This design comes from an exercise in tuning for small area, a short achievable clock period and few clock cycles per item on the open sky130 flow, not from production work. The RTL was checked by simulation tests, not by an equivalence proof against the original design. Some runs may be left out. An edit can pass the tests and still lose a function that they never use.

### Pin placement, run 1

Pins as bars across the die edge, other pins in grey.
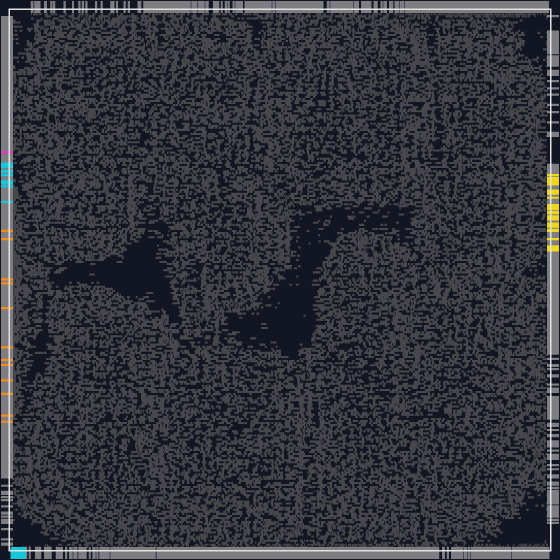
### Routed metal, one colour a layer, run 1

Bar = 200 um. Two of the layers only.
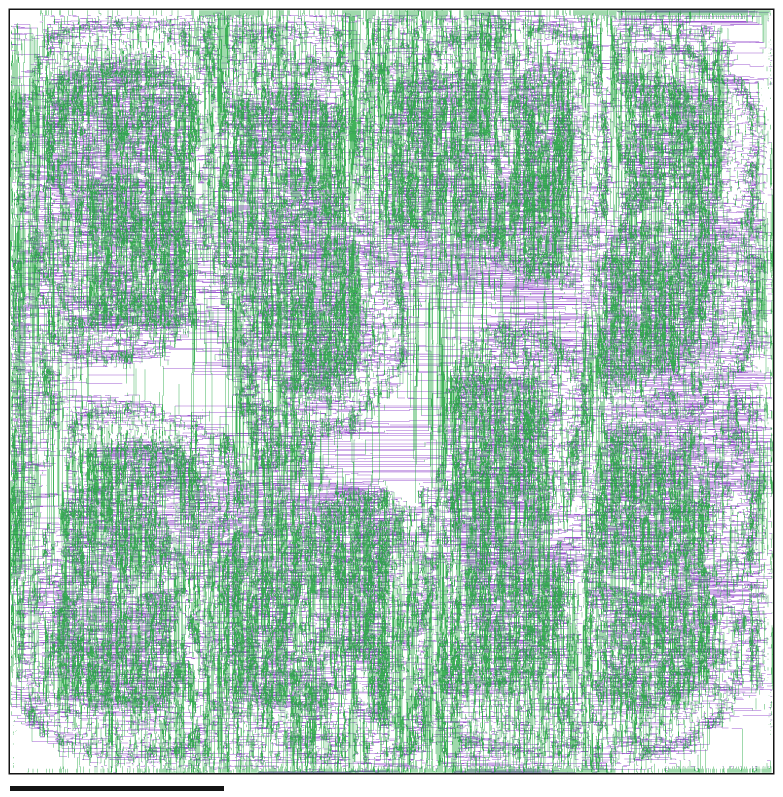
### M3 wires, run 1

Bar = 200 um. Cells faint in the background.
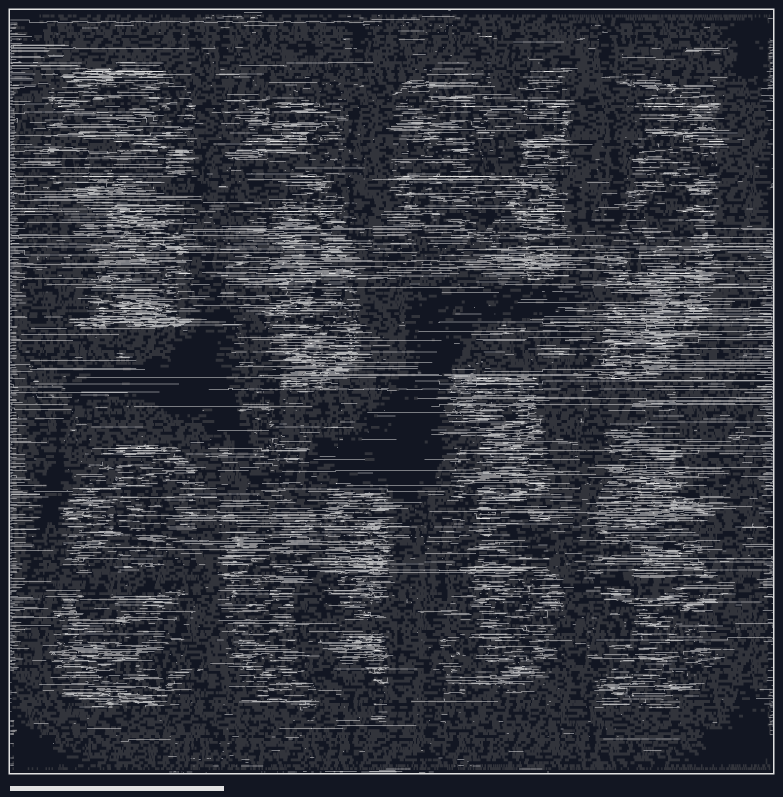
--- flow/design.v: outline only ---
// module fully_connected_core: 838 lines
// module fc_fa: 4 lines
// module fc_ctlout: 23 lines
// module fc_rdreg: 6 lines
// module fc_areg: 12 lines
// module fc_mreg: 12 lines
// module data_mover_bram: 330 lines
module data_mover_bram
#(
	parameter CNT_BIT = 31,
	parameter DWIDTH = 32,
	parameter AWIDTH = 12,
	parameter MEM_SIZE = 3481,
	parameter IN_DATA_WITDH = 32  
)
(
    input 				clk,
    input 				reset_n,
	input 				i_run,
	input  [CNT_BIT-1:0]	i_num_cnt,
	output   			o_idle,
	output   			o_read,
	output   			o_write,
	output  			o_done,
	output[AWIDTH-1:0] 	addr_b0,
	output 				ce_b0,
	output 				we_b0,
	input [DWIDTH-1:0]  q_b0,
	output[DWIDTH-1:0] 	d_b0,
	output[AWIDTH-1:0] 	addr_b1,
	output 				ce_b1,
	output 				we_b1,
	input [DWIDTH-1:0]  q_b1,
	output[DWIDTH-1:0] 	d_b1,
	output[AWIDTH-1:0] 	addr_b2,
	output 				ce_b2,
	output 				we_b2,
	input [DWIDTH-1:0]  q_b2,
	output[DWIDTH-1:0] 	d_b2,
	output[AWIDTH-1:0] 	addr_b3,
	output 				ce_b3,
	output 				we_b3,
	input [DWIDTH-1:0]  q_b3,
	output[DWIDTH-1:0] 	d_b3,
	output[AWIDTH-1:0] 	addr_b4,
	output 				ce_b4,
	output 				we_b4,
	input [DWIDTH-1:0]  q_b4,
	output[DWIDTH-1:0] 	d_b4,
	output[AWIDTH-1:0] 	addr_b5,
	output 				ce_b5,
	output 				we_b5,
	input [DWIDTH-1:0]  q_b5,
	output[DWIDTH-1:0] 	d_b5,
	output[AWIDTH-1:0] 	addr_b6,
	output 				ce_b6,
	output 				we_b6,
	input [DWIDTH-1:0]  q_b6,
	output[DWIDTH-1:0] 	d_b6,
	output[AWIDTH-1:0] 	addr_b7,
	output 				ce_b7,
	output 				we_b7,
	input [DWIDTH-1:0]  q_b7,
	output[DWIDTH-1:0] 	d_b7,
	output[AWIDTH-1:0] 	addr_b8,
	output 				ce_b8,
	output 				we_b8,
	input [DWIDTH-1:0]  q_b8,
	output[DWIDTH-1:0] 	d_b8,
	output[AWIDTH-1:0] 	addr_b9,
	output 				ce_b9,
	output 				we_b9,
	input [DWIDTH-1:0]  q_b9,
	output[DWIDTH-1:0] 	d_b9,
	output[AWIDTH-1:0] 	addr_b10,
	output 				ce_b10,
	output 				we_b10,
	input [DWIDTH-1:0]  q_b10,
	output[DWIDTH-1:0] 	d_b10,
	output[AWIDTH-1:0] 	addr_b11,
	output 				ce_b11,
	output 				we_b11,
	input [DWIDTH-1:0]  q_b11,
	output[DWIDTH-1:0] 	d_b11,
	output[AWIDTH-1:0] 	addr_b12,
	output 				ce_b12,
	output 				we_b12,
	input [DWIDTH-1:0]  q_b12,
	output[DWIDTH-1:0] 	d_b12,
	output[AWIDTH-1:0] 	addr_b13,
	output 				ce_b13,
	output 				we_b13,
	input [DWIDTH-1:0]  q_b13,
	output[DWIDTH-1:0] 	d_b13,
	output[AWIDTH-1:0] 	addr_b14,
	output 				ce_b14,
	output 				we_b14,
	input [DWIDTH-1:0]  q_b14,
	output[DWIDTH-1:0] 	d_b14,
	output[AWIDTH-1:0] 	addr_b15,
	output 				ce_b15,
	output 				we_b15,
	input [DWIDTH-1:0]  q_b15,
	output[DWIDTH-1:0] 	d_b15,
	output[AWIDTH-1:0] 	addr_b16,
	output 				ce_b16,
	output 				we_b16,
	input [DWIDTH-1:0]  q_b16,
	output[DWIDTH-1:0] 	d_b16,
	output[DWIDTH-1:0]  result_0,
	output[DWIDTH-1:0]  result_1,
	output[DWIDTH-1:0]  result_2,
	output[DWIDTH-1:0]  result_3,
	output[DWIDTH-1:0]  result_4,
	output[DWIDTH-1:0]  result_5,
	output[DWIDTH-1:0]  result_6,
	output[DWIDTH-1:0]  result_7,
	output[DWIDTH-1:0]  result_8,
	output[DWIDTH-1:0]  result_9,
	output[DWIDTH-1:0]  result_10,
	output[DWIDTH-1:0]  result_11,
	output[DWIDTH-1:0]  result_12,
	output[DWIDTH-1:0]  result_13,
	output[DWIDTH-1:0]  result_14,
	output[DWIDTH-1:0]  result_15
    );
  // ...
==> flow/run.sh <==
#!/bin/bash
# synth_recipe.tcl (not shown) runs the flow's synth.tcl, then flattens the netlist and writes it again
# the make line also repeats each setting of config.mk as NAME=value (left out here)
make -C /OpenROAD-flow-scripts/flow DESIGN_CONFIG=/design/flow/config.mk WORK_HOME=/design/flow/orfs CLKGATE_MAP_FILE= SYNTH_SCRIPT=/design/flow/synth_recipe.tcl finish
==> flow/config.mk <==
export PLATFORM = sky130hd
export DESIGN_NAME = data_mover_bram
export DESIGN_NICKNAME = data_mover_bram
export VERILOG_FILES = /design/flow/design.v
export SDC_FILE = /design/flow/constraint.sdc
export NUM_CORES = 8
export LEC_CHECK = 0
export CAP_MARGIN = 20
export CORE_MARGIN = 2
export CORE_UTILIZATION = 50
export CTS_CLUSTER_DIAMETER = 80
export CTS_CLUSTER_SIZE = 24
export SETUP_SLACK_MARGIN = 5
export SLEW_MARGIN = 20
export SYNTH_HIERARCHICAL = 1
==> flow/constraint.sdc <==
create_clock -name core_clock -period 10.0 [get_ports {clk}]
set_input_delay 2.0000 -clock core_clock [delete_from_list [all_inputs] [get_ports {clk}]]
set_output_delay 2.0000 -clock core_clock [all_outputs]
set_load 0.01 [all_outputs]
==> flow_metrics.env, run 1 <==
export IMPL_cts_tree="yes"
export IMPL_synth_seq_cells=3203
export IMPL_cp_top_family="compound AO/OA/AOI/OAI gates"
export IMPL_fin_worst_skew_ns=0.07566
export IMPL_dominant_cells="multi-input combinational cells"
export IMPL_dp_slack_ns=5.093
export IMPL_slew_viol_final=0
export IMPL_seq_area_frac_synth_pct=25.66
export IMPL_nNonClkInverters=188
export IMPL_buf_share_pct=7.022
export IMPL_synth_edff_count=0
export IMPL_htree_levels=4
export IMPL_violations="antenna rules"
export IMPL_cts_resized=0
export IMPL_synth_top_family_by_area="adder cells"
export IMPL_slowest_delay_ns=0.92
export IMPL_layout_common_cells="xnor2_1, dfxtp_1, a22o_1"
export IMPL_gp_congestion=0.9466
export IMPL_period_share_pct=45.55
export IMPL_final_common_cell="xnor2_1"
export IMPL_synth_cells=23770
export IMPL_nFillCells=43770
export IMPL_antenna_left=1
export IMPL_synth_top_area_share_pct=25.47
export IMPL_grt_busiest_layer="met2"
export IMPL_diodes=255
export IMPL_placed_area_mm2=0.2646
export IMPL_top_level_ports=1876
export IMPL_dr_wl_met3_um=102300
export IMPL_vias=200900
export IMPL_grt_pass1_vias=193300
export IMPL_multi_input_gates=17640
export IMPL_crit_fanout=11
export IMPL_synth_area_mm2=0.2503
export IMPL_outcome="finished with violations"
export IMPL_slew_headroom_pct=20.96
export IMPL_tightest_slew_ns=1.180
export IMPL_drv_cap=0
export IMPL_nClkBuffers=235
export IMPL_totalNegativeSetupSlack_ns=0
export IMPL_cts_hold_buffers=0
export IMPL_wirelength_um=956500
Testbench counts for the RTL of run 1, summed over its fixed seeds: cycles 51,412, items 50,068.
About 'Pin placement':
- orange: `addr_b3` (pins 12; direction output; edge left)
- cyan: `i_num_cnt` (pins 31; direction input; edge 19 bottom, 12 left)
- magenta: `o_read` (pins 1; direction output; edge left)
- yellow: `q_b15` (pins 32; direction input; edge right)
- all pins by edge: 629 bottom, 480 top, 464 left, 303 right

About 'Routed metal, one colour a layer':
- purple: metal 1 (wire length 351 mm)
- green: metal 2 (wire length 428 mm)

About 'M3 wires':
- main direction: horizontal
- nets with wire on the layer: 3436
- wire length on this layer: 102 mm

==> run 1: cells in the mapped netlist (19+ instances only) <==
library cell  instances
xnor2_1            3850
dfxtp_1            3184
a22o_1             2640
a221oi_1           2499
fa_1               2369
clkbuf_1           1928
ha_1               1007
nor2b_1             770
buf_4               715
nand2_1             595
nor2_1              418
buf_1               368
o21ai_0             355
a21oi_1             347
xor2_1              253
and2_1              224
buf_2               224
inv_1               188
a222oi_1            176
a22oi_1             176
a221oi_2            146
nand4b_1            144
or4b_2              144
a21o_1              140
nand3_1             105
o21a_1               85
o21bai_1             85
nand2b_1             65
buf_6                64
nor4_1               50
o21ai_1              48
nand4_1              37
a31oi_1              34
a21oi_2              33
o2111ai_1            32
xnor2_2              32
nor3_1               23
a211oi_1             20
and4_1               20
o31ai_1              19
### Clock distribution, run 1

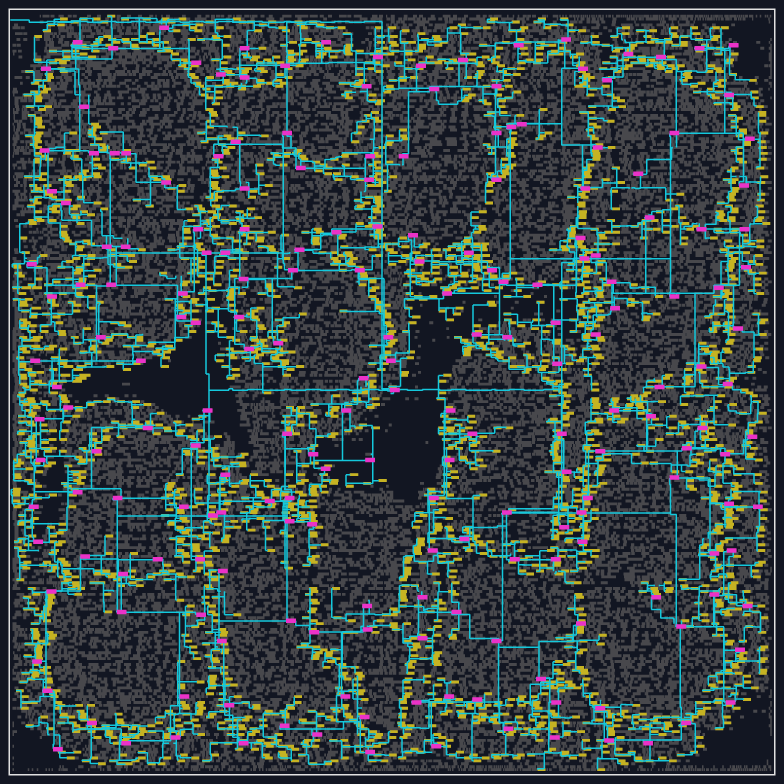

==> run 2: changes to the inputs <==
--- a/flow/config.mk
+++ b/flow/config.mk
@@ -7,5 +7,5 @@
 export LEC_CHECK = 0
-export CAP_MARGIN = 20
+export CAP_MARGIN = 40
 export CORE_MARGIN = 2
-export CORE_UTILIZATION = 50
+export CORE_UTILIZATION = 60
 export CTS_CLUSTER_DIAMETER = 80
@@ -13,3 +13,3 @@
 export SETUP_SLACK_MARGIN = 5
-export SLEW_MARGIN = 20
+export SLEW_MARGIN = 40
 export SYNTH_HIERARCHICAL = 1
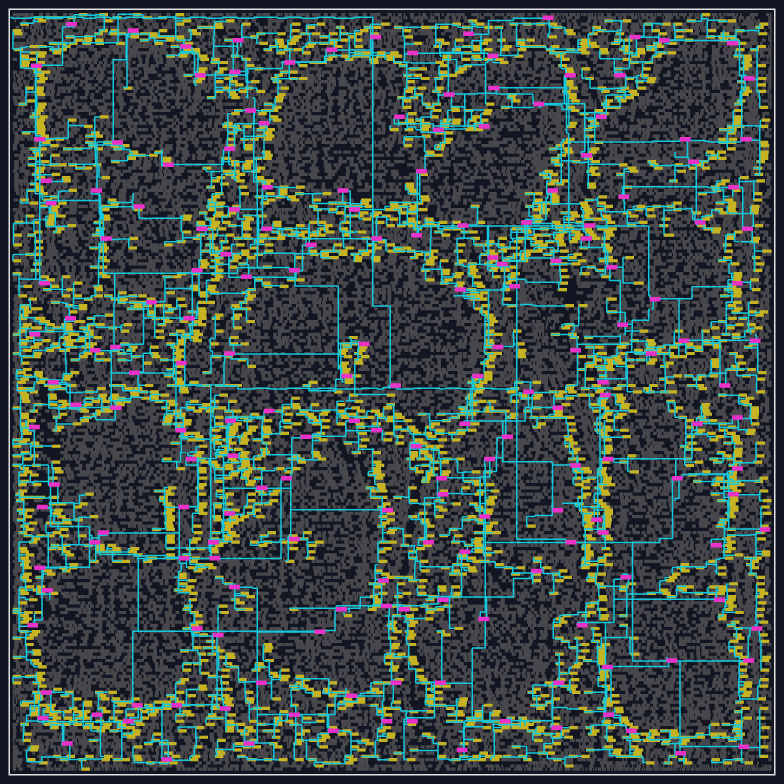
*Clock distribution, run 2*
- magenta: clock drivers (count 192)
- yellow: flip-flops (count 3203)
- cyan: clock wires (length 38.3 mm)
- routed clock nets: 193
- flops lie: widely spread

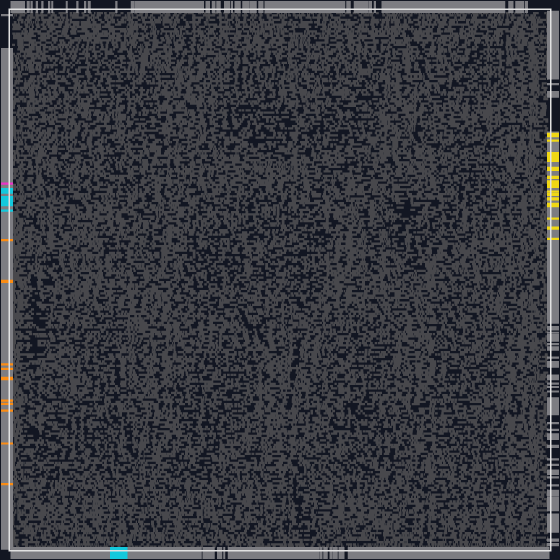
*Pin placement, run 2*
Pins as bars across the die edge, other pins in grey.
- cyan: `i_num_cnt` (pins 31; direction input; edge 19 bottom, 12 left)
- magenta: `o_read` (pins 1; direction output; edge left)
- orange: `addr_b3` (pins 12; direction output; edge left)
- yellow: `q_b15` (pins 32; direction input; edge right)
- all pins by edge: 657 bottom, 454 top, 444 left, 321 right

==> run 2 against run 1 <==
Against the previous run: now clean on timing, DRC and antenna; wire length decreased by 2.2%; utilization increased by 10 points; flip-flop and latch count unchanged; global-route usage increased by 6.4 points; die area decreased by 17%; worst hold slack got worse by 0.0027 ns; synthesized area unchanged; first-iteration DRC count increased by 15%; critical path type is now reg2out; critical endpoint is now result_2[12].
==> flow_metrics.env, run 2 <==
export IMPL_grt_pass1_vias=194100
export IMPL_multi_input_gates=17640
export IMPL_synth_most_common_cell="xnor2_1"
export IMPL_final_common_cell="xnor2_1"
export IMPL_nClkBuffers=218
export IMPL_dominant_cells="multi-input combinational cells"
export IMPL_vias=204600
export IMPL_nNonClkInverters=188
export IMPL_startpoint_type="flip-flop"
export IMPL_top_level_ports=1876
export IMPL_synth_commonest_cells="xnor2_1, dfxtp_1, a22o_1, a221oi_1, fa_1"
export IMPL_n_all_buffers=2083
export IMPL_final_cells=29220
export IMPL_outcome="no timing/DRC/antenna violations"
export IMPL_synth_top_area_share_pct=25.47
export IMPL_slew_viol_final=0
export IMPL_cts_hold_buffers=0
export IMPL_period_share_pct=44.54
export IMPL_clock_latency_ns=1.04
export IMPL_seq_area_frac_synth_pct=25.66
export IMPL_gp_congestion=0.9681
export IMPL_fin_worst_skew_ns=0.06400
export IMPL_tightest_slew_ns=0.9768
export IMPL_diodes=296
export IMPL_fmax_mhz=224.5
export IMPL_slew_headroom_pct=34.79
export IMPL_synth_cells=23770
export IMPL_synth_area_mm2=0.2503
export IMPL_grt_busiest_layer="met2"
export IMPL_synth_seq_cells=3203
export IMPL_placed_area_mm2=0.2631
export IMPL_dp_slack_ns=5.173
export IMPL_totalNegativeSetupSlack_ns=0
export IMPL_cp_top_family="buffers and inverters"
export IMPL_nFillCells=33830
export IMPL_slowest_delay_ns=0.74
export IMPL_cts_resized=0
export IMPL_crit_fanout=2
export IMPL_yosys_warnings=12
export IMPL_cts_tree="yes"
export IMPL_layout_common_cells="xnor2_1, dfxtp_1, a22o_1"
export IMPL_antenna_left=0
export IMPL_buf_share_pct=7.022
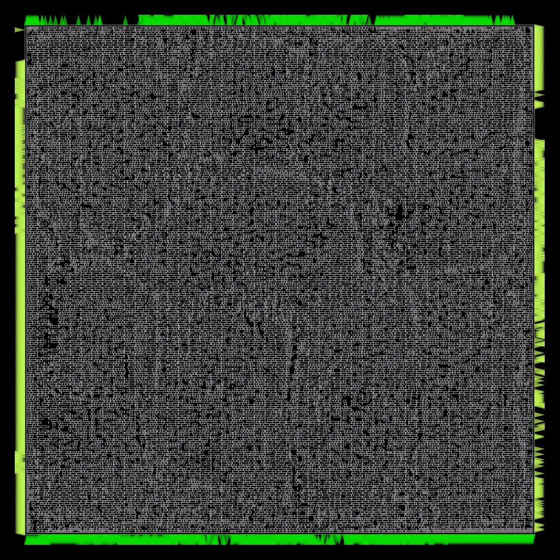
*Placed standard cells, run 2*
core area: 0.4160 mm2
sequential cell count: 3203
sequential fraction of total cell area: 23.87%
Row Count: 237
Tapcells: 5497

run 2: cell count changes in the layout (fill, tap and decap cells not counted), sizes merged:
| cell | previous run | this run |
|---|---|---|
| diode | 255 | 296 |
| clkdlybuf4s50 | 1295 | 1294 |
| inv | 259 | 232 |
| clkinv | 39 | 37 |
| bufinv | 5 | 6 |
| buf | 815 | 787 |
| clkbuf | 235 | 220 |
| clkinvlp | 9 | 5 |
run 2: kinds of logic after synthesis:
| family | after synthesis | share of synthesized area [%] |
|---|---|---|
| buffers and inverters | 3490 | 6.615 |
| other | 17 | 0.02549 |
| multiplexers | 11 | 0.04449 |
| adder cells (fa/ha/maj) | 3376 | 23.98 |
| AND/OR/NAND/NOR | 2643 | 5.935 |
| flip-flops | 3203 | 25.66 |
| AO/OA/AOI/OAI | 6899 | 23.17 |
| XOR/XNOR | 4135 | 14.57 |
### Routing congestion, run 2

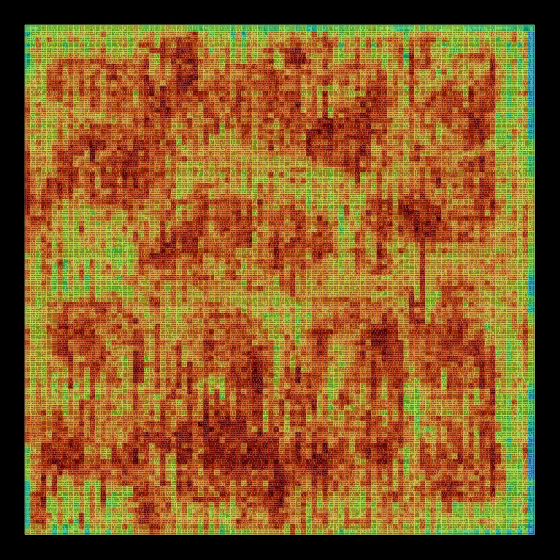

==> run 3: changes to the inputs <==
--- a/flow/config.mk
+++ b/flow/config.mk
@@ -7,5 +7,5 @@
 export LEC_CHECK = 0
-export CAP_MARGIN = 40
+export CAP_MARGIN = 30
 export CORE_MARGIN = 2
-export CORE_UTILIZATION = 60
+export CORE_UTILIZATION = 45
 export CTS_CLUSTER_DIAMETER = 80
@@ -13,3 +13,3 @@
 export SETUP_SLACK_MARGIN = 5
-export SLEW_MARGIN = 40
+export SLEW_MARGIN = 30
 export SYNTH_HIERARCHICAL = 1
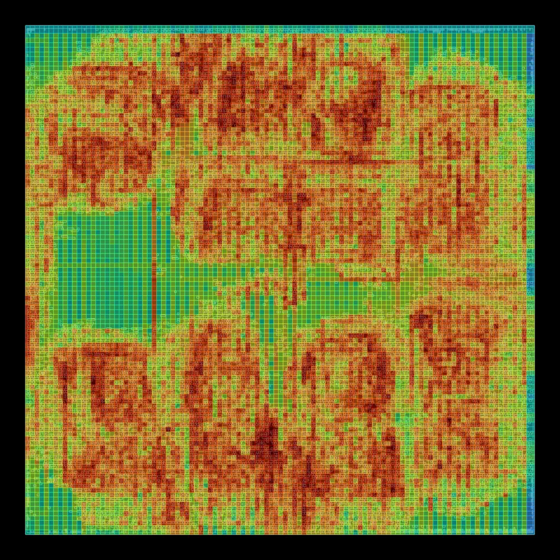
*Routing congestion, run 3*
drt wl/cell: 31.47 um
most used routing layer: met2
Final Core Density: 49.56%

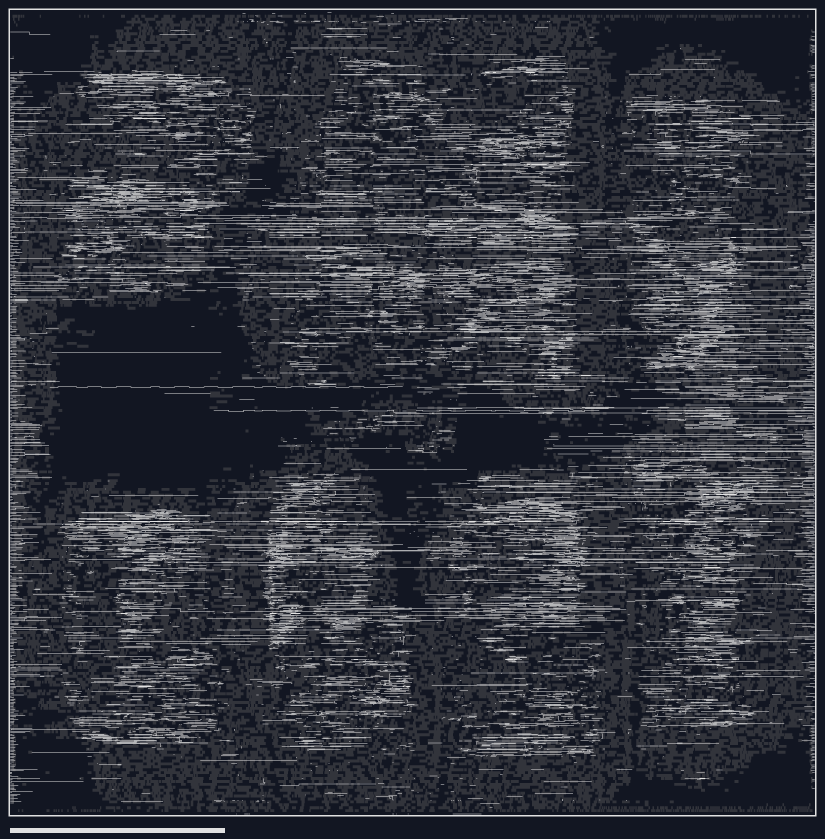
*M3 wires, run 3*
Bar = 200 um. Cells faint in the background.
- longest straight run: 283 um
- share of all routed wire: 11%
- wire length on this layer: 110 mm
- nets with wire on the layer: 3679

==> run 3 against run 2 <==
Against the previous run: design area up 1.5%; clock skew up 0.0055 ns; critical path depth up 12; still clean on timing, DRC and antenna; sequential share of layout area down 0.38 points; via count down 0.98%; largest cell class unchanged; global-route usage down 9.2 points; first-iteration DRC count down 6.5%; synthesized area unchanged; fmax down 2.4%; flip-flop and latch count unchanged; critical path type is now reg2reg.
==> flow_metrics.env, run 3 <==
export IMPL_rsz0062_at_grt="no"
export IMPL_cts_buffer_depth=4
export IMPL_synth_area_mm2=0.2503
export IMPL_layout_common_cells="xnor2_1, dfxtp_1, a22o_1"
export IMPL_synth_area_leaders="dfxtp_1, fa_1, xnor2_1"
export IMPL_final_hold_violation_count=0
export IMPL_crit_slowest_cell="buf_4"
export IMPL_synth_seq_cells=3203
export IMPL_slew_headroom_pct=27.60
export IMPL_final_cells=31190
export IMPL_drc_errors=0
export IMPL_clock_latency_ns=1.04
export IMPL_gp_congestion=0.9386
export IMPL_tightest_slew_ns=1.084
export IMPL_crit_top_cell="xnor2_1"
export IMPL_synthMuxAreaShare_pct=0.04449
export IMPL_synth_cells=23770
export IMPL_via_per_inst=6.496
export IMPL_synth_area_leader_cell="dfxtp_1"
export IMPL_crit_buf_inv=1
export IMPL_seq_area_frac_synth_pct=25.66
export IMPL_rows=273
export IMPL_ys_flop_type="dfxtp_1"
export IMPL_cts_buffers=217
export IMPL_avgSynthCellArea_um2=10.53
export IMPL_areaGrowthSynthToFinish_pct=9.578
export IMPL_dp_cells=30460
export IMPL_synth_commonest_cells="xnor2_1, dfxtp_1, a22o_1, a221oi_1, fa_1"
export IMPL_grt_usage_pct=33.50
export IMPL_synth_edff_count=0
export IMPL_final_common_cell="xnor2_1"
export IMPL_grt_pass1_vias=193400
export IMPL_coreArea_mm2=0.5534
export IMPL_dp_slack_ns=5.142
export IMPL_wirelength_um=981700
export IMPL_cts_tree="yes"
export IMPL_worstHoldPathCells=0
export IMPL_fin_ws_ns=5.438
export IMPL_crit_fanout=54
export IMPL_cts_hold_buffers=0
export IMPL_period_share_pct=45.62
export IMPL_yosys_area_share_adder_pct=23.98
export IMPL_synth_top_area_share_pct=25.47
export IMPL_antenna_left=0
export IMPL_slowest_delay_ns=0.62
export IMPL_vias=202600
export IMPL_ctsRootBufferMaster="clkbuf_16"
export IMPL_synth_async_reset_ratio_pct=0.5932
export IMPL_htree_levels=4
export IMPL_top_level_ports=1876
export IMPL_die_h_um=749.8
export IMPL_grt_max_degree=63
export IMPL_grt_pass1_wl_um=1403000
export IMPL_yosys_warnings=12
export IMPL_synth_most_common_cell="xnor2_1"
export IMPL_slew_viol_final=0
export IMPL_die_width_um=749.8
export IMPL_cts_resized=0
export IMPL_fin_worst_skew_ns=0.06951
export IMPL_clock_sinks=3203
export IMPL_start_util_pct=45.23
export IMPL_totalNegativeSetupSlack_ns=0
export IMPL_nFillCells=50340
export IMPL_portBuffers=1295
export IMPL_startpoint_type="flip-flop"
export IMPL_final_nets=27340
export IMPL_synth_simple_area_share_pct=5.935
export IMPL_path_cells="buf_4 -> a22o_1 -> a221oi_1 -> xnor2_1 -> fa_1 -> fa_1 -> fa_1 -> xnor2_1 -> xnor2_1 -> xnor2_1 -> xnor2_1 -> xnor2_1 -> xnor2_1"
export IMPL_fmax_mhz=219.2
export IMPL_synth_top_family_by_area="adder cells"
export IMPL_outcome="no timing/DRC/antenna violations"
export IMPL_wl_met1_um=376600
export IMPL_synth_compound_area_share_pct=23.17
export IMPL_synth_xor_area_share_pct=14.57
export IMPL_cp_top_family="XOR/XNOR gates"
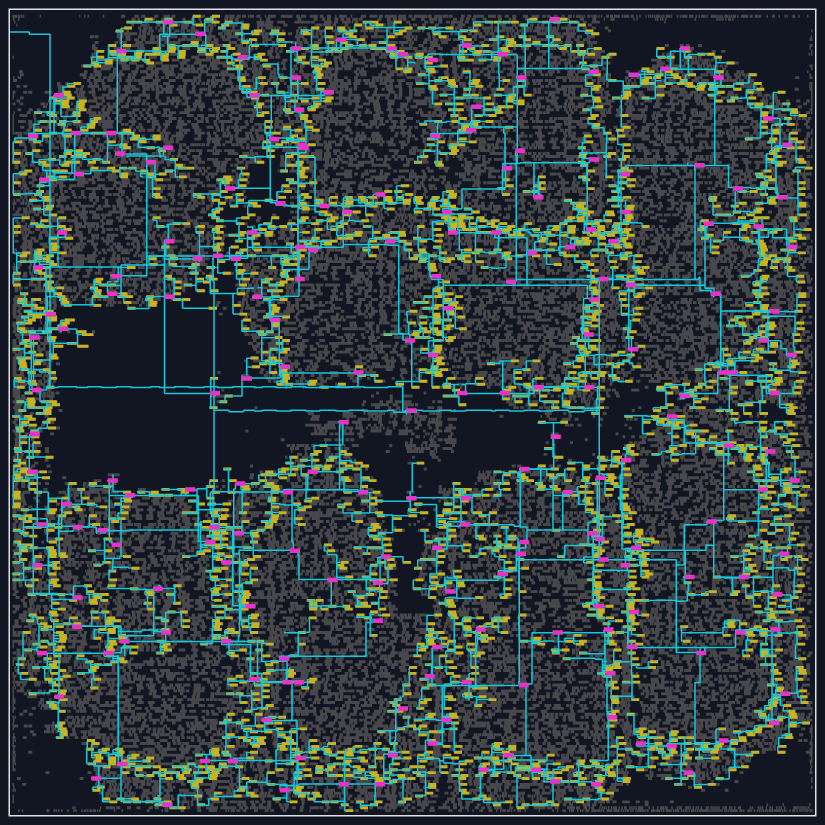
*Clock distribution, run 3*
- cyan: clock wires (length 41.6 mm)
- yellow: flip-flops (count 3203)
- magenta: clock drivers (count 217)
- routed clock nets: 218

## run 3: cell count changes in the layout (fill, tap and decap cells not counted), sizes merged
cell | before | now
bufinv | 6 | 7
diode | 296 | 356
buf | 787 | 844
clkdlybuf4s50 | 1294 | 1293
clkinvlp | 5 | 10
inv | 232 | 265
clkbuf | 220 | 234
clkinv | 37 | 52
## run 3: per-stage QoR
step           hold slack (ns)  util [%]  cell area (um2)
3_5_place_dp            0.3341     47.99           265600
3_3_place_gp            0.3309     47.98           265500
4_1_cts                 0.3534     49.40           273300
6_report                0.3530     49.56           274300
5_1_grt                 0.3589     49.48           273800
2_1_floorplan           0.3258         -           252400
## run 3: area by class of cell
cell class	count	area (um2)	share of cell area, %
multi-input combinational	17640	172000	62.72
sequential	3203	64450	23.50
timing repair buffer	2137	19310	7.040
tap	7287	9117	3.324
clock buffer	234	5607	2.044
clock inverter	146	2172	0.7920
antenna	356	890.9	0.3248
inverter	188	705.7	0.2573
### Routed metal, one colour a layer, run 3

Bar = 200 um. Two of the layers only.
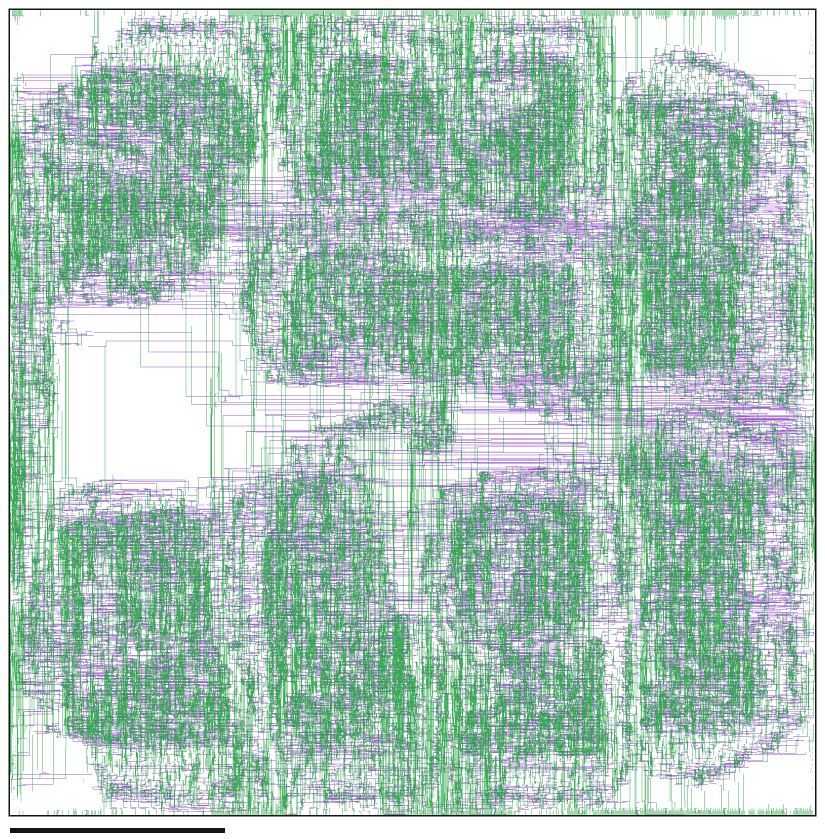

==> run 4: changes to the inputs <==
--- a/flow/design.v
+++ b/flow/design.v
@@ -4,3 +4,3 @@
     input             i_clr_pre,   
-    input      [31:0] i_m1,        
+    input      [31:0] i_n1,        
     input      [31:0] i_m3,        
@@ -10,2 +10,6 @@
 );
+reg  [31:0] i_m1;
+always @(posedge clk) begin
+    i_m1 <= i_n1;
+end
 reg [54:0] e_r;
@@ -886,5 +890,3 @@
     input             clk,
-    input      [31:0] i_n1,
     input      [31:0] i_n3,
-    output reg [31:0] o_m1,
     output reg [31:0] o_m3
@@ -892,3 +894,2 @@
 always @(posedge clk) begin
-    o_m1 <= i_n1;
     o_m3 <= i_n3;
@@ -1073,18 +1074,18 @@
 wire [31:0] m3 = n + {n[30:0], 1'b0};
-wire [31:0] m1_0, m3_0;
-fc_mreg u_mreg_0 (.clk(clk), .i_n1(m1), .i_n3(m3), .o_m1(m1_0), .o_m3(m3_0));
-wire [31:0] m1_1, m3_1;
-fc_mreg u_mreg_1 (.clk(clk), .i_n1(m1), .i_n3(m3), .o_m1(m1_1), .o_m3(m3_1));
-wire [31:0] m1_2, m3_2;
-fc_mreg u_mreg_2 (.clk(clk), .i_n1(m1), .i_n3(m3), .o_m1(m1_2), .o_m3(m3_2));
-wire [31:0] m1_3, m3_3;
-fc_mreg u_mreg_3 (.clk(clk), .i_n1(m1), .i_n3(m3), .o_m1(m1_3), .o_m3(m3_3));
-wire [31:0] m1_4, m3_4;
-fc_mreg u_mreg_4 (.clk(clk), .i_n1(m1), .i_n3(m3), .o_m1(m1_4), .o_m3(m3_4));
-wire [31:0] m1_5, m3_5;
-fc_mreg u_mreg_5 (.clk(clk), .i_n1(m1), .i_n3(m3), .o_m1(m1_5), .o_m3(m3_5));
-wire [31:0] m1_6, m3_6;
-fc_mreg u_mreg_6 (.clk(clk), .i_n1(m1), .i_n3(m3), .o_m1(m1_6), .o_m3(m3_6));
-wire [31:0] m1_7, m3_7;
-fc_mreg u_mreg_7 (.clk(clk), .i_n1(m1), .i_n3(m3), .o_m1(m1_7), .o_m3(m3_7));
+wire [31:0] m3_0;
+fc_mreg u_mreg_0 (.clk(clk), .i_n3(m3), .o_m3(m3_0));
+wire [31:0] m3_1;
+fc_mreg u_mreg_1 (.clk(clk), .i_n3(m3), .o_m3(m3_1));
+wire [31:0] m3_2;
+fc_mreg u_mreg_2 (.clk(clk), .i_n3(m3), .o_m3(m3_2));
+wire [31:0] m3_3;
+fc_mreg u_mreg_3 (.clk(clk), .i_n3(m3), .o_m3(m3_3));
+wire [31:0] m3_4;
+fc_mreg u_mreg_4 (.clk(clk), .i_n3(m3), .o_m3(m3_4));
+wire [31:0] m3_5;
+fc_mreg u_mreg_5 (.clk(clk), .i_n3(m3), .o_m3(m3_5));
+wire [31:0] m3_6;
+fc_mreg u_mreg_6 (.clk(clk), .i_n3(m3), .o_m3(m3_6));
+wire [31:0] m3_7;
+fc_mreg u_mreg_7 (.clk(clk), .i_n3(m3), .o_m3(m3_7));
 assign we_b0 = 1'b0; assign d_b0 = 32'd0;
@@ -1149,3 +1150,3 @@
     .i_vld(vld_w),
-    .i_m1(m1_0), .i_m3(m3_0),
+    .i_n1(m1), .i_m3(m3_0),
     .i_wegt(q_b1), .o_result(result_0));
@@ -1154,3 +1155,3 @@
     .i_vld(vld_w),
-    .i_m1(m1_0), .i_m3(m3_0),
+    .i_n1(m1), .i_m3(m3_0),
     .i_wegt(q_b2), .o_result(result_1));
@@ -1159,3 +1160,3 @@
     .i_vld(vld_w),
-    .i_m1(m1_1), .i_m3(m3_1),
+    .i_n1(m1), .i_m3(m3_1),
     .i_wegt(q_b3), .o_result(result_2));
@@ -1164,3 +1165,3 @@
     .i_vld(vld_w),
-    .i_m1(m1_1), .i_m3(m3_1),
+    .i_n1(m1), .i_m3(m3_1),
     .i_wegt(q_b4), .o_result(result_3));
@@ -1169,3 +1170,3 @@
     .i_vld(vld_w),
-    .i_m1(m1_2), .i_m3(m3_2),
+    .i_n1(m1), .i_m3(m3_2),
     .i_wegt(q_b5), .o_result(result_4));
@@ -1174,3 +1175,3 @@
     .i_vld(vld_w),
-    .i_m1(m1_2), .i_m3(m3_2),
+    .i_n1(m1), .i_m3(m3_2),
     .i_wegt(q_b6), .o_result(result_5));
@@ -1179,3 +1180,3 @@
     .i_vld(vld_w),
-    .i_m1(m1_3), .i_m3(m3_3),
+    .i_n1(m1), .i_m3(m3_3),
     .i_wegt(q_b7), .o_result(result_6));
@@ -1184,3 +1185,3 @@
     .i_vld(vld_w),
-    .i_m1(m1_3), .i_m3(m3_3),
+    .i_n1(m1), .i_m3(m3_3),
     .i_wegt(q_b8), .o_result(result_7));
@@ -1189,3 +1190,3 @@
     .i_vld(vld_w),
-    .i_m1(m1_4), .i_m3(m3_4),
+    .i_n1(m1), .i_m3(m3_4),
     .i_wegt(q_b9), .o_result(result_8));
@@ -1194,3 +1195,3 @@
     .i_vld(vld_w),
-    .i_m1(m1_4), .i_m3(m3_4),
+    .i_n1(m1), .i_m3(m3_4),
     .i_wegt(q_b10), .o_result(result_9));
@@ -1199,3 +1200,3 @@
     .i_vld(vld_w),
-    .i_m1(m1_5), .i_m3(m3_5),
+    .i_n1(m1), .i_m3(m3_5),
     .i_wegt(q_b11), .o_result(result_10));
@@ -1204,3 +1205,3 @@
     .i_vld(vld_w),
-    .i_m1(m1_5), .i_m3(m3_5),
+    .i_n1(m1), .i_m3(m3_5),
     .i_wegt(q_b12), .o_result(result_11));
@@ -1209,3 +1210,3 @@
     .i_vld(vld_w),
-    .i_m1(m1_6), .i_m3(m3_6),
+    .i_n1(m1), .i_m3(m3_6),
     .i_wegt(q_b13), .o_result(result_12));
@@ -1214,3 +1215,3 @@
     .i_vld(vld_w),
-    .i_m1(m1_6), .i_m3(m3_6),
+    .i_n1(m1), .i_m3(m3_6),
     .i_wegt(q_b14), .o_result(result_13));
@@ -1219,3 +1220,3 @@
     .i_vld(vld_w),
-    .i_m1(m1_7), .i_m3(m3_7),
+    .i_n1(m1), .i_m3(m3_7),
     .i_wegt(q_b15), .o_result(result_14));
@@ -1224,3 +1225,3 @@
     .i_vld(vld_w),
-    .i_m1(m1_7), .i_m3(m3_7),
+    .i_n1(m1), .i_m3(m3_7),
     .i_wegt(q_b16), .o_result(result_15));
==> flow/flow/run.sh (new file) <==
#!/bin/bash
# Layout flow: the standard ORFS flow (standard.sh, with the standard synthesis), with
# these changes to how the layout is made:
#   - the port buffers that placement inserts start as buf_1 cells (the resizer sizes up
#     the ones on timing paths), not the delay cells it picks by default;
#   - antenna repair after detailed routing may take more rounds.
# ORFS writes each step's full log under orfs/logs/; make's own output goes to make.log.
set -euo pipefail
export BUFFER_PORTS_ARGS="-buffer_cell sky130_fd_sc_hd__buf_1"
export SETUP_SLACK_MARGIN=6.3
export MAX_REPAIR_ANTENNAS_ITER_DRT=15
bash standard.sh finish > make.log 2>&1
==> flow/standard.sh (new file) <==
#!/bin/bash
# synth_recipe.tcl (not shown) runs the flow's synth.tcl, then flattens the netlist and writes it again
# the make line also repeats each setting of config.mk as NAME=value (left out here)
make -C /OpenROAD-flow-scripts/flow DESIGN_CONFIG=/design/flow/config.mk WORK_HOME=/design/flow/orfs CLKGATE_MAP_FILE= SYNTH_SCRIPT=/design/flow/synth_recipe.tcl "${@:-finish}"
--- a/flow/config.mk
+++ b/flow/config.mk
@@ -7,9 +7,8 @@
 export LEC_CHECK = 0
-export CAP_MARGIN = 30
+export CAP_MARGIN = 20
 export CORE_MARGIN = 2
-export CORE_UTILIZATION = 45
+export CORE_UTILIZATION = 50
 export CTS_CLUSTER_DIAMETER = 80
 export CTS_CLUSTER_SIZE = 24
-export SETUP_SLACK_MARGIN = 5
-export SLEW_MARGIN = 30
+export SLEW_MARGIN = 20
 export SYNTH_HIERARCHICAL = 1
removed: flow/run.sh
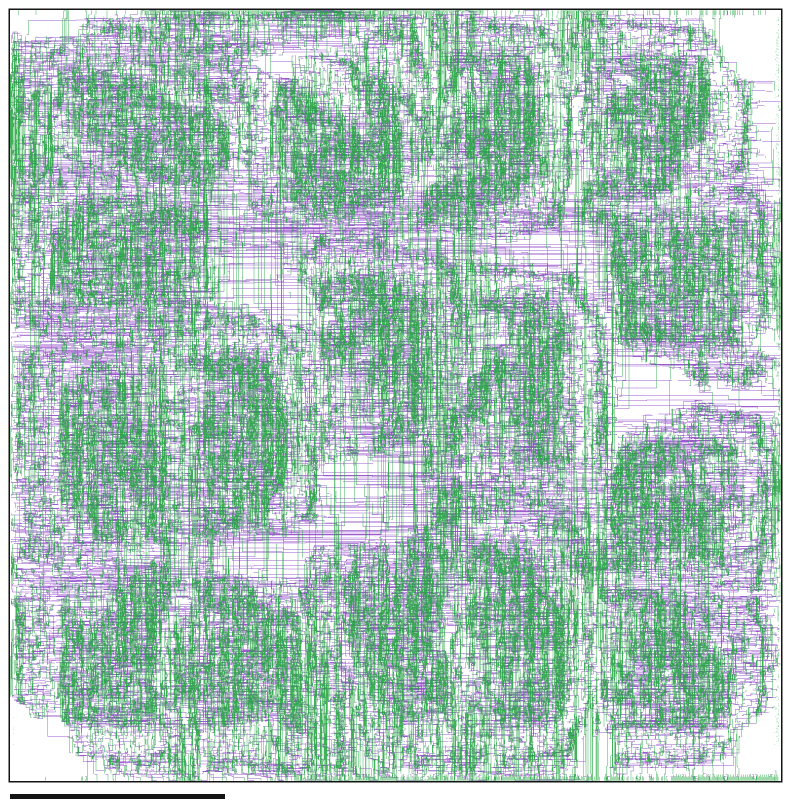
*Routed metal, one colour a layer, run 4*
Bar = 200 um. Two of the layers only.
- purple: metal 1 (wire length 380 mm)
- green: metal 2 (wire length 406 mm)

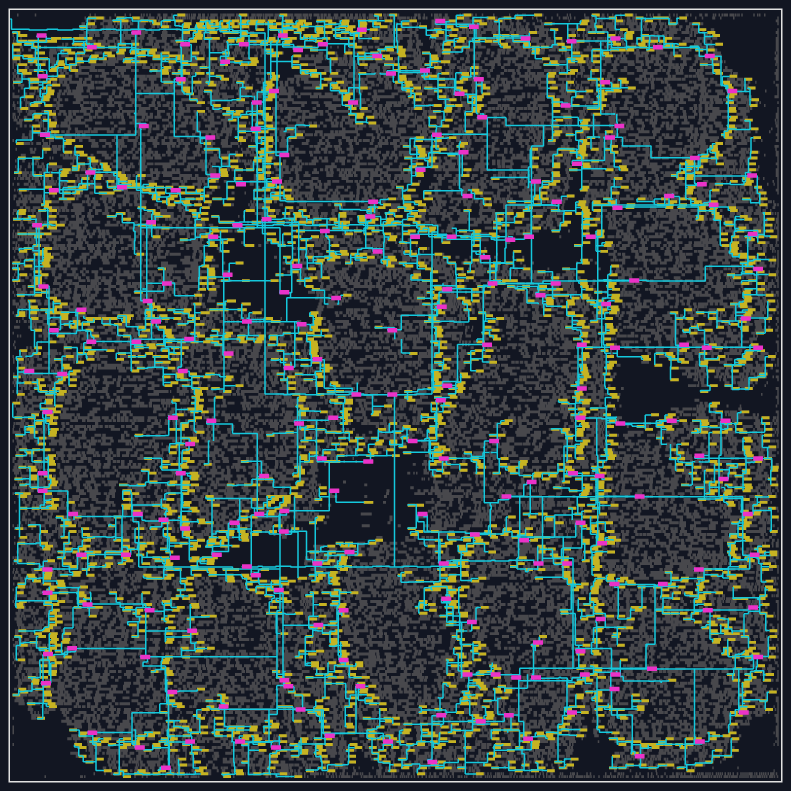
*Clock distribution, run 4*
- magenta: clock drivers (count 225)
- yellow: flip-flops (count 3459)
- cyan: clock wires (length 43.4 mm)
- routed clock nets: 226
- flops lie: widely spread

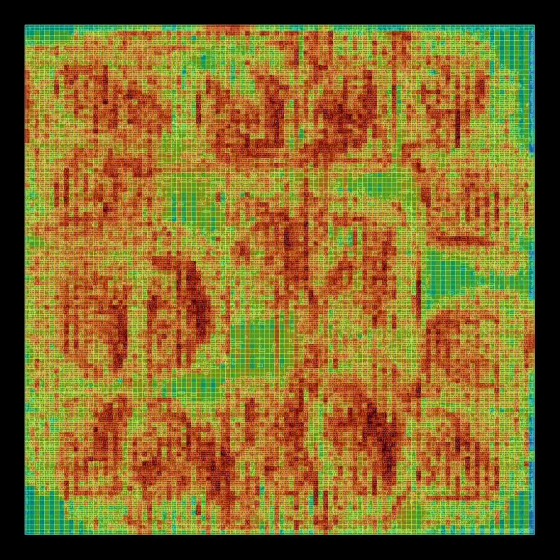
*Routing congestion, run 4*
met2 Resource Use GR: 51.23%
Final Core Density: 53.78%
GR Layer Usage met3: 12.95%
drt wl/cell: 31.37 um
grt met1 use: 46.55%

==> run 4 against run 3 <==
Against the previous run: fmax is 22% higher; register-to-register slack better by 0.88 ns; synthesized cell count is 1.1% higher; worst setup slack better by 0.83 ns; flip-flop and latch count is 256 higher; non-clock buffer count is 19 higher; critical path type is now reg2out.
==> flow_metrics.env, run 4 <==
export IMPL_slew_headroom_pct=27.79
export IMPL_worstHoldPathCells=0
export IMPL_via_per_inst=6.567
export IMPL_crit_fanout=1
export IMPL_clock_latency_ns=1.07
export IMPL_synth_cells=24030
export IMPL_path_cells="buf_6"
export IMPL_cp_top_family="flip-flops"
export IMPL_startpoint_type="flip-flop"
export IMPL_yosys_warnings=12
export IMPL_rsz0062_at_grt="yes"
export IMPL_areaGrowthSynthToFinish_pct=7.204
export IMPL_synth_area_mm2=0.2554
export IMPL_cts_hold_buffers=0
export IMPL_final_hold_violation_count=0
export IMPL_grt_usage_pct=35.85
export IMPL_synthMuxAreaShare_pct=0.04360
export IMPL_fin_hold_ws_ns=0.3584
export IMPL_cts_buffers=225
export IMPL_synth_compound_area_share_pct=22.71
export IMPL_gp_congestion=0.9665
export IMPL_coreArea_mm2=0.5091
export IMPL_synth_area_leaders="dfxtp_1, fa_1, xnor2_1"
export IMPL_tightest_slew_ns=1.083
export IMPL_synth_most_common_cell="xnor2_1"
export IMPL_ys_flop_type="dfxtp_1"
export IMPL_portBuffers=1295
export IMPL_dp_cells=30120
export IMPL_synth_top_family_by_area="adder cells"
export IMPL_die_width_um=718.7
export IMPL_synth_seq_cells=3459
export IMPL_ctsRootBufferMaster="clkbuf_16"
export IMPL_fin_worst_skew_ns=0.09479
export IMPL_synth_area_leader_cell="dfxtp_1"
export IMPL_vias=202500
export IMPL_start_util_pct=50.17
export IMPL_crit_slowest_cell="dfstp_2"
export IMPL_slew_viol_final=0
export IMPL_grt_pass1_wl_um=1385000
export IMPL_final_cells=30840
export IMPL_fin_area_mm2=0.2738
export IMPL_drc_errors=0
export IMPL_dp_slack_ns=4.960
export IMPL_die_h_um=718.7
export IMPL_synth_edff_count=0
export IMPL_outcome="no timing/DRC/antenna violations"
export IMPL_rows=262
export IMPL_placed_area_mm2=0.2616
export IMPL_synth_simple_area_share_pct=5.816
export IMPL_layout_common_cells="xnor2_1, dfxtp_1, a22o_1"
export IMPL_totalNegativeSetupSlack_ns=0
export IMPL_yosys_area_share_adder_pct=23.50
export IMPL_top_level_ports=1876
export IMPL_cts_tree="yes"
export IMPL_cts_buffer_depth=4
export IMPL_antenna_left=0
export IMPL_slowest_delay_ns=0.54
export IMPL_synth_xor_area_share_pct=14.27
export IMPL_nFillCells=45320
export IMPL_avgSynthCellArea_um2=10.63
export IMPL_crit_buf_inv=1
export IMPL_fmax_mhz=267.9
export IMPL_fin_ws_ns=6.267
export IMPL_htree_levels=4
export IMPL_final_common_cell="xnor2_1"
export IMPL_clock_sinks=3459
export IMPL_final_nets=27630
export IMPL_arrival_ns=1.73
export IMPL_wirelength_um=967700
export IMPL_synth_async_reset_ratio_pct=0.5493
export IMPL_grt_pass1_vias=193900
export IMPL_synth_top_area_share_pct=26.96
export IMPL_seq_area_mm2=0.07009
export IMPL_multi_input_area_mm2=0.1734
export IMPL_period_share_pct=37.33
export IMPL_grt_max_degree=57
export IMPL_seq_area_frac_synth_pct=27.15
Testbench counts for the RTL of run 4, summed over its fixed seeds: cycles 51,412, items 50,068.
-- run 4: what timing repair did --
action | 4_1_cts | 5_1_grt
cloned | 1 | 11
pin swaps | 26 | 106
setup endpoints to repair | 399 | 126
setup buffers | 22 | 19
gates resized for setup | 472 | 534
-- run 4: layout make-up --
type	count	area share, %
clock inverters	137	0.7334
well taps	6732	3.076
flip-flops and latches	3459	25.60
repair buffers	2156	4.589
inverters	188	0.2577
diodes	279	0.2550
clock buffers	251	2.156
multi-input cells	17640	63.33
-- run 4: metal layers --
layer	vias up	global-route usage (%)	wire [um]
li1	85990	-	-
met1	101100	46.55	380200
met2	12610	51.23	405800
met3	2682	12.95	118300
met4	144	20.88	62350
met5	-	0	948
### Placed standard cells, run 4

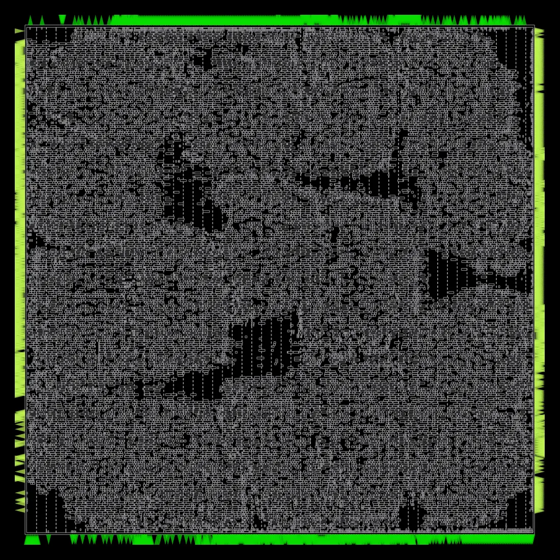

==> run 5: changes to the inputs <==
--- a/flow/design.v
+++ b/flow/design.v
@@ -435,122 +435,134 @@
 wire t121, t122;
-fc_fa u_t121 (.a(p0_23), .b(p1_23), .c(p2_23), .s(t121), .co(t122));
+fc_fa u_t121 (.a(t117), .b(t108), .c(t119), .s(t121), .co(t122));
 wire t123, t124;
-fc_fa u_t123 (.a(p3_23), .b(p4_23), .c(p5_23), .s(t123), .co(t124));
+fc_fa u_t123 (.a(p0_23), .b(p1_23), .c(p2_23), .s(t123), .co(t124));
 wire t125, t126;
-fc_fa u_t125 (.a(p6_23), .b(p7_23), .c(t112), .s(t125), .co(t126));
+fc_fa u_t125 (.a(p3_23), .b(p4_23), .c(p5_23), .s(t125), .co(t126));
 wire t127, t128;
-fc_fa u_t127 (.a(t114), .b(t121), .c(t123), .s(t127), .co(t128));
+fc_fa u_t127 (.a(p6_23), .b(p7_23), .c(t112), .s(t127), .co(t128));
 wire t129, t130;
-fc_fa u_t129 (.a(t116), .b(t118), .c(t125), .s(t129), .co(t130));
+fc_fa u_t129 (.a(t114), .b(t123), .c(t125), .s(t129), .co(t130));
 wire t131, t132;
-fc_fa u_t131 (.a(n8), .b(p0_24), .c(p1_24), .s(t131), .co(t132));
+fc_fa u_t131 (.a(t116), .b(t118), .c(t127), .s(t131), .co(t132));
 wire t133, t134;
-fc_fa u_t133 (.a(p2_24), .b(p3_24), .c(p4_24), .s(t133), .co(t134));
+fc_fa u_t133 (.a(t129), .b(t120), .c(t131), .s(t133), .co(t134));
 wire t135, t136;
-fc_fa u_t135 (.a(p5_24), .b(p6_24), .c(p7_24), .s(t135), .co(t136));
+fc_fa u_t135 (.a(n8), .b(p0_24), .c(p1_24), .s(t135), .co(t136));
 wire t137, t138;
-fc_fa u_t137 (.a(p8_24), .b(t122), .c(t124), .s(t137), .co(t138));
+fc_fa u_t137 (.a(p2_24), .b(p3_24), .c(p4_24), .s(t137), .co(t138));
 wire t139, t140;
-fc_fa u_t139 (.a(t131), .b(t133), .c(t135), .s(t139), .co(t140));
+fc_fa u_t139 (.a(p5_24), .b(p6_24), .c(p7_24), .s(t139), .co(t140));
 wire t141, t142;
-fc_fa u_t141 (.a(t126), .b(t128), .c(t137), .s(t141), .co(t142));
+fc_fa u_t141 (.a(p8_24), .b(t124), .c(t126), .s(t141), .co(t142));
 wire t143, t144;
-fc_fa u_t143 (.a(p0_25), .b(p1_25), .c(p2_25), .s(t143), .co(t144));
+fc_fa u_t143 (.a(t135), .b(t137), .c(t139), .s(t143), .co(t144));
 wire t145, t146;
-fc_fa u_t145 (.a(p3_25), .b(p4_25), .c(p5_25), .s(t145), .co(t146));
+fc_fa u_t145 (.a(t128), .b(t130), .c(t141), .s(t145), .co(t146));
 wire t147, t148;
-fc_fa u_t147 (.a(p6_25), .b(p7_25), .c(p8_25), .s(t147), .co(t148));
+fc_fa u_t147 (.a(t143), .b(t132), .c(t145), .s(t147), .co(t148));
 wire t149, t150;
-fc_fa u_t149 (.a(t132), .b(t134), .c(t136), .s(t149), .co(t150));
+fc_fa u_t149 (.a(p0_25), .b(p1_25), .c(p2_25), .s(t149), .co(t150));
 wire t151, t152;
-fc_fa u_t151 (.a(t143), .b(t145), .c(t147), .s(t151), .co(t152));
+fc_fa u_t151 (.a(p3_25), .b(p4_25), .c(p5_25), .s(t151), .co(t152));
 wire t153, t154;
-fc_fa u_t153 (.a(t138), .b(t140), .c(t149), .s(t153), .co(t154));
+fc_fa u_t153 (.a(p6_25), .b(p7_25), .c(p8_25), .s(t153), .co(t154));
 wire t155, t156;
-fc_fa u_t155 (.a(p0_26), .b(p1_26), .c(p2_26), .s(t155), .co(t156));
+fc_fa u_t155 (.a(t136), .b(t138), .c(t140), .s(t155), .co(t156));
 wire t157, t158;
-fc_fa u_t157 (.a(p3_26), .b(p4_26), .c(p5_26), .s(t157), .co(t158));
+fc_fa u_t157 (.a(t149), .b(t151), .c(t153), .s(t157), .co(t158));
 wire t159, t160;
-fc_fa u_t159 (.a(p6_26), .b(p7_26), .c(p8_26), .s(t159), .co(t160));
+fc_fa u_t159 (.a(t142), .b(t144), .c(t155), .s(t159), .co(t160));
 wire t161, t162;
-fc_fa u_t161 (.a(t144), .b(t146), .c(t148), .s(t161), .co(t162));
+fc_fa u_t161 (.a(t157), .b(t146), .c(t159), .s(t161), .co(t162));
 wire t163, t164;
-fc_fa u_t163 (.a(t155), .b(t157), .c(t159), .s(t163), .co(t164));
+fc_fa u_t163 (.a(p0_26), .b(p1_26), .c(p2_26), .s(t163), .co(t164));
 wire t165, t166;
-fc_fa u_t165 (.a(t150), .b(t152), .c(t161), .s(t165), .co(t166));
+fc_fa u_t165 (.a(p3_26), .b(p4_26), .c(p5_26), .s(t165), .co(t166));
 wire t167, t168;
-fc_fa u_t167 (.a(n9), .b(p0_27), .c(p1_27), .s(t167), .co(t168));
+fc_fa u_t167 (.a(p6_26), .b(p7_26), .c(p8_26), .s(t167), .co(t168));
 wire t169, t170;
-fc_fa u_t169 (.a(p2_27), .b(p3_27), .c(p4_27), .s(t169), .co(t170));
+fc_fa u_t169 (.a(t150), .b(t152), .c(t154), .s(t169), .co(t170));
 wire t171, t172;
-fc_fa u_t171 (.a(p5_27), .b(p6_27), .c(p7_27), .s(t171), .co(t172));
+fc_fa u_t171 (.a(t163), .b(t165), .c(t167), .s(t171), .co(t172));
 wire t173, t174;
-fc_fa u_t173 (.a(p8_27), .b(p9_27), .c(t156), .s(t173), .co(t174));
+fc_fa u_t173 (.a(t156), .b(t158), .c(t169), .s(t173), .co(t174));
 wire t175, t176;
-fc_fa u_t175 (.a(t158), .b(t160), .c(t167), .s(t175), .co(t176));
+fc_fa u_t175 (.a(t171), .b(t160), .c(t173), .s(t175), .co(t176));
 wire t177, t178;
-fc_fa u_t177 (.a(t169), .b(t171), .c(t162), .s(t177), .co(t178));
+fc_fa u_t177 (.a(n9), .b(p0_27), .c(p1_27), .s(t177), .co(t178));
 wire t179, t180;
-fc_fa u_t179 (.a(t164), .b(t173), .c(t175), .s(t179), .co(t180));
+fc_fa u_t179 (.a(p2_27), .b(p3_27), .c(p4_27), .s(t179), .co(t180));
 wire t181, t182;
-fc_fa u_t181 (.a(p0_28), .b(p1_28), .c(p2_28), .s(t181), .co(t182));
+fc_fa u_t181 (.a(p5_27), .b(p6_27), .c(p7_27), .s(t181), .co(t182));
 wire t183, t184;
-fc_fa u_t183 (.a(p3_28), .b(p4_28), .c(p5_28), .s(t183), .co(t184));
+fc_fa u_t183 (.a(p8_27), .b(p9_27), .c(t164), .s(t183), .co(t184));
 wire t185, t186;
-fc_fa u_t185 (.a(p6_28), .b(p7_28), .c(p8_28), .s(t185), .co(t186));
+fc_fa u_t185 (.a(t166), .b(t168), .c(t177), .s(t185), .co(t186));
 wire t187, t188;
-fc_fa u_t187 (.a(p9_28), .b(t168), .c(t170), .s(t187), .co(t188));
+fc_fa u_t187 (.a(t179), .b(t181), .c(t170), .s(t187), .co(t188));
 wire t189, t190;
-fc_fa u_t189 (.a(t172), .b(t181), .c(t183), .s(t189), .co(t190));
+fc_fa u_t189 (.a(t172), .b(t183), .c(t185), .s(t189), .co(t190));
 wire t191, t192;
-fc_fa u_t191 (.a(t185), .b(t174), .c(t176), .s(t191), .co(t192));
+fc_fa u_t191 (.a(t174), .b(t187), .c(t189), .s(t191), .co(t192));
 wire t193, t194;
-fc_fa u_t193 (.a(t187), .b(t189), .c(t178), .s(t193), .co(t194));
+fc_fa u_t193 (.a(p0_28), .b(p1_28), .c(p2_28), .s(t193), .co(t194));
 wire t195, t196;
-fc_fa u_t195 (.a(p0_29), .b(p1_29), .c(p2_29), .s(t195), .co(t196));
+fc_fa u_t195 (.a(p3_28), .b(p4_28), .c(p5_28), .s(t195), .co(t196));
 wire t197, t198;
-fc_fa u_t197 (.a(p3_29), .b(p4_29), .c(p5_29), .s(t197), .co(t198));
+fc_fa u_t197 (.a(p6_28), .b(p7_28), .c(p8_28), .s(t197), .co(t198));
 wire t199, t200;
-fc_fa u_t199 (.a(p6_29), .b(p7_29), .c(p8_29), .s(t199), .co(t200));
+fc_fa u_t199 (.a(p9_28), .b(t178), .c(t180), .s(t199), .co(t200));
 wire t201, t202;
-fc_fa u_t201 (.a(p9_29), .b(t182), .c(t184), .s(t201), .co(t202));
+fc_fa u_t201 (.a(t182), .b(t193), .c(t195), .s(t201), .co(t202));
 wire t203, t204;
-fc_fa u_t203 (.a(t186), .b(t195), .c(t197), .s(t203), .co(t204));
+fc_fa u_t203 (.a(t197), .b(t184), .c(t186), .s(t203), .co(t204));
 wire t205, t206;
-fc_fa u_t205 (.a(t199), .b(t188), .c(t190), .s(t205), .co(t206));
+fc_fa u_t205 (.a(t199), .b(t201), .c(t188), .s(t205), .co(t206));
 wire t207, t208;
-fc_fa u_t207 (.a(t201), .b(t203), .c(t192), .s(t207), .co(t208));
+fc_fa u_t207 (.a(p0_29), .b(p1_29), .c(p2_29), .s(t207), .co(t208));
 wire t209, t210;
-fc_fa u_t209 (.a(n10), .b(p0_30), .c(p10_30), .s(t209), .co(t210));
+fc_fa u_t209 (.a(p3_29), .b(p4_29), .c(p5_29), .s(t209), .co(t210));
 wire t211, t212;
-fc_fa u_t211 (.a(p1_30), .b(p2_30), .c(p3_30), .s(t211), .co(t212));
+fc_fa u_t211 (.a(p6_29), .b(p7_29), .c(p8_29), .s(t211), .co(t212));
 wire t213, t214;
-fc_fa u_t213 (.a(p4_30), .b(p5_30), .c(p6_30), .s(t213), .co(t214));
+fc_fa u_t213 (.a(p9_29), .b(t194), .c(t196), .s(t213), .co(t214));
 wire t215, t216;
-fc_fa u_t215 (.a(p7_30), .b(p8_30), .c(p9_30), .s(t215), .co(t216));
+fc_fa u_t215 (.a(t198), .b(t207), .c(t209), .s(t215), .co(t216));
 wire t217, t218;
-fc_fa u_t217 (.a(t196), .b(t198), .c(t200), .s(t217), .co(t218));
+fc_fa u_t217 (.a(t211), .b(t200), .c(t202), .s(t217), .co(t218));
 wire t219, t220;
-fc_fa u_t219 (.a(t209), .b(t211), .c(t213), .s(t219), .co(t220));
+fc_fa u_t219 (.a(t213), .b(t215), .c(t204), .s(t219), .co(t220));
 wire t221, t222;
-fc_fa u_t221 (.a(t215), .b(t202), .c(t204), .s(t221), .co(t222));
+fc_fa u_t221 (.a(n10), .b(p0_30), .c(p10_30), .s(t221), .co(t222));
 wire t223, t224;
-fc_fa u_t223 (.a(t217), .b(t219), .c(t206), .s(t223), .co(t224));
-wire t225 = p0_31 ^ p10_31;
-wire t226 = p1_31 ^ p2_31;
-wire t227 = p3_31 ^ p4_31;
-wire t228 = p5_31 ^ p6_31;
-wire t229 = p7_31 ^ p8_31;
-wire t230 = p9_31 ^ t225;
-wire t231 = t226 ^ t227;
-wire t232 = t228 ^ t229;
-wire t233 = t230 ^ t231;
-wire t234 = t232 ^ t210;
-wire t235 = t212 ^ t214;
-wire t236 = t216 ^ t233;
-wire t237 = t234 ^ t235;
-wire t238 = t236 ^ t237;
-wire t239 = t218 ^ t220;
-wire t240 = t238 ^ t239;
-wire t241 = t240 ^ t222;
+fc_fa u_t223 (.a(p1_30), .b(p2_30), .c(p3_30), .s(t223), .co(t224));
+wire t225, t226;
+fc_fa u_t225 (.a(p4_30), .b(p5_30), .c(p6_30), .s(t225), .co(t226));
+wire t227, t228;
+fc_fa u_t227 (.a(p7_30), .b(p8_30), .c(p9_30), .s(t227), .co(t228));
+wire t229, t230;
+fc_fa u_t229 (.a(t208), .b(t210), .c(t212), .s(t229), .co(t230));
+wire t231, t232;
+fc_fa u_t231 (.a(t221), .b(t223), .c(t225), .s(t231), .co(t232));
+wire t233, t234;
+fc_fa u_t233 (.a(t227), .b(t214), .c(t216), .s(t233), .co(t234));
+wire t235, t236;
+fc_fa u_t235 (.a(t229), .b(t231), .c(t218), .s(t235), .co(t236));
+wire t237 = p0_31 ^ p10_31;
+wire t238 = p1_31 ^ p2_31;
+wire t239 = p3_31 ^ p4_31;
+wire t240 = p5_31 ^ p6_31;
+wire t241 = p7_31 ^ p8_31;
+wire t242 = p9_31 ^ t237;
+wire t243 = t238 ^ t239;
+wire t244 = t240 ^ t241;
+wire t245 = t242 ^ t243;
+wire t246 = t244 ^ t222;
+wire t247 = t224 ^ t226;
+wire t248 = t228 ^ t245;
+wire t249 = t246 ^ t247;
+wire t250 = t248 ^ t249;
+wire t251 = t230 ^ t232;
+wire t252 = t250 ^ t251;
+wire t253 = t252 ^ t234;
 reg [31:0] r0_r;
@@ -579,12 +591,12 @@
     r0_r[21] <= t98;
-    r0_r[22] <= t117;
-    r0_r[23] <= t127;
-    r0_r[24] <= t139;
-    r0_r[25] <= t151;
-    r0_r[26] <= t163;
-    r0_r[27] <= t166;
-    r0_r[28] <= t180;
-    r0_r[29] <= t205;
-    r0_r[30] <= t221;
-    r0_r[31] <= t241;
+    r0_r[22] <= t110;
+    r0_r[23] <= t122;
+    r0_r[24] <= t134;
+    r0_r[25] <= t148;
+    r0_r[26] <= t162;
+    r0_r[27] <= t176;
+    r0_r[28] <= t190;
+    r0_r[29] <= t217;
+    r0_r[30] <= t233;
+    r0_r[31] <= t253;
 end
@@ -614,12 +626,12 @@
     r1_r[21] <= t109;
-    r1_r[22] <= t108;
-    r1_r[23] <= t120;
-    r1_r[24] <= t130;
-    r1_r[25] <= t142;
-    r1_r[26] <= t154;
-    r1_r[27] <= t177;
-    r1_r[28] <= t191;
-    r1_r[29] <= t194;
-    r1_r[30] <= t208;
-    r1_r[31] <= t224;
+    r1_r[22] <= t121;
+    r1_r[23] <= t133;
+    r1_r[24] <= t147;
+    r1_r[25] <= t161;
+    r1_r[26] <= t175;
+    r1_r[27] <= t191;
+    r1_r[28] <= t203;
+    r1_r[29] <= t206;
+    r1_r[30] <= t220;
+    r1_r[31] <= t236;
 end
@@ -649,11 +661,11 @@
     r2_r[21] <= 1'b0;
-    r2_r[22] <= t119;
-    r2_r[23] <= t129;
-    r2_r[24] <= t141;
-    r2_r[25] <= t153;
-    r2_r[26] <= t165;
-    r2_r[27] <= t179;
-    r2_r[28] <= t193;
-    r2_r[29] <= t207;
-    r2_r[30] <= t223;
+    r2_r[22] <= 1'b0;
+    r2_r[23] <= 1'b0;
+    r2_r[24] <= 1'b0;
+    r2_r[25] <= 1'b0;
+    r2_r[26] <= 1'b0;
+    r2_r[27] <= 1'b0;
+    r2_r[28] <= t205;
+    r2_r[29] <= t219;
+    r2_r[30] <= t235;
     r2_r[31] <= 1'b0;
@@ -684,3 +696,3 @@
     r3_r[21] <= 1'b0;
-    r3_r[22] <= t110;
+    r3_r[22] <= 1'b0;
     r3_r[23] <= 1'b0;
@@ -690,3 +702,3 @@
     r3_r[27] <= 1'b0;
-    r3_r[28] <= 1'b0;
+    r3_r[28] <= t192;
     r3_r[29] <= 1'b0;
@@ -776,29 +788,29 @@
 wire a75, a76;
-fc_fa u_a75 (.a(r0_r[22]), .b(r1_r[22]), .c(r2_r[22]), .s(a75), .co(a76));
-wire a77, a78;
-fc_fa u_a77 (.a(r3_r[22]), .b(a75), .c(acc_in[22]), .s(a77), .co(a78));
-wire a79 = a72 ^ a77;
-wire a80 = a72 & a77;
-wire a81, a82;
-fc_fa u_a81 (.a(r0_r[23]), .b(r1_r[23]), .c(r2_r[23]), .s(a81), .co(a82));
+fc_fa u_a75 (.a(r0_r[22]), .b(r1_r[22]), .c(acc_in[22]), .s(a75), .co(a76));
+wire a77 = a72 ^ a75;
+wire a78 = a72 & a75;
+wire a79, a80;
+fc_fa u_a79 (.a(r0_r[23]), .b(r1_r[23]), .c(acc_in[23]), .s(a79), .co(a80));
+wire a81 = a76 ^ a79;
+wire a82 = a76 & a79;
 wire a83, a84;
-fc_fa u_a83 (.a(a76), .b(a81), .c(acc_in[23]), .s(a83), .co(a84));
-wire a85 = a78 ^ a83;
-wire a86 = a78 & a83;
+fc_fa u_a83 (.a(r0_r[24]), .b(r1_r[24]), .c(acc_in[24]), .s(a83), .co(a84));
+wire a85 = a80 ^ a83;
+wire a86 = a80 & a83;
 wire a87, a88;
-fc_fa u_a87 (.a(r0_r[24]), .b(r1_r[24]), .c(r2_r[24]), .s(a87), .co(a88));
-wire a89, a90;
-fc_fa u_a89 (.a(a82), .b(a87), .c(acc_in[24]), .s(a89), .co(a90));
-wire a91 = a84 ^ a89;
-wire a92 = a84 & a89;
-wire a93, a94;
-fc_fa u_a93 (.a(r0_r[25]), .b(r1_r[25]), .c(r2_r[25]), .s(a93), .co(a94));
+fc_fa u_a87 (.a(r0_r[25]), .b(r1_r[25]), .c(acc_in[25]), .s(a87), .co(a88));
+wire a89 = a84 ^ a87;
+wire a90 = a84 & a87;
+wire a91, a92;
+fc_fa u_a91 (.a(r0_r[26]), .b(r1_r[26]), .c(acc_in[26]), .s(a91), .co(a92));
+wire a93 = a88 ^ a91;
+wire a94 = a88 & a91;
 wire a95, a96;
-fc_fa u_a95 (.a(a88), .b(a93), .c(acc_in[25]), .s(a95), .co(a96));
-wire a97 = a90 ^ a95;
-wire a98 = a90 & a95;
+fc_fa u_a95 (.a(r0_r[27]), .b(r1_r[27]), .c(acc_in[27]), .s(a95), .co(a96));
+wire a97 = a92 ^ a95;
+wire a98 = a92 & a95;
 wire a99, a100;
-fc_fa u_a99 (.a(r0_r[26]), .b(r1_r[26]), .c(r2_r[26]), .s(a99), .co(a100));
+fc_fa u_a99 (.a(r0_r[28]), .b(r1_r[28]), .c(r2_r[28]), .s(a99), .co(a100));
 wire a101, a102;
-fc_fa u_a101 (.a(a94), .b(a99), .c(acc_in[26]), .s(a101), .co(a102));
+fc_fa u_a101 (.a(r3_r[28]), .b(a99), .c(acc_in[28]), .s(a101), .co(a102));
 wire a103 = a96 ^ a101;
@@ -806,5 +818,5 @@
 wire a105, a106;
-fc_fa u_a105 (.a(r0_r[27]), .b(r1_r[27]), .c(r2_r[27]), .s(a105), .co(a106));
+fc_fa u_a105 (.a(r0_r[29]), .b(r1_r[29]), .c(r2_r[29]), .s(a105), .co(a106));
 wire a107, a108;
-fc_fa u_a107 (.a(a100), .b(a105), .c(acc_in[27]), .s(a107), .co(a108));
+fc_fa u_a107 (.a(a100), .b(a105), .c(acc_in[29]), .s(a107), .co(a108));
 wire a109 = a102 ^ a107;
@@ -812,25 +824,13 @@
 wire a111, a112;
-fc_fa u_a111 (.a(r0_r[28]), .b(r1_r[28]), .c(r2_r[28]), .s(a111), .co(a112));
+fc_fa u_a111 (.a(r0_r[30]), .b(r1_r[30]), .c(r2_r[30]), .s(a111), .co(a112));
 wire a113, a114;
-fc_fa u_a113 (.a(a106), .b(a111), .c(acc_in[28]), .s(a113), .co(a114));
+fc_fa u_a113 (.a(a106), .b(a111), .c(acc_in[30]), .s(a113), .co(a114));
 wire a115 = a108 ^ a113;
 wire a116 = a108 & a113;
-wire a117, a118;
-fc_fa u_a117 (.a(r0_r[29]), .b(r1_r[29]), .c(r2_r[29]), .s(a117), .co(a118));
-wire a119, a120;
-fc_fa u_a119 (.a(a112), .b(a117), .c(acc_in[29]), .s(a119), .co(a120));
-wire a121 = a114 ^ a119;
-wire a122 = a114 & a119;
-wire a123, a124;
-fc_fa u_a123 (.a(r0_r[30]), .b(r1_r[30]), .c(r2_r[30]), .s(a123), .co(a124));
-wire a125, a126;
-fc_fa u_a125 (.a(a118), .b(a123), .c(acc_in[30]), .s(a125), .co(a126));
-wire a127 = a120 ^ a125;
-wire a128 = a120 & a125;
-wire a129 = r0_r[31] ^ r1_r[31];
-wire a130 = a129 ^ a124;
-wire a131 = a130 ^ acc_in[31];
-wire a132 = a131 ^ a126;
-wire [31:0] acc_x = {a132, a122, a116, a110, a104, a98, a92, a86, a80, a74, a70, a66, a62, a58, a54, a50, a46, a42, a38, a34, a30, a26, a23, a18, a14, a12, a10, a8, acc_in[3], a5, a3, a1};
-wire [31:0] acc_y = {a128, a127, a121, a115, a109, a103, a97, a91, a85, a79, a73, a69, a65, a61, a57, a53, a49, a45, a41, a37, a33, a29, a25, a21, a17, a13, a11, a9, a7, acc_in[2], acc_in[1], acc_in[0]};
+wire a117 = r0_r[31] ^ r1_r[31];
+wire a118 = a117 ^ a112;
+wire a119 = a118 ^ acc_in[31];
+wire a120 = a119 ^ a114;
+wire [31:0] acc_x = {a120, a110, a104, a98, a94, a90, a86, a82, a78, a74, a70, a66, a62, a58, a54, a50, a46, a42, a38, a34, a30, a26, a23, a18, a14, a12, a10, a8, acc_in[3], a5, a3, a1};
+wire [31:0] acc_y = {a116, a115, a109, a103, a97, a93, a89, a85, a81, a77, a73, a69, a65, a61, a57, a53, a49, a45, a41, a37, a33, a29, a25, a21, a17, a13, a11, a9, a7, acc_in[2], acc_in[1], acc_in[0]};
 reg         acc_c;
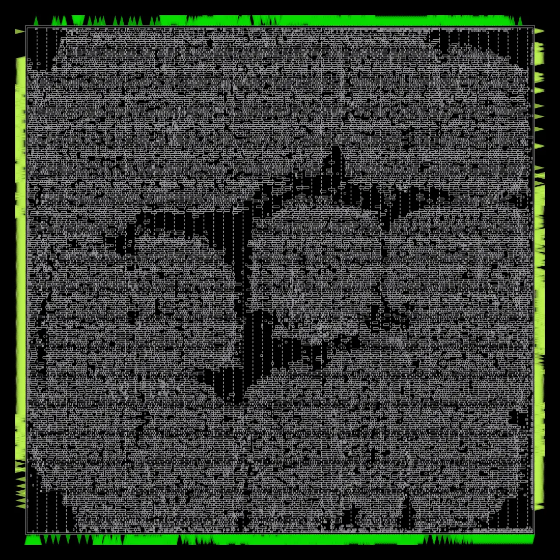
*Placed standard cells, run 5*
non-filler instance count after layout: 30670
sequential fraction of total cell area: 25.11%
core area: 0.5052 mm2

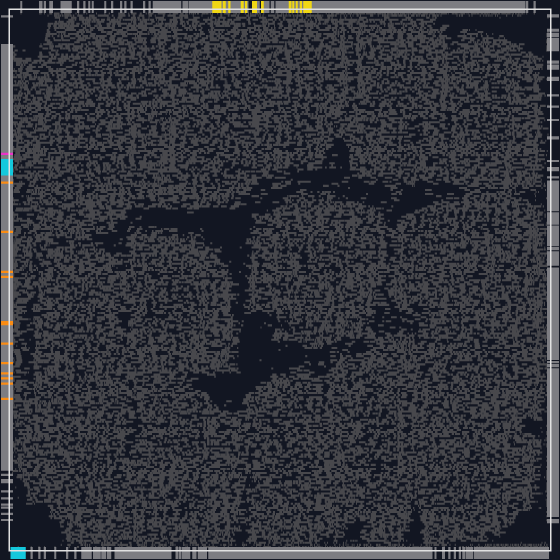
*Pin placement, run 5*
Pins as bars across the die edge, other pins in grey.
- cyan: `i_num_cnt` (pins 31; direction input; edge 19 bottom, 12 left)
- magenta: `o_read` (pins 1; direction output; edge left)
- orange: `addr_b3` (pins 12; direction output; edge left)
- yellow: `q_b15` (pins 32; direction input; edge top)

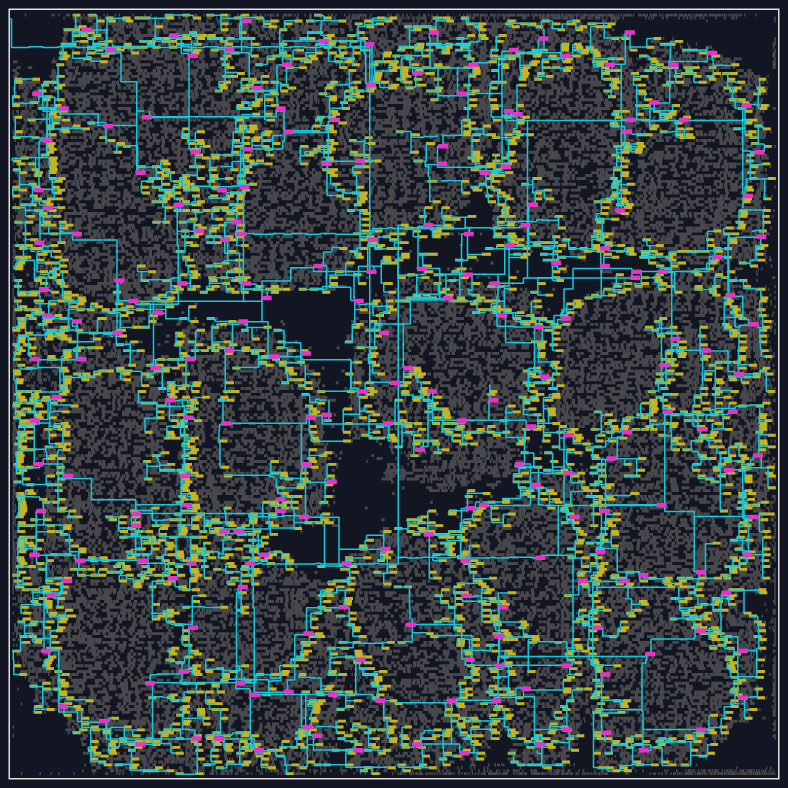
*Clock distribution, run 5*
- yellow: flip-flops (count 3363)
- cyan: clock wires (length 42.7 mm)
- magenta: clock drivers (count 223)
- flops lie: widely spread

==> run 5 against run 4 <==
Against the previous run: utilization is 0.074 points lower; fmax is 0.38% lower; design area is 0.90% lower; synthesized area is 0.75% lower; non-clock buffer count is 42 lower; final cell count is 0.57% lower; register-to-register slack worse by 0.07 ns; critical path type is now reg2reg.
==> flow_metrics.env, run 5 <==
export IMPL_outcome="no timing/DRC/antenna violations"
export IMPL_rows=261
export IMPL_dp_cells=29950
export IMPL_portBuffers=1295
export IMPL_synth_cells=23930
export IMPL_crit_buf_inv=0
export IMPL_synth_compound_area_share_pct=22.88
export IMPL_wl_per_cell_um=31.98
export IMPL_synth_area_mm2=0.2535
export IMPL_yosys_area_share_adder_pct=23.68
export IMPL_layout_common_cells="xnor2_1, dfxtp_1, a22o_1"
export IMPL_grt_pass1_vias=194500
export IMPL_startpoint_type="flip-flop"
export IMPL_synth_most_common_cell="xnor2_1"
export IMPL_placed_area_mm2=0.2593
export IMPL_arrival_ns=4.64
export IMPL_die_width_um=716.0
export IMPL_grt_usage_pct=36.71
export IMPL_crit_fanout=12
export IMPL_fin_worst_skew_ns=0.07510
export IMPL_synth_async_reset_ratio_pct=0.5650
export IMPL_via_per_inst=6.641
export IMPL_synth_xor_area_share_pct=14.38
export IMPL_fin_hold_ws_ns=0.3614
export IMPL_grt_util_met2_pct=55.74
export IMPL_top_layer="met5"
export IMPL_synth_edff_count=0
export IMPL_wl_met1_um=358300
export IMPL_synth_top_area_share_pct=26.41
export IMPL_totalNegativeSetupSlack_ns=0
export IMPL_fin_area_mm2=0.2713
export IMPL_period_share_pct=37.48
export IMPL_wirelength_um=980700
export IMPL_use_met1_pct=44.58
export IMPL_slew_viol_final=0
export IMPL_htree_levels=4
export IMPL_cts_buffer_depth=4
export IMPL_antenna_left=0
Testbench counts for the RTL of run 5, summed over its fixed seeds: cycles 51,412, items 50,068.
run 5: cell count changes after synthesis, sizes merged:
cell / previous run / this run
dfxtp: 3440 / 3344
run 5: final cells by class:
class / count / area (um2)
antenna: 263 / 658.1
clock buffer: 250 / 5793
clock inverter: 143 / 2105
fill: 44880 / 233900
inverter: 188 / 705.7
multi-input combinational: 17640 / 173400
sequential: 3363 / 68140
tap: 6706 / 8391
timing repair buffer: 2114 / 12150
run 5: worst register-to-register path: cells and delay by family, from the launching register on:
| family | cells | cell delay [ns] |
|---|---|---|
| xor gates and xnor gates | 7 | 1.36 |
| AOI/OAI and AO/OA | 2 | 0.35 |
| DFF | 1 | 1.05 |
| adders and majority gates | 2 | 0.88 |
run 5: timing repair:
item                                    4_1_cts  5_1_grt
setup buffers                                36       13
pin swaps                                    21       75
gates resized for setup                     526      510
hold buffers                                  0        0
endpoints found under the setup margin      425      133
cloned                                        2        7
run 5: cell families (layout without fill, tap and decap cells):
family,count (synthesis),after routing
XOR/XNOR,4135,4135
flip-flops,3363,3363
multiplexers,11,11
buffers and inverters,3490,2695
AO/OA/AOI/OAI,6899,6899
AND/OR/NAND/NOR,2643,2643
adder cells (fa/ha/maj),3376,3376
other,17,840
### Routed metal, one colour a layer, run 5

Bar = 200 um. Two of the layers only.
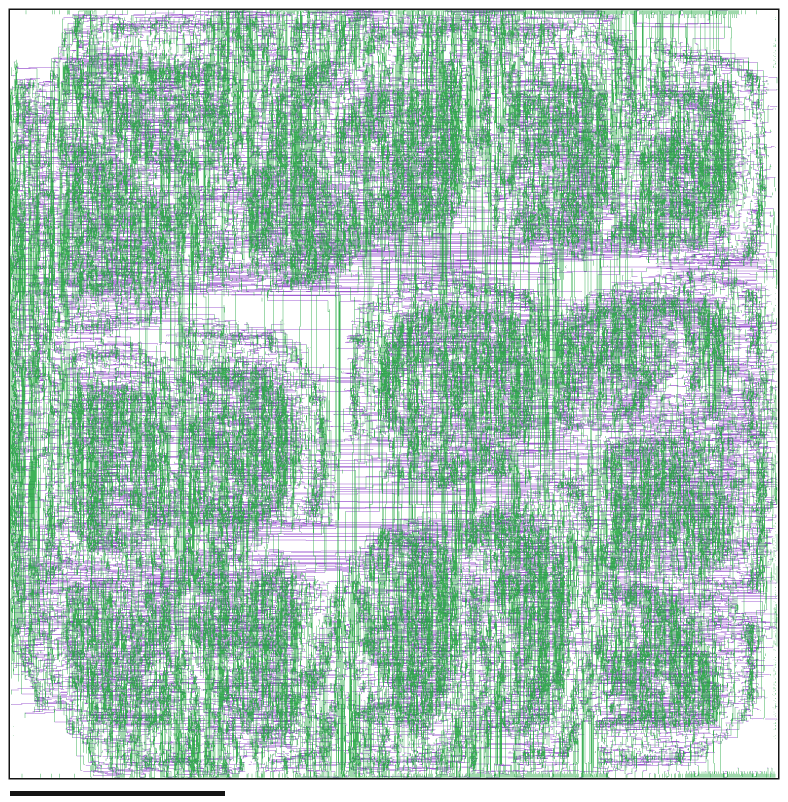

==> run 6: too many edits to list; what changed since run 5 <==
flow/design.v: 1228 -> 1291 lines; modules unchanged: 4
  fully_connected_core: edited, 842 -> 894 lines
  fc_x2: new, 3 lines
  fc_mreg: edited, 9 -> 12 lines
  data_mover_bram: edited, 330 -> 335 lines
==> module fc_x2 as of run 6 <==
module fc_x2 (input a, input b, output y);
assign y = a ^ b;
endmodule
==> module fc_mreg as of run 6 <==
module fc_mreg (
    input             clk,
    input      [31:0] i_n1,
    input      [31:0] i_n3,
    output reg [31:0] o_m1,
    output reg [31:0] o_m3
);
always @(posedge clk) begin
    o_m1 <= i_n1;
    o_m3 <= i_n3;
end
endmodule
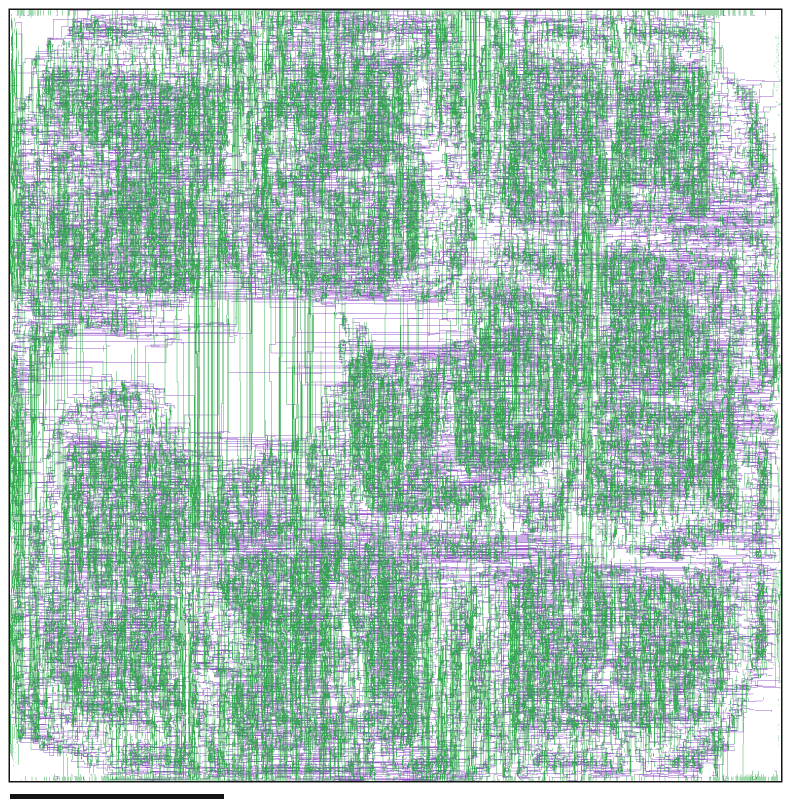
*Routed metal, one colour a layer, run 6*
Bar = 200 um. Two of the layers only.
- purple: metal 1 (wire length 376 mm)
- green: metal 2 (wire length 434 mm)

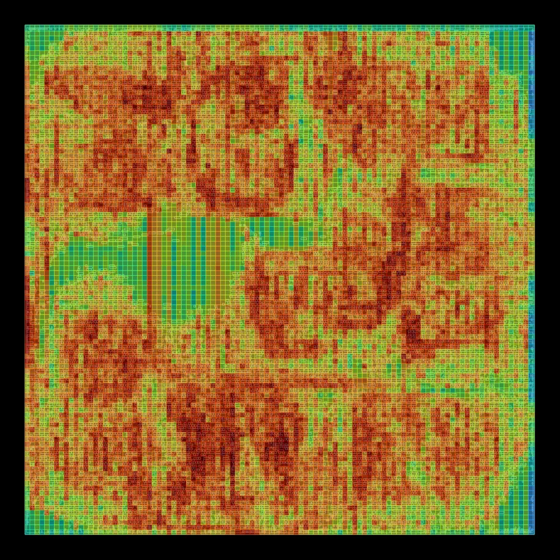
*Routing congestion, run 6*
GR Layer Usage met3: 11.89%
met2 Resource Use GR: 54.82%

==> run 6 against run 5 <==
Against the previous run: wire length increased by 3.0%; non-clock buffer count down 270; synthesized area is 0.91% higher; sequential share of layout area barely moved; register-to-register slack improved by 0.098 ns; clock skew down 0.0038 ns; highest routed layer unchanged.
==> flow_metrics.env, run 6 <==
export IMPL_synth_area_leaders="dfxtp_1, fa_1, xnor2_1"
export IMPL_cts_buffer_depth=4
export IMPL_coreArea_mm2=0.5094
export IMPL_grt_usage_pct=37.42
export IMPL_start_util_pct=50.21
export IMPL_synth_area_mm2=0.2558
export IMPL_areaGrowthSynthToFinish_pct=5.904
export IMPL_grt_pass1_vias=198000
export IMPL_startpoint_type="flip-flop"
export IMPL_wirelength_um=1010000
export IMPL_wl_per_cell_um=32.51
export IMPL_dp_final_hpwl_um=693300
export IMPL_rows=262
export IMPL_fin_area_mm2=0.2709
export IMPL_htree_levels=4
export IMPL_synth_most_common_cell="xnor2_1"
export IMPL_vias=210400
export IMPL_drive_gt1_share_pct=7.517
export IMPL_utilization_pct=53.18
export IMPL_via_per_inst=6.769
export IMPL_synth_async_reset_ratio_pct=0.5651
export IMPL_grt_remaining_overflow=0
export IMPL_antenna_found_initial=312
export IMPL_slew_viol_final=0
export IMPL_grt_pass1_wl_um=1442000
export IMPL_criticalPathCategory="reg2out"
export IMPL_cts_buffers=227
export IMPL_synth_cells=24580
export IMPL_avgSynthCellArea_um2=10.41
export IMPL_fin_hold_ws_ns=0.3413
export IMPL_worstHoldPathCells=0
export IMPL_portBuffers=1295
export IMPL_totalNegativeSetupSlack_ns=0
export IMPL_die_h_um=719.3
export IMPL_required_ns=8.00
export IMPL_first_pass_iters=9
export IMPL_hold_class="reg2reg"
export IMPL_ctsRootBufferMaster="clkbuf_16"
export IMPL_layout_common_cells="xnor2_1, dfxtp_1, a22o_1"
export IMPL_antenna_left=0
export IMPL_synth_top_area_share_pct=26.16
export IMPL_drv_cap=0
export IMPL_fin_worst_skew_ns=0.07131
export IMPL_setup_viol=0
export IMPL_final_cells=31080
export IMPL_synth_seq_cells=3362
export IMPL_arrival_ns=1.72
export IMPL_drtIter0Drc=26980
export IMPL_ff2ff_path_depth=6
export IMPL_period_share_pct=37.20
export IMPL_tightest_slew_ns=1.392
export IMPL_synth_commonest_cells="xnor2_1, dfxtp_1, a22o_1, a221oi_1, clkbuf_1"
export IMPL_crit_fanout=2
export IMPL_die_width_um=719.3
export IMPL_yosys_warnings=12
export IMPL_synth_edff_count=0
export IMPL_placed_area_mm2=0.2602
export IMPL_dp_cells=30280
export IMPL_final_nets=27730
export IMPL_slew_headroom_pct=7.222
export IMPL_outcome="no timing/DRC/antenna violations"
Testbench counts for the RTL of run 6, summed over its fixed seeds: cycles 51,412, items 50,068.
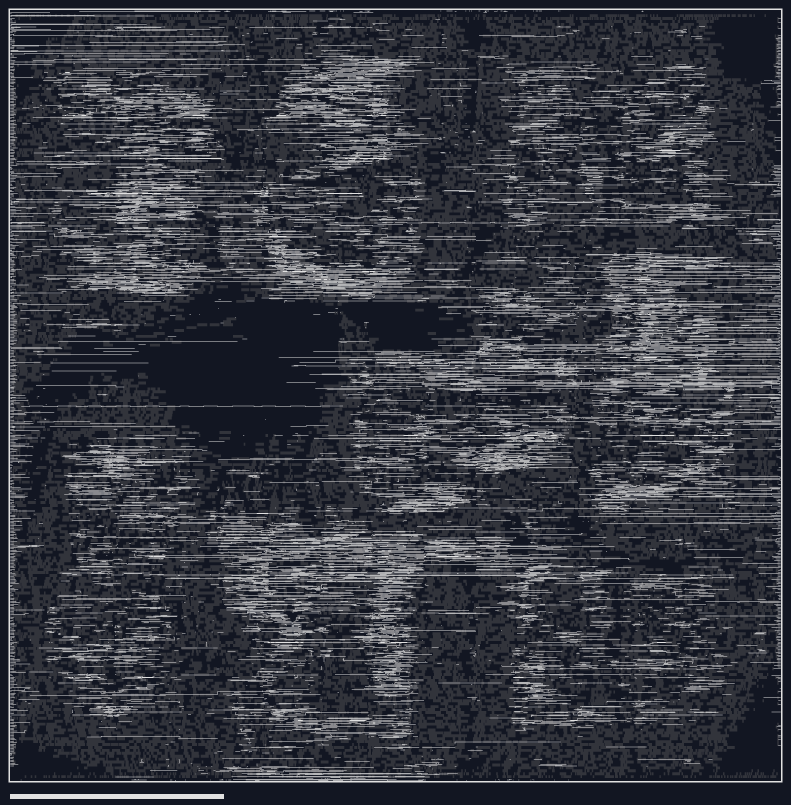
*M3 wires, run 6*
Bar = 200 um. Cells faint in the background.
- nets with wire on the layer: 3752
- share of all routed wire: 12%
- main direction: horizontal
- wire length on this layer: 121 mm
- longest straight run: 334 um

## run 6: cell type report
class	count	area, um2
Fill cell	45900	238500
Inverter	177	664.4
Tap cell	6732	8423
Clock inverter	154	2296
Antenna cell	378	945.9
Multi-Input combinational cell	18190	175000
Sequential cell	3362	67940
Timing Repair Buffer	1844	9813
Clock buffer	246	5853
## run 6: per-layer routing
layer / vias up / GRT usage, % / part of all wire (%)
met2: 14400 / 54.82 / 43
li1: 87820 / - / -
met3: 2998 / 11.89 / 12
met5: - / 0.1849 / 0.054
met1: 105100 / 47.08 / 37
met4: 80 / 25.38 / 7.7
## run 6: critical path: stages (launching register included)
cell and delay [ns]:
dfxtp_4 0.38, buf_12 0.15, buf_6 0.13
## run 6: logic make-up after synthesis
group	synth area share, %
AND/OR/NAND/NOR	6.319
AO/OA/AOI/OAI	23.54
XOR/XNOR	13.99
other	0.02494
flip-flops	26.35
buffers and inverters	6.249
multiplexers	0.1683
adder cells (fa/ha/maj)	23.36
## run 6: repair_timing
action,4_1_cts,5_1_grt
setup buffers,10,12
gates cloned,0,3
pin swaps,3,15
gates resized for setup,508,107
hold buffers,0,0
endpoints found under the hold margin,0,0
setup endpoints to repair,349,81

==> afterwards: timing with drivers on the ports <==
How much do the figures lean on ideal ports? The routed layouts below were timed once more, with nothing changed but the port constraints. Step 1 sets driving cells, clkbuf_16 on the clock port and buf_2 on the other inputs (assumed; they add their load-dependent delay and slew). Step 2 adds t to the input delays and takes it off the output delays; t is the mean of the earliest and latest rising clock arrival at the registers after step 1. Input paths then give back, and output paths get back, about the clock's delay inside the block. Three values: ideal, step 1, step 2; two values: the first two.
| run | t (ns) | setup slack, ns | clock arrival spread, ns |
|---|---|---|---|
| run 1 | 1.095 | 5.445 / 5.445 / 5.011 | 0.089 / 0.089 |
| run 2 | 1.138 | 5.546 / 5.412 / 5.062 | 0.077 / 0.078 |
| run 3 | 1.137 | 5.438 / 5.438 / 5.068 | 0.073 / 0.073 |
| run 4 | 1.152 | 6.267 / 6.134 / 5.703 | 0.098 / 0.098 |
| run 5 | 1.139 | 6.252 / 6.113 / 5.798 | 0.089 / 0.089 |
| run 6 | 1.162 | 6.280 / 6.139 / 5.119 | 0.099 / 0.099 |
For run 6, which loses most, drivers alone change the setup slack by -0.141 ns; drivers and shift together by -1.161 ns.
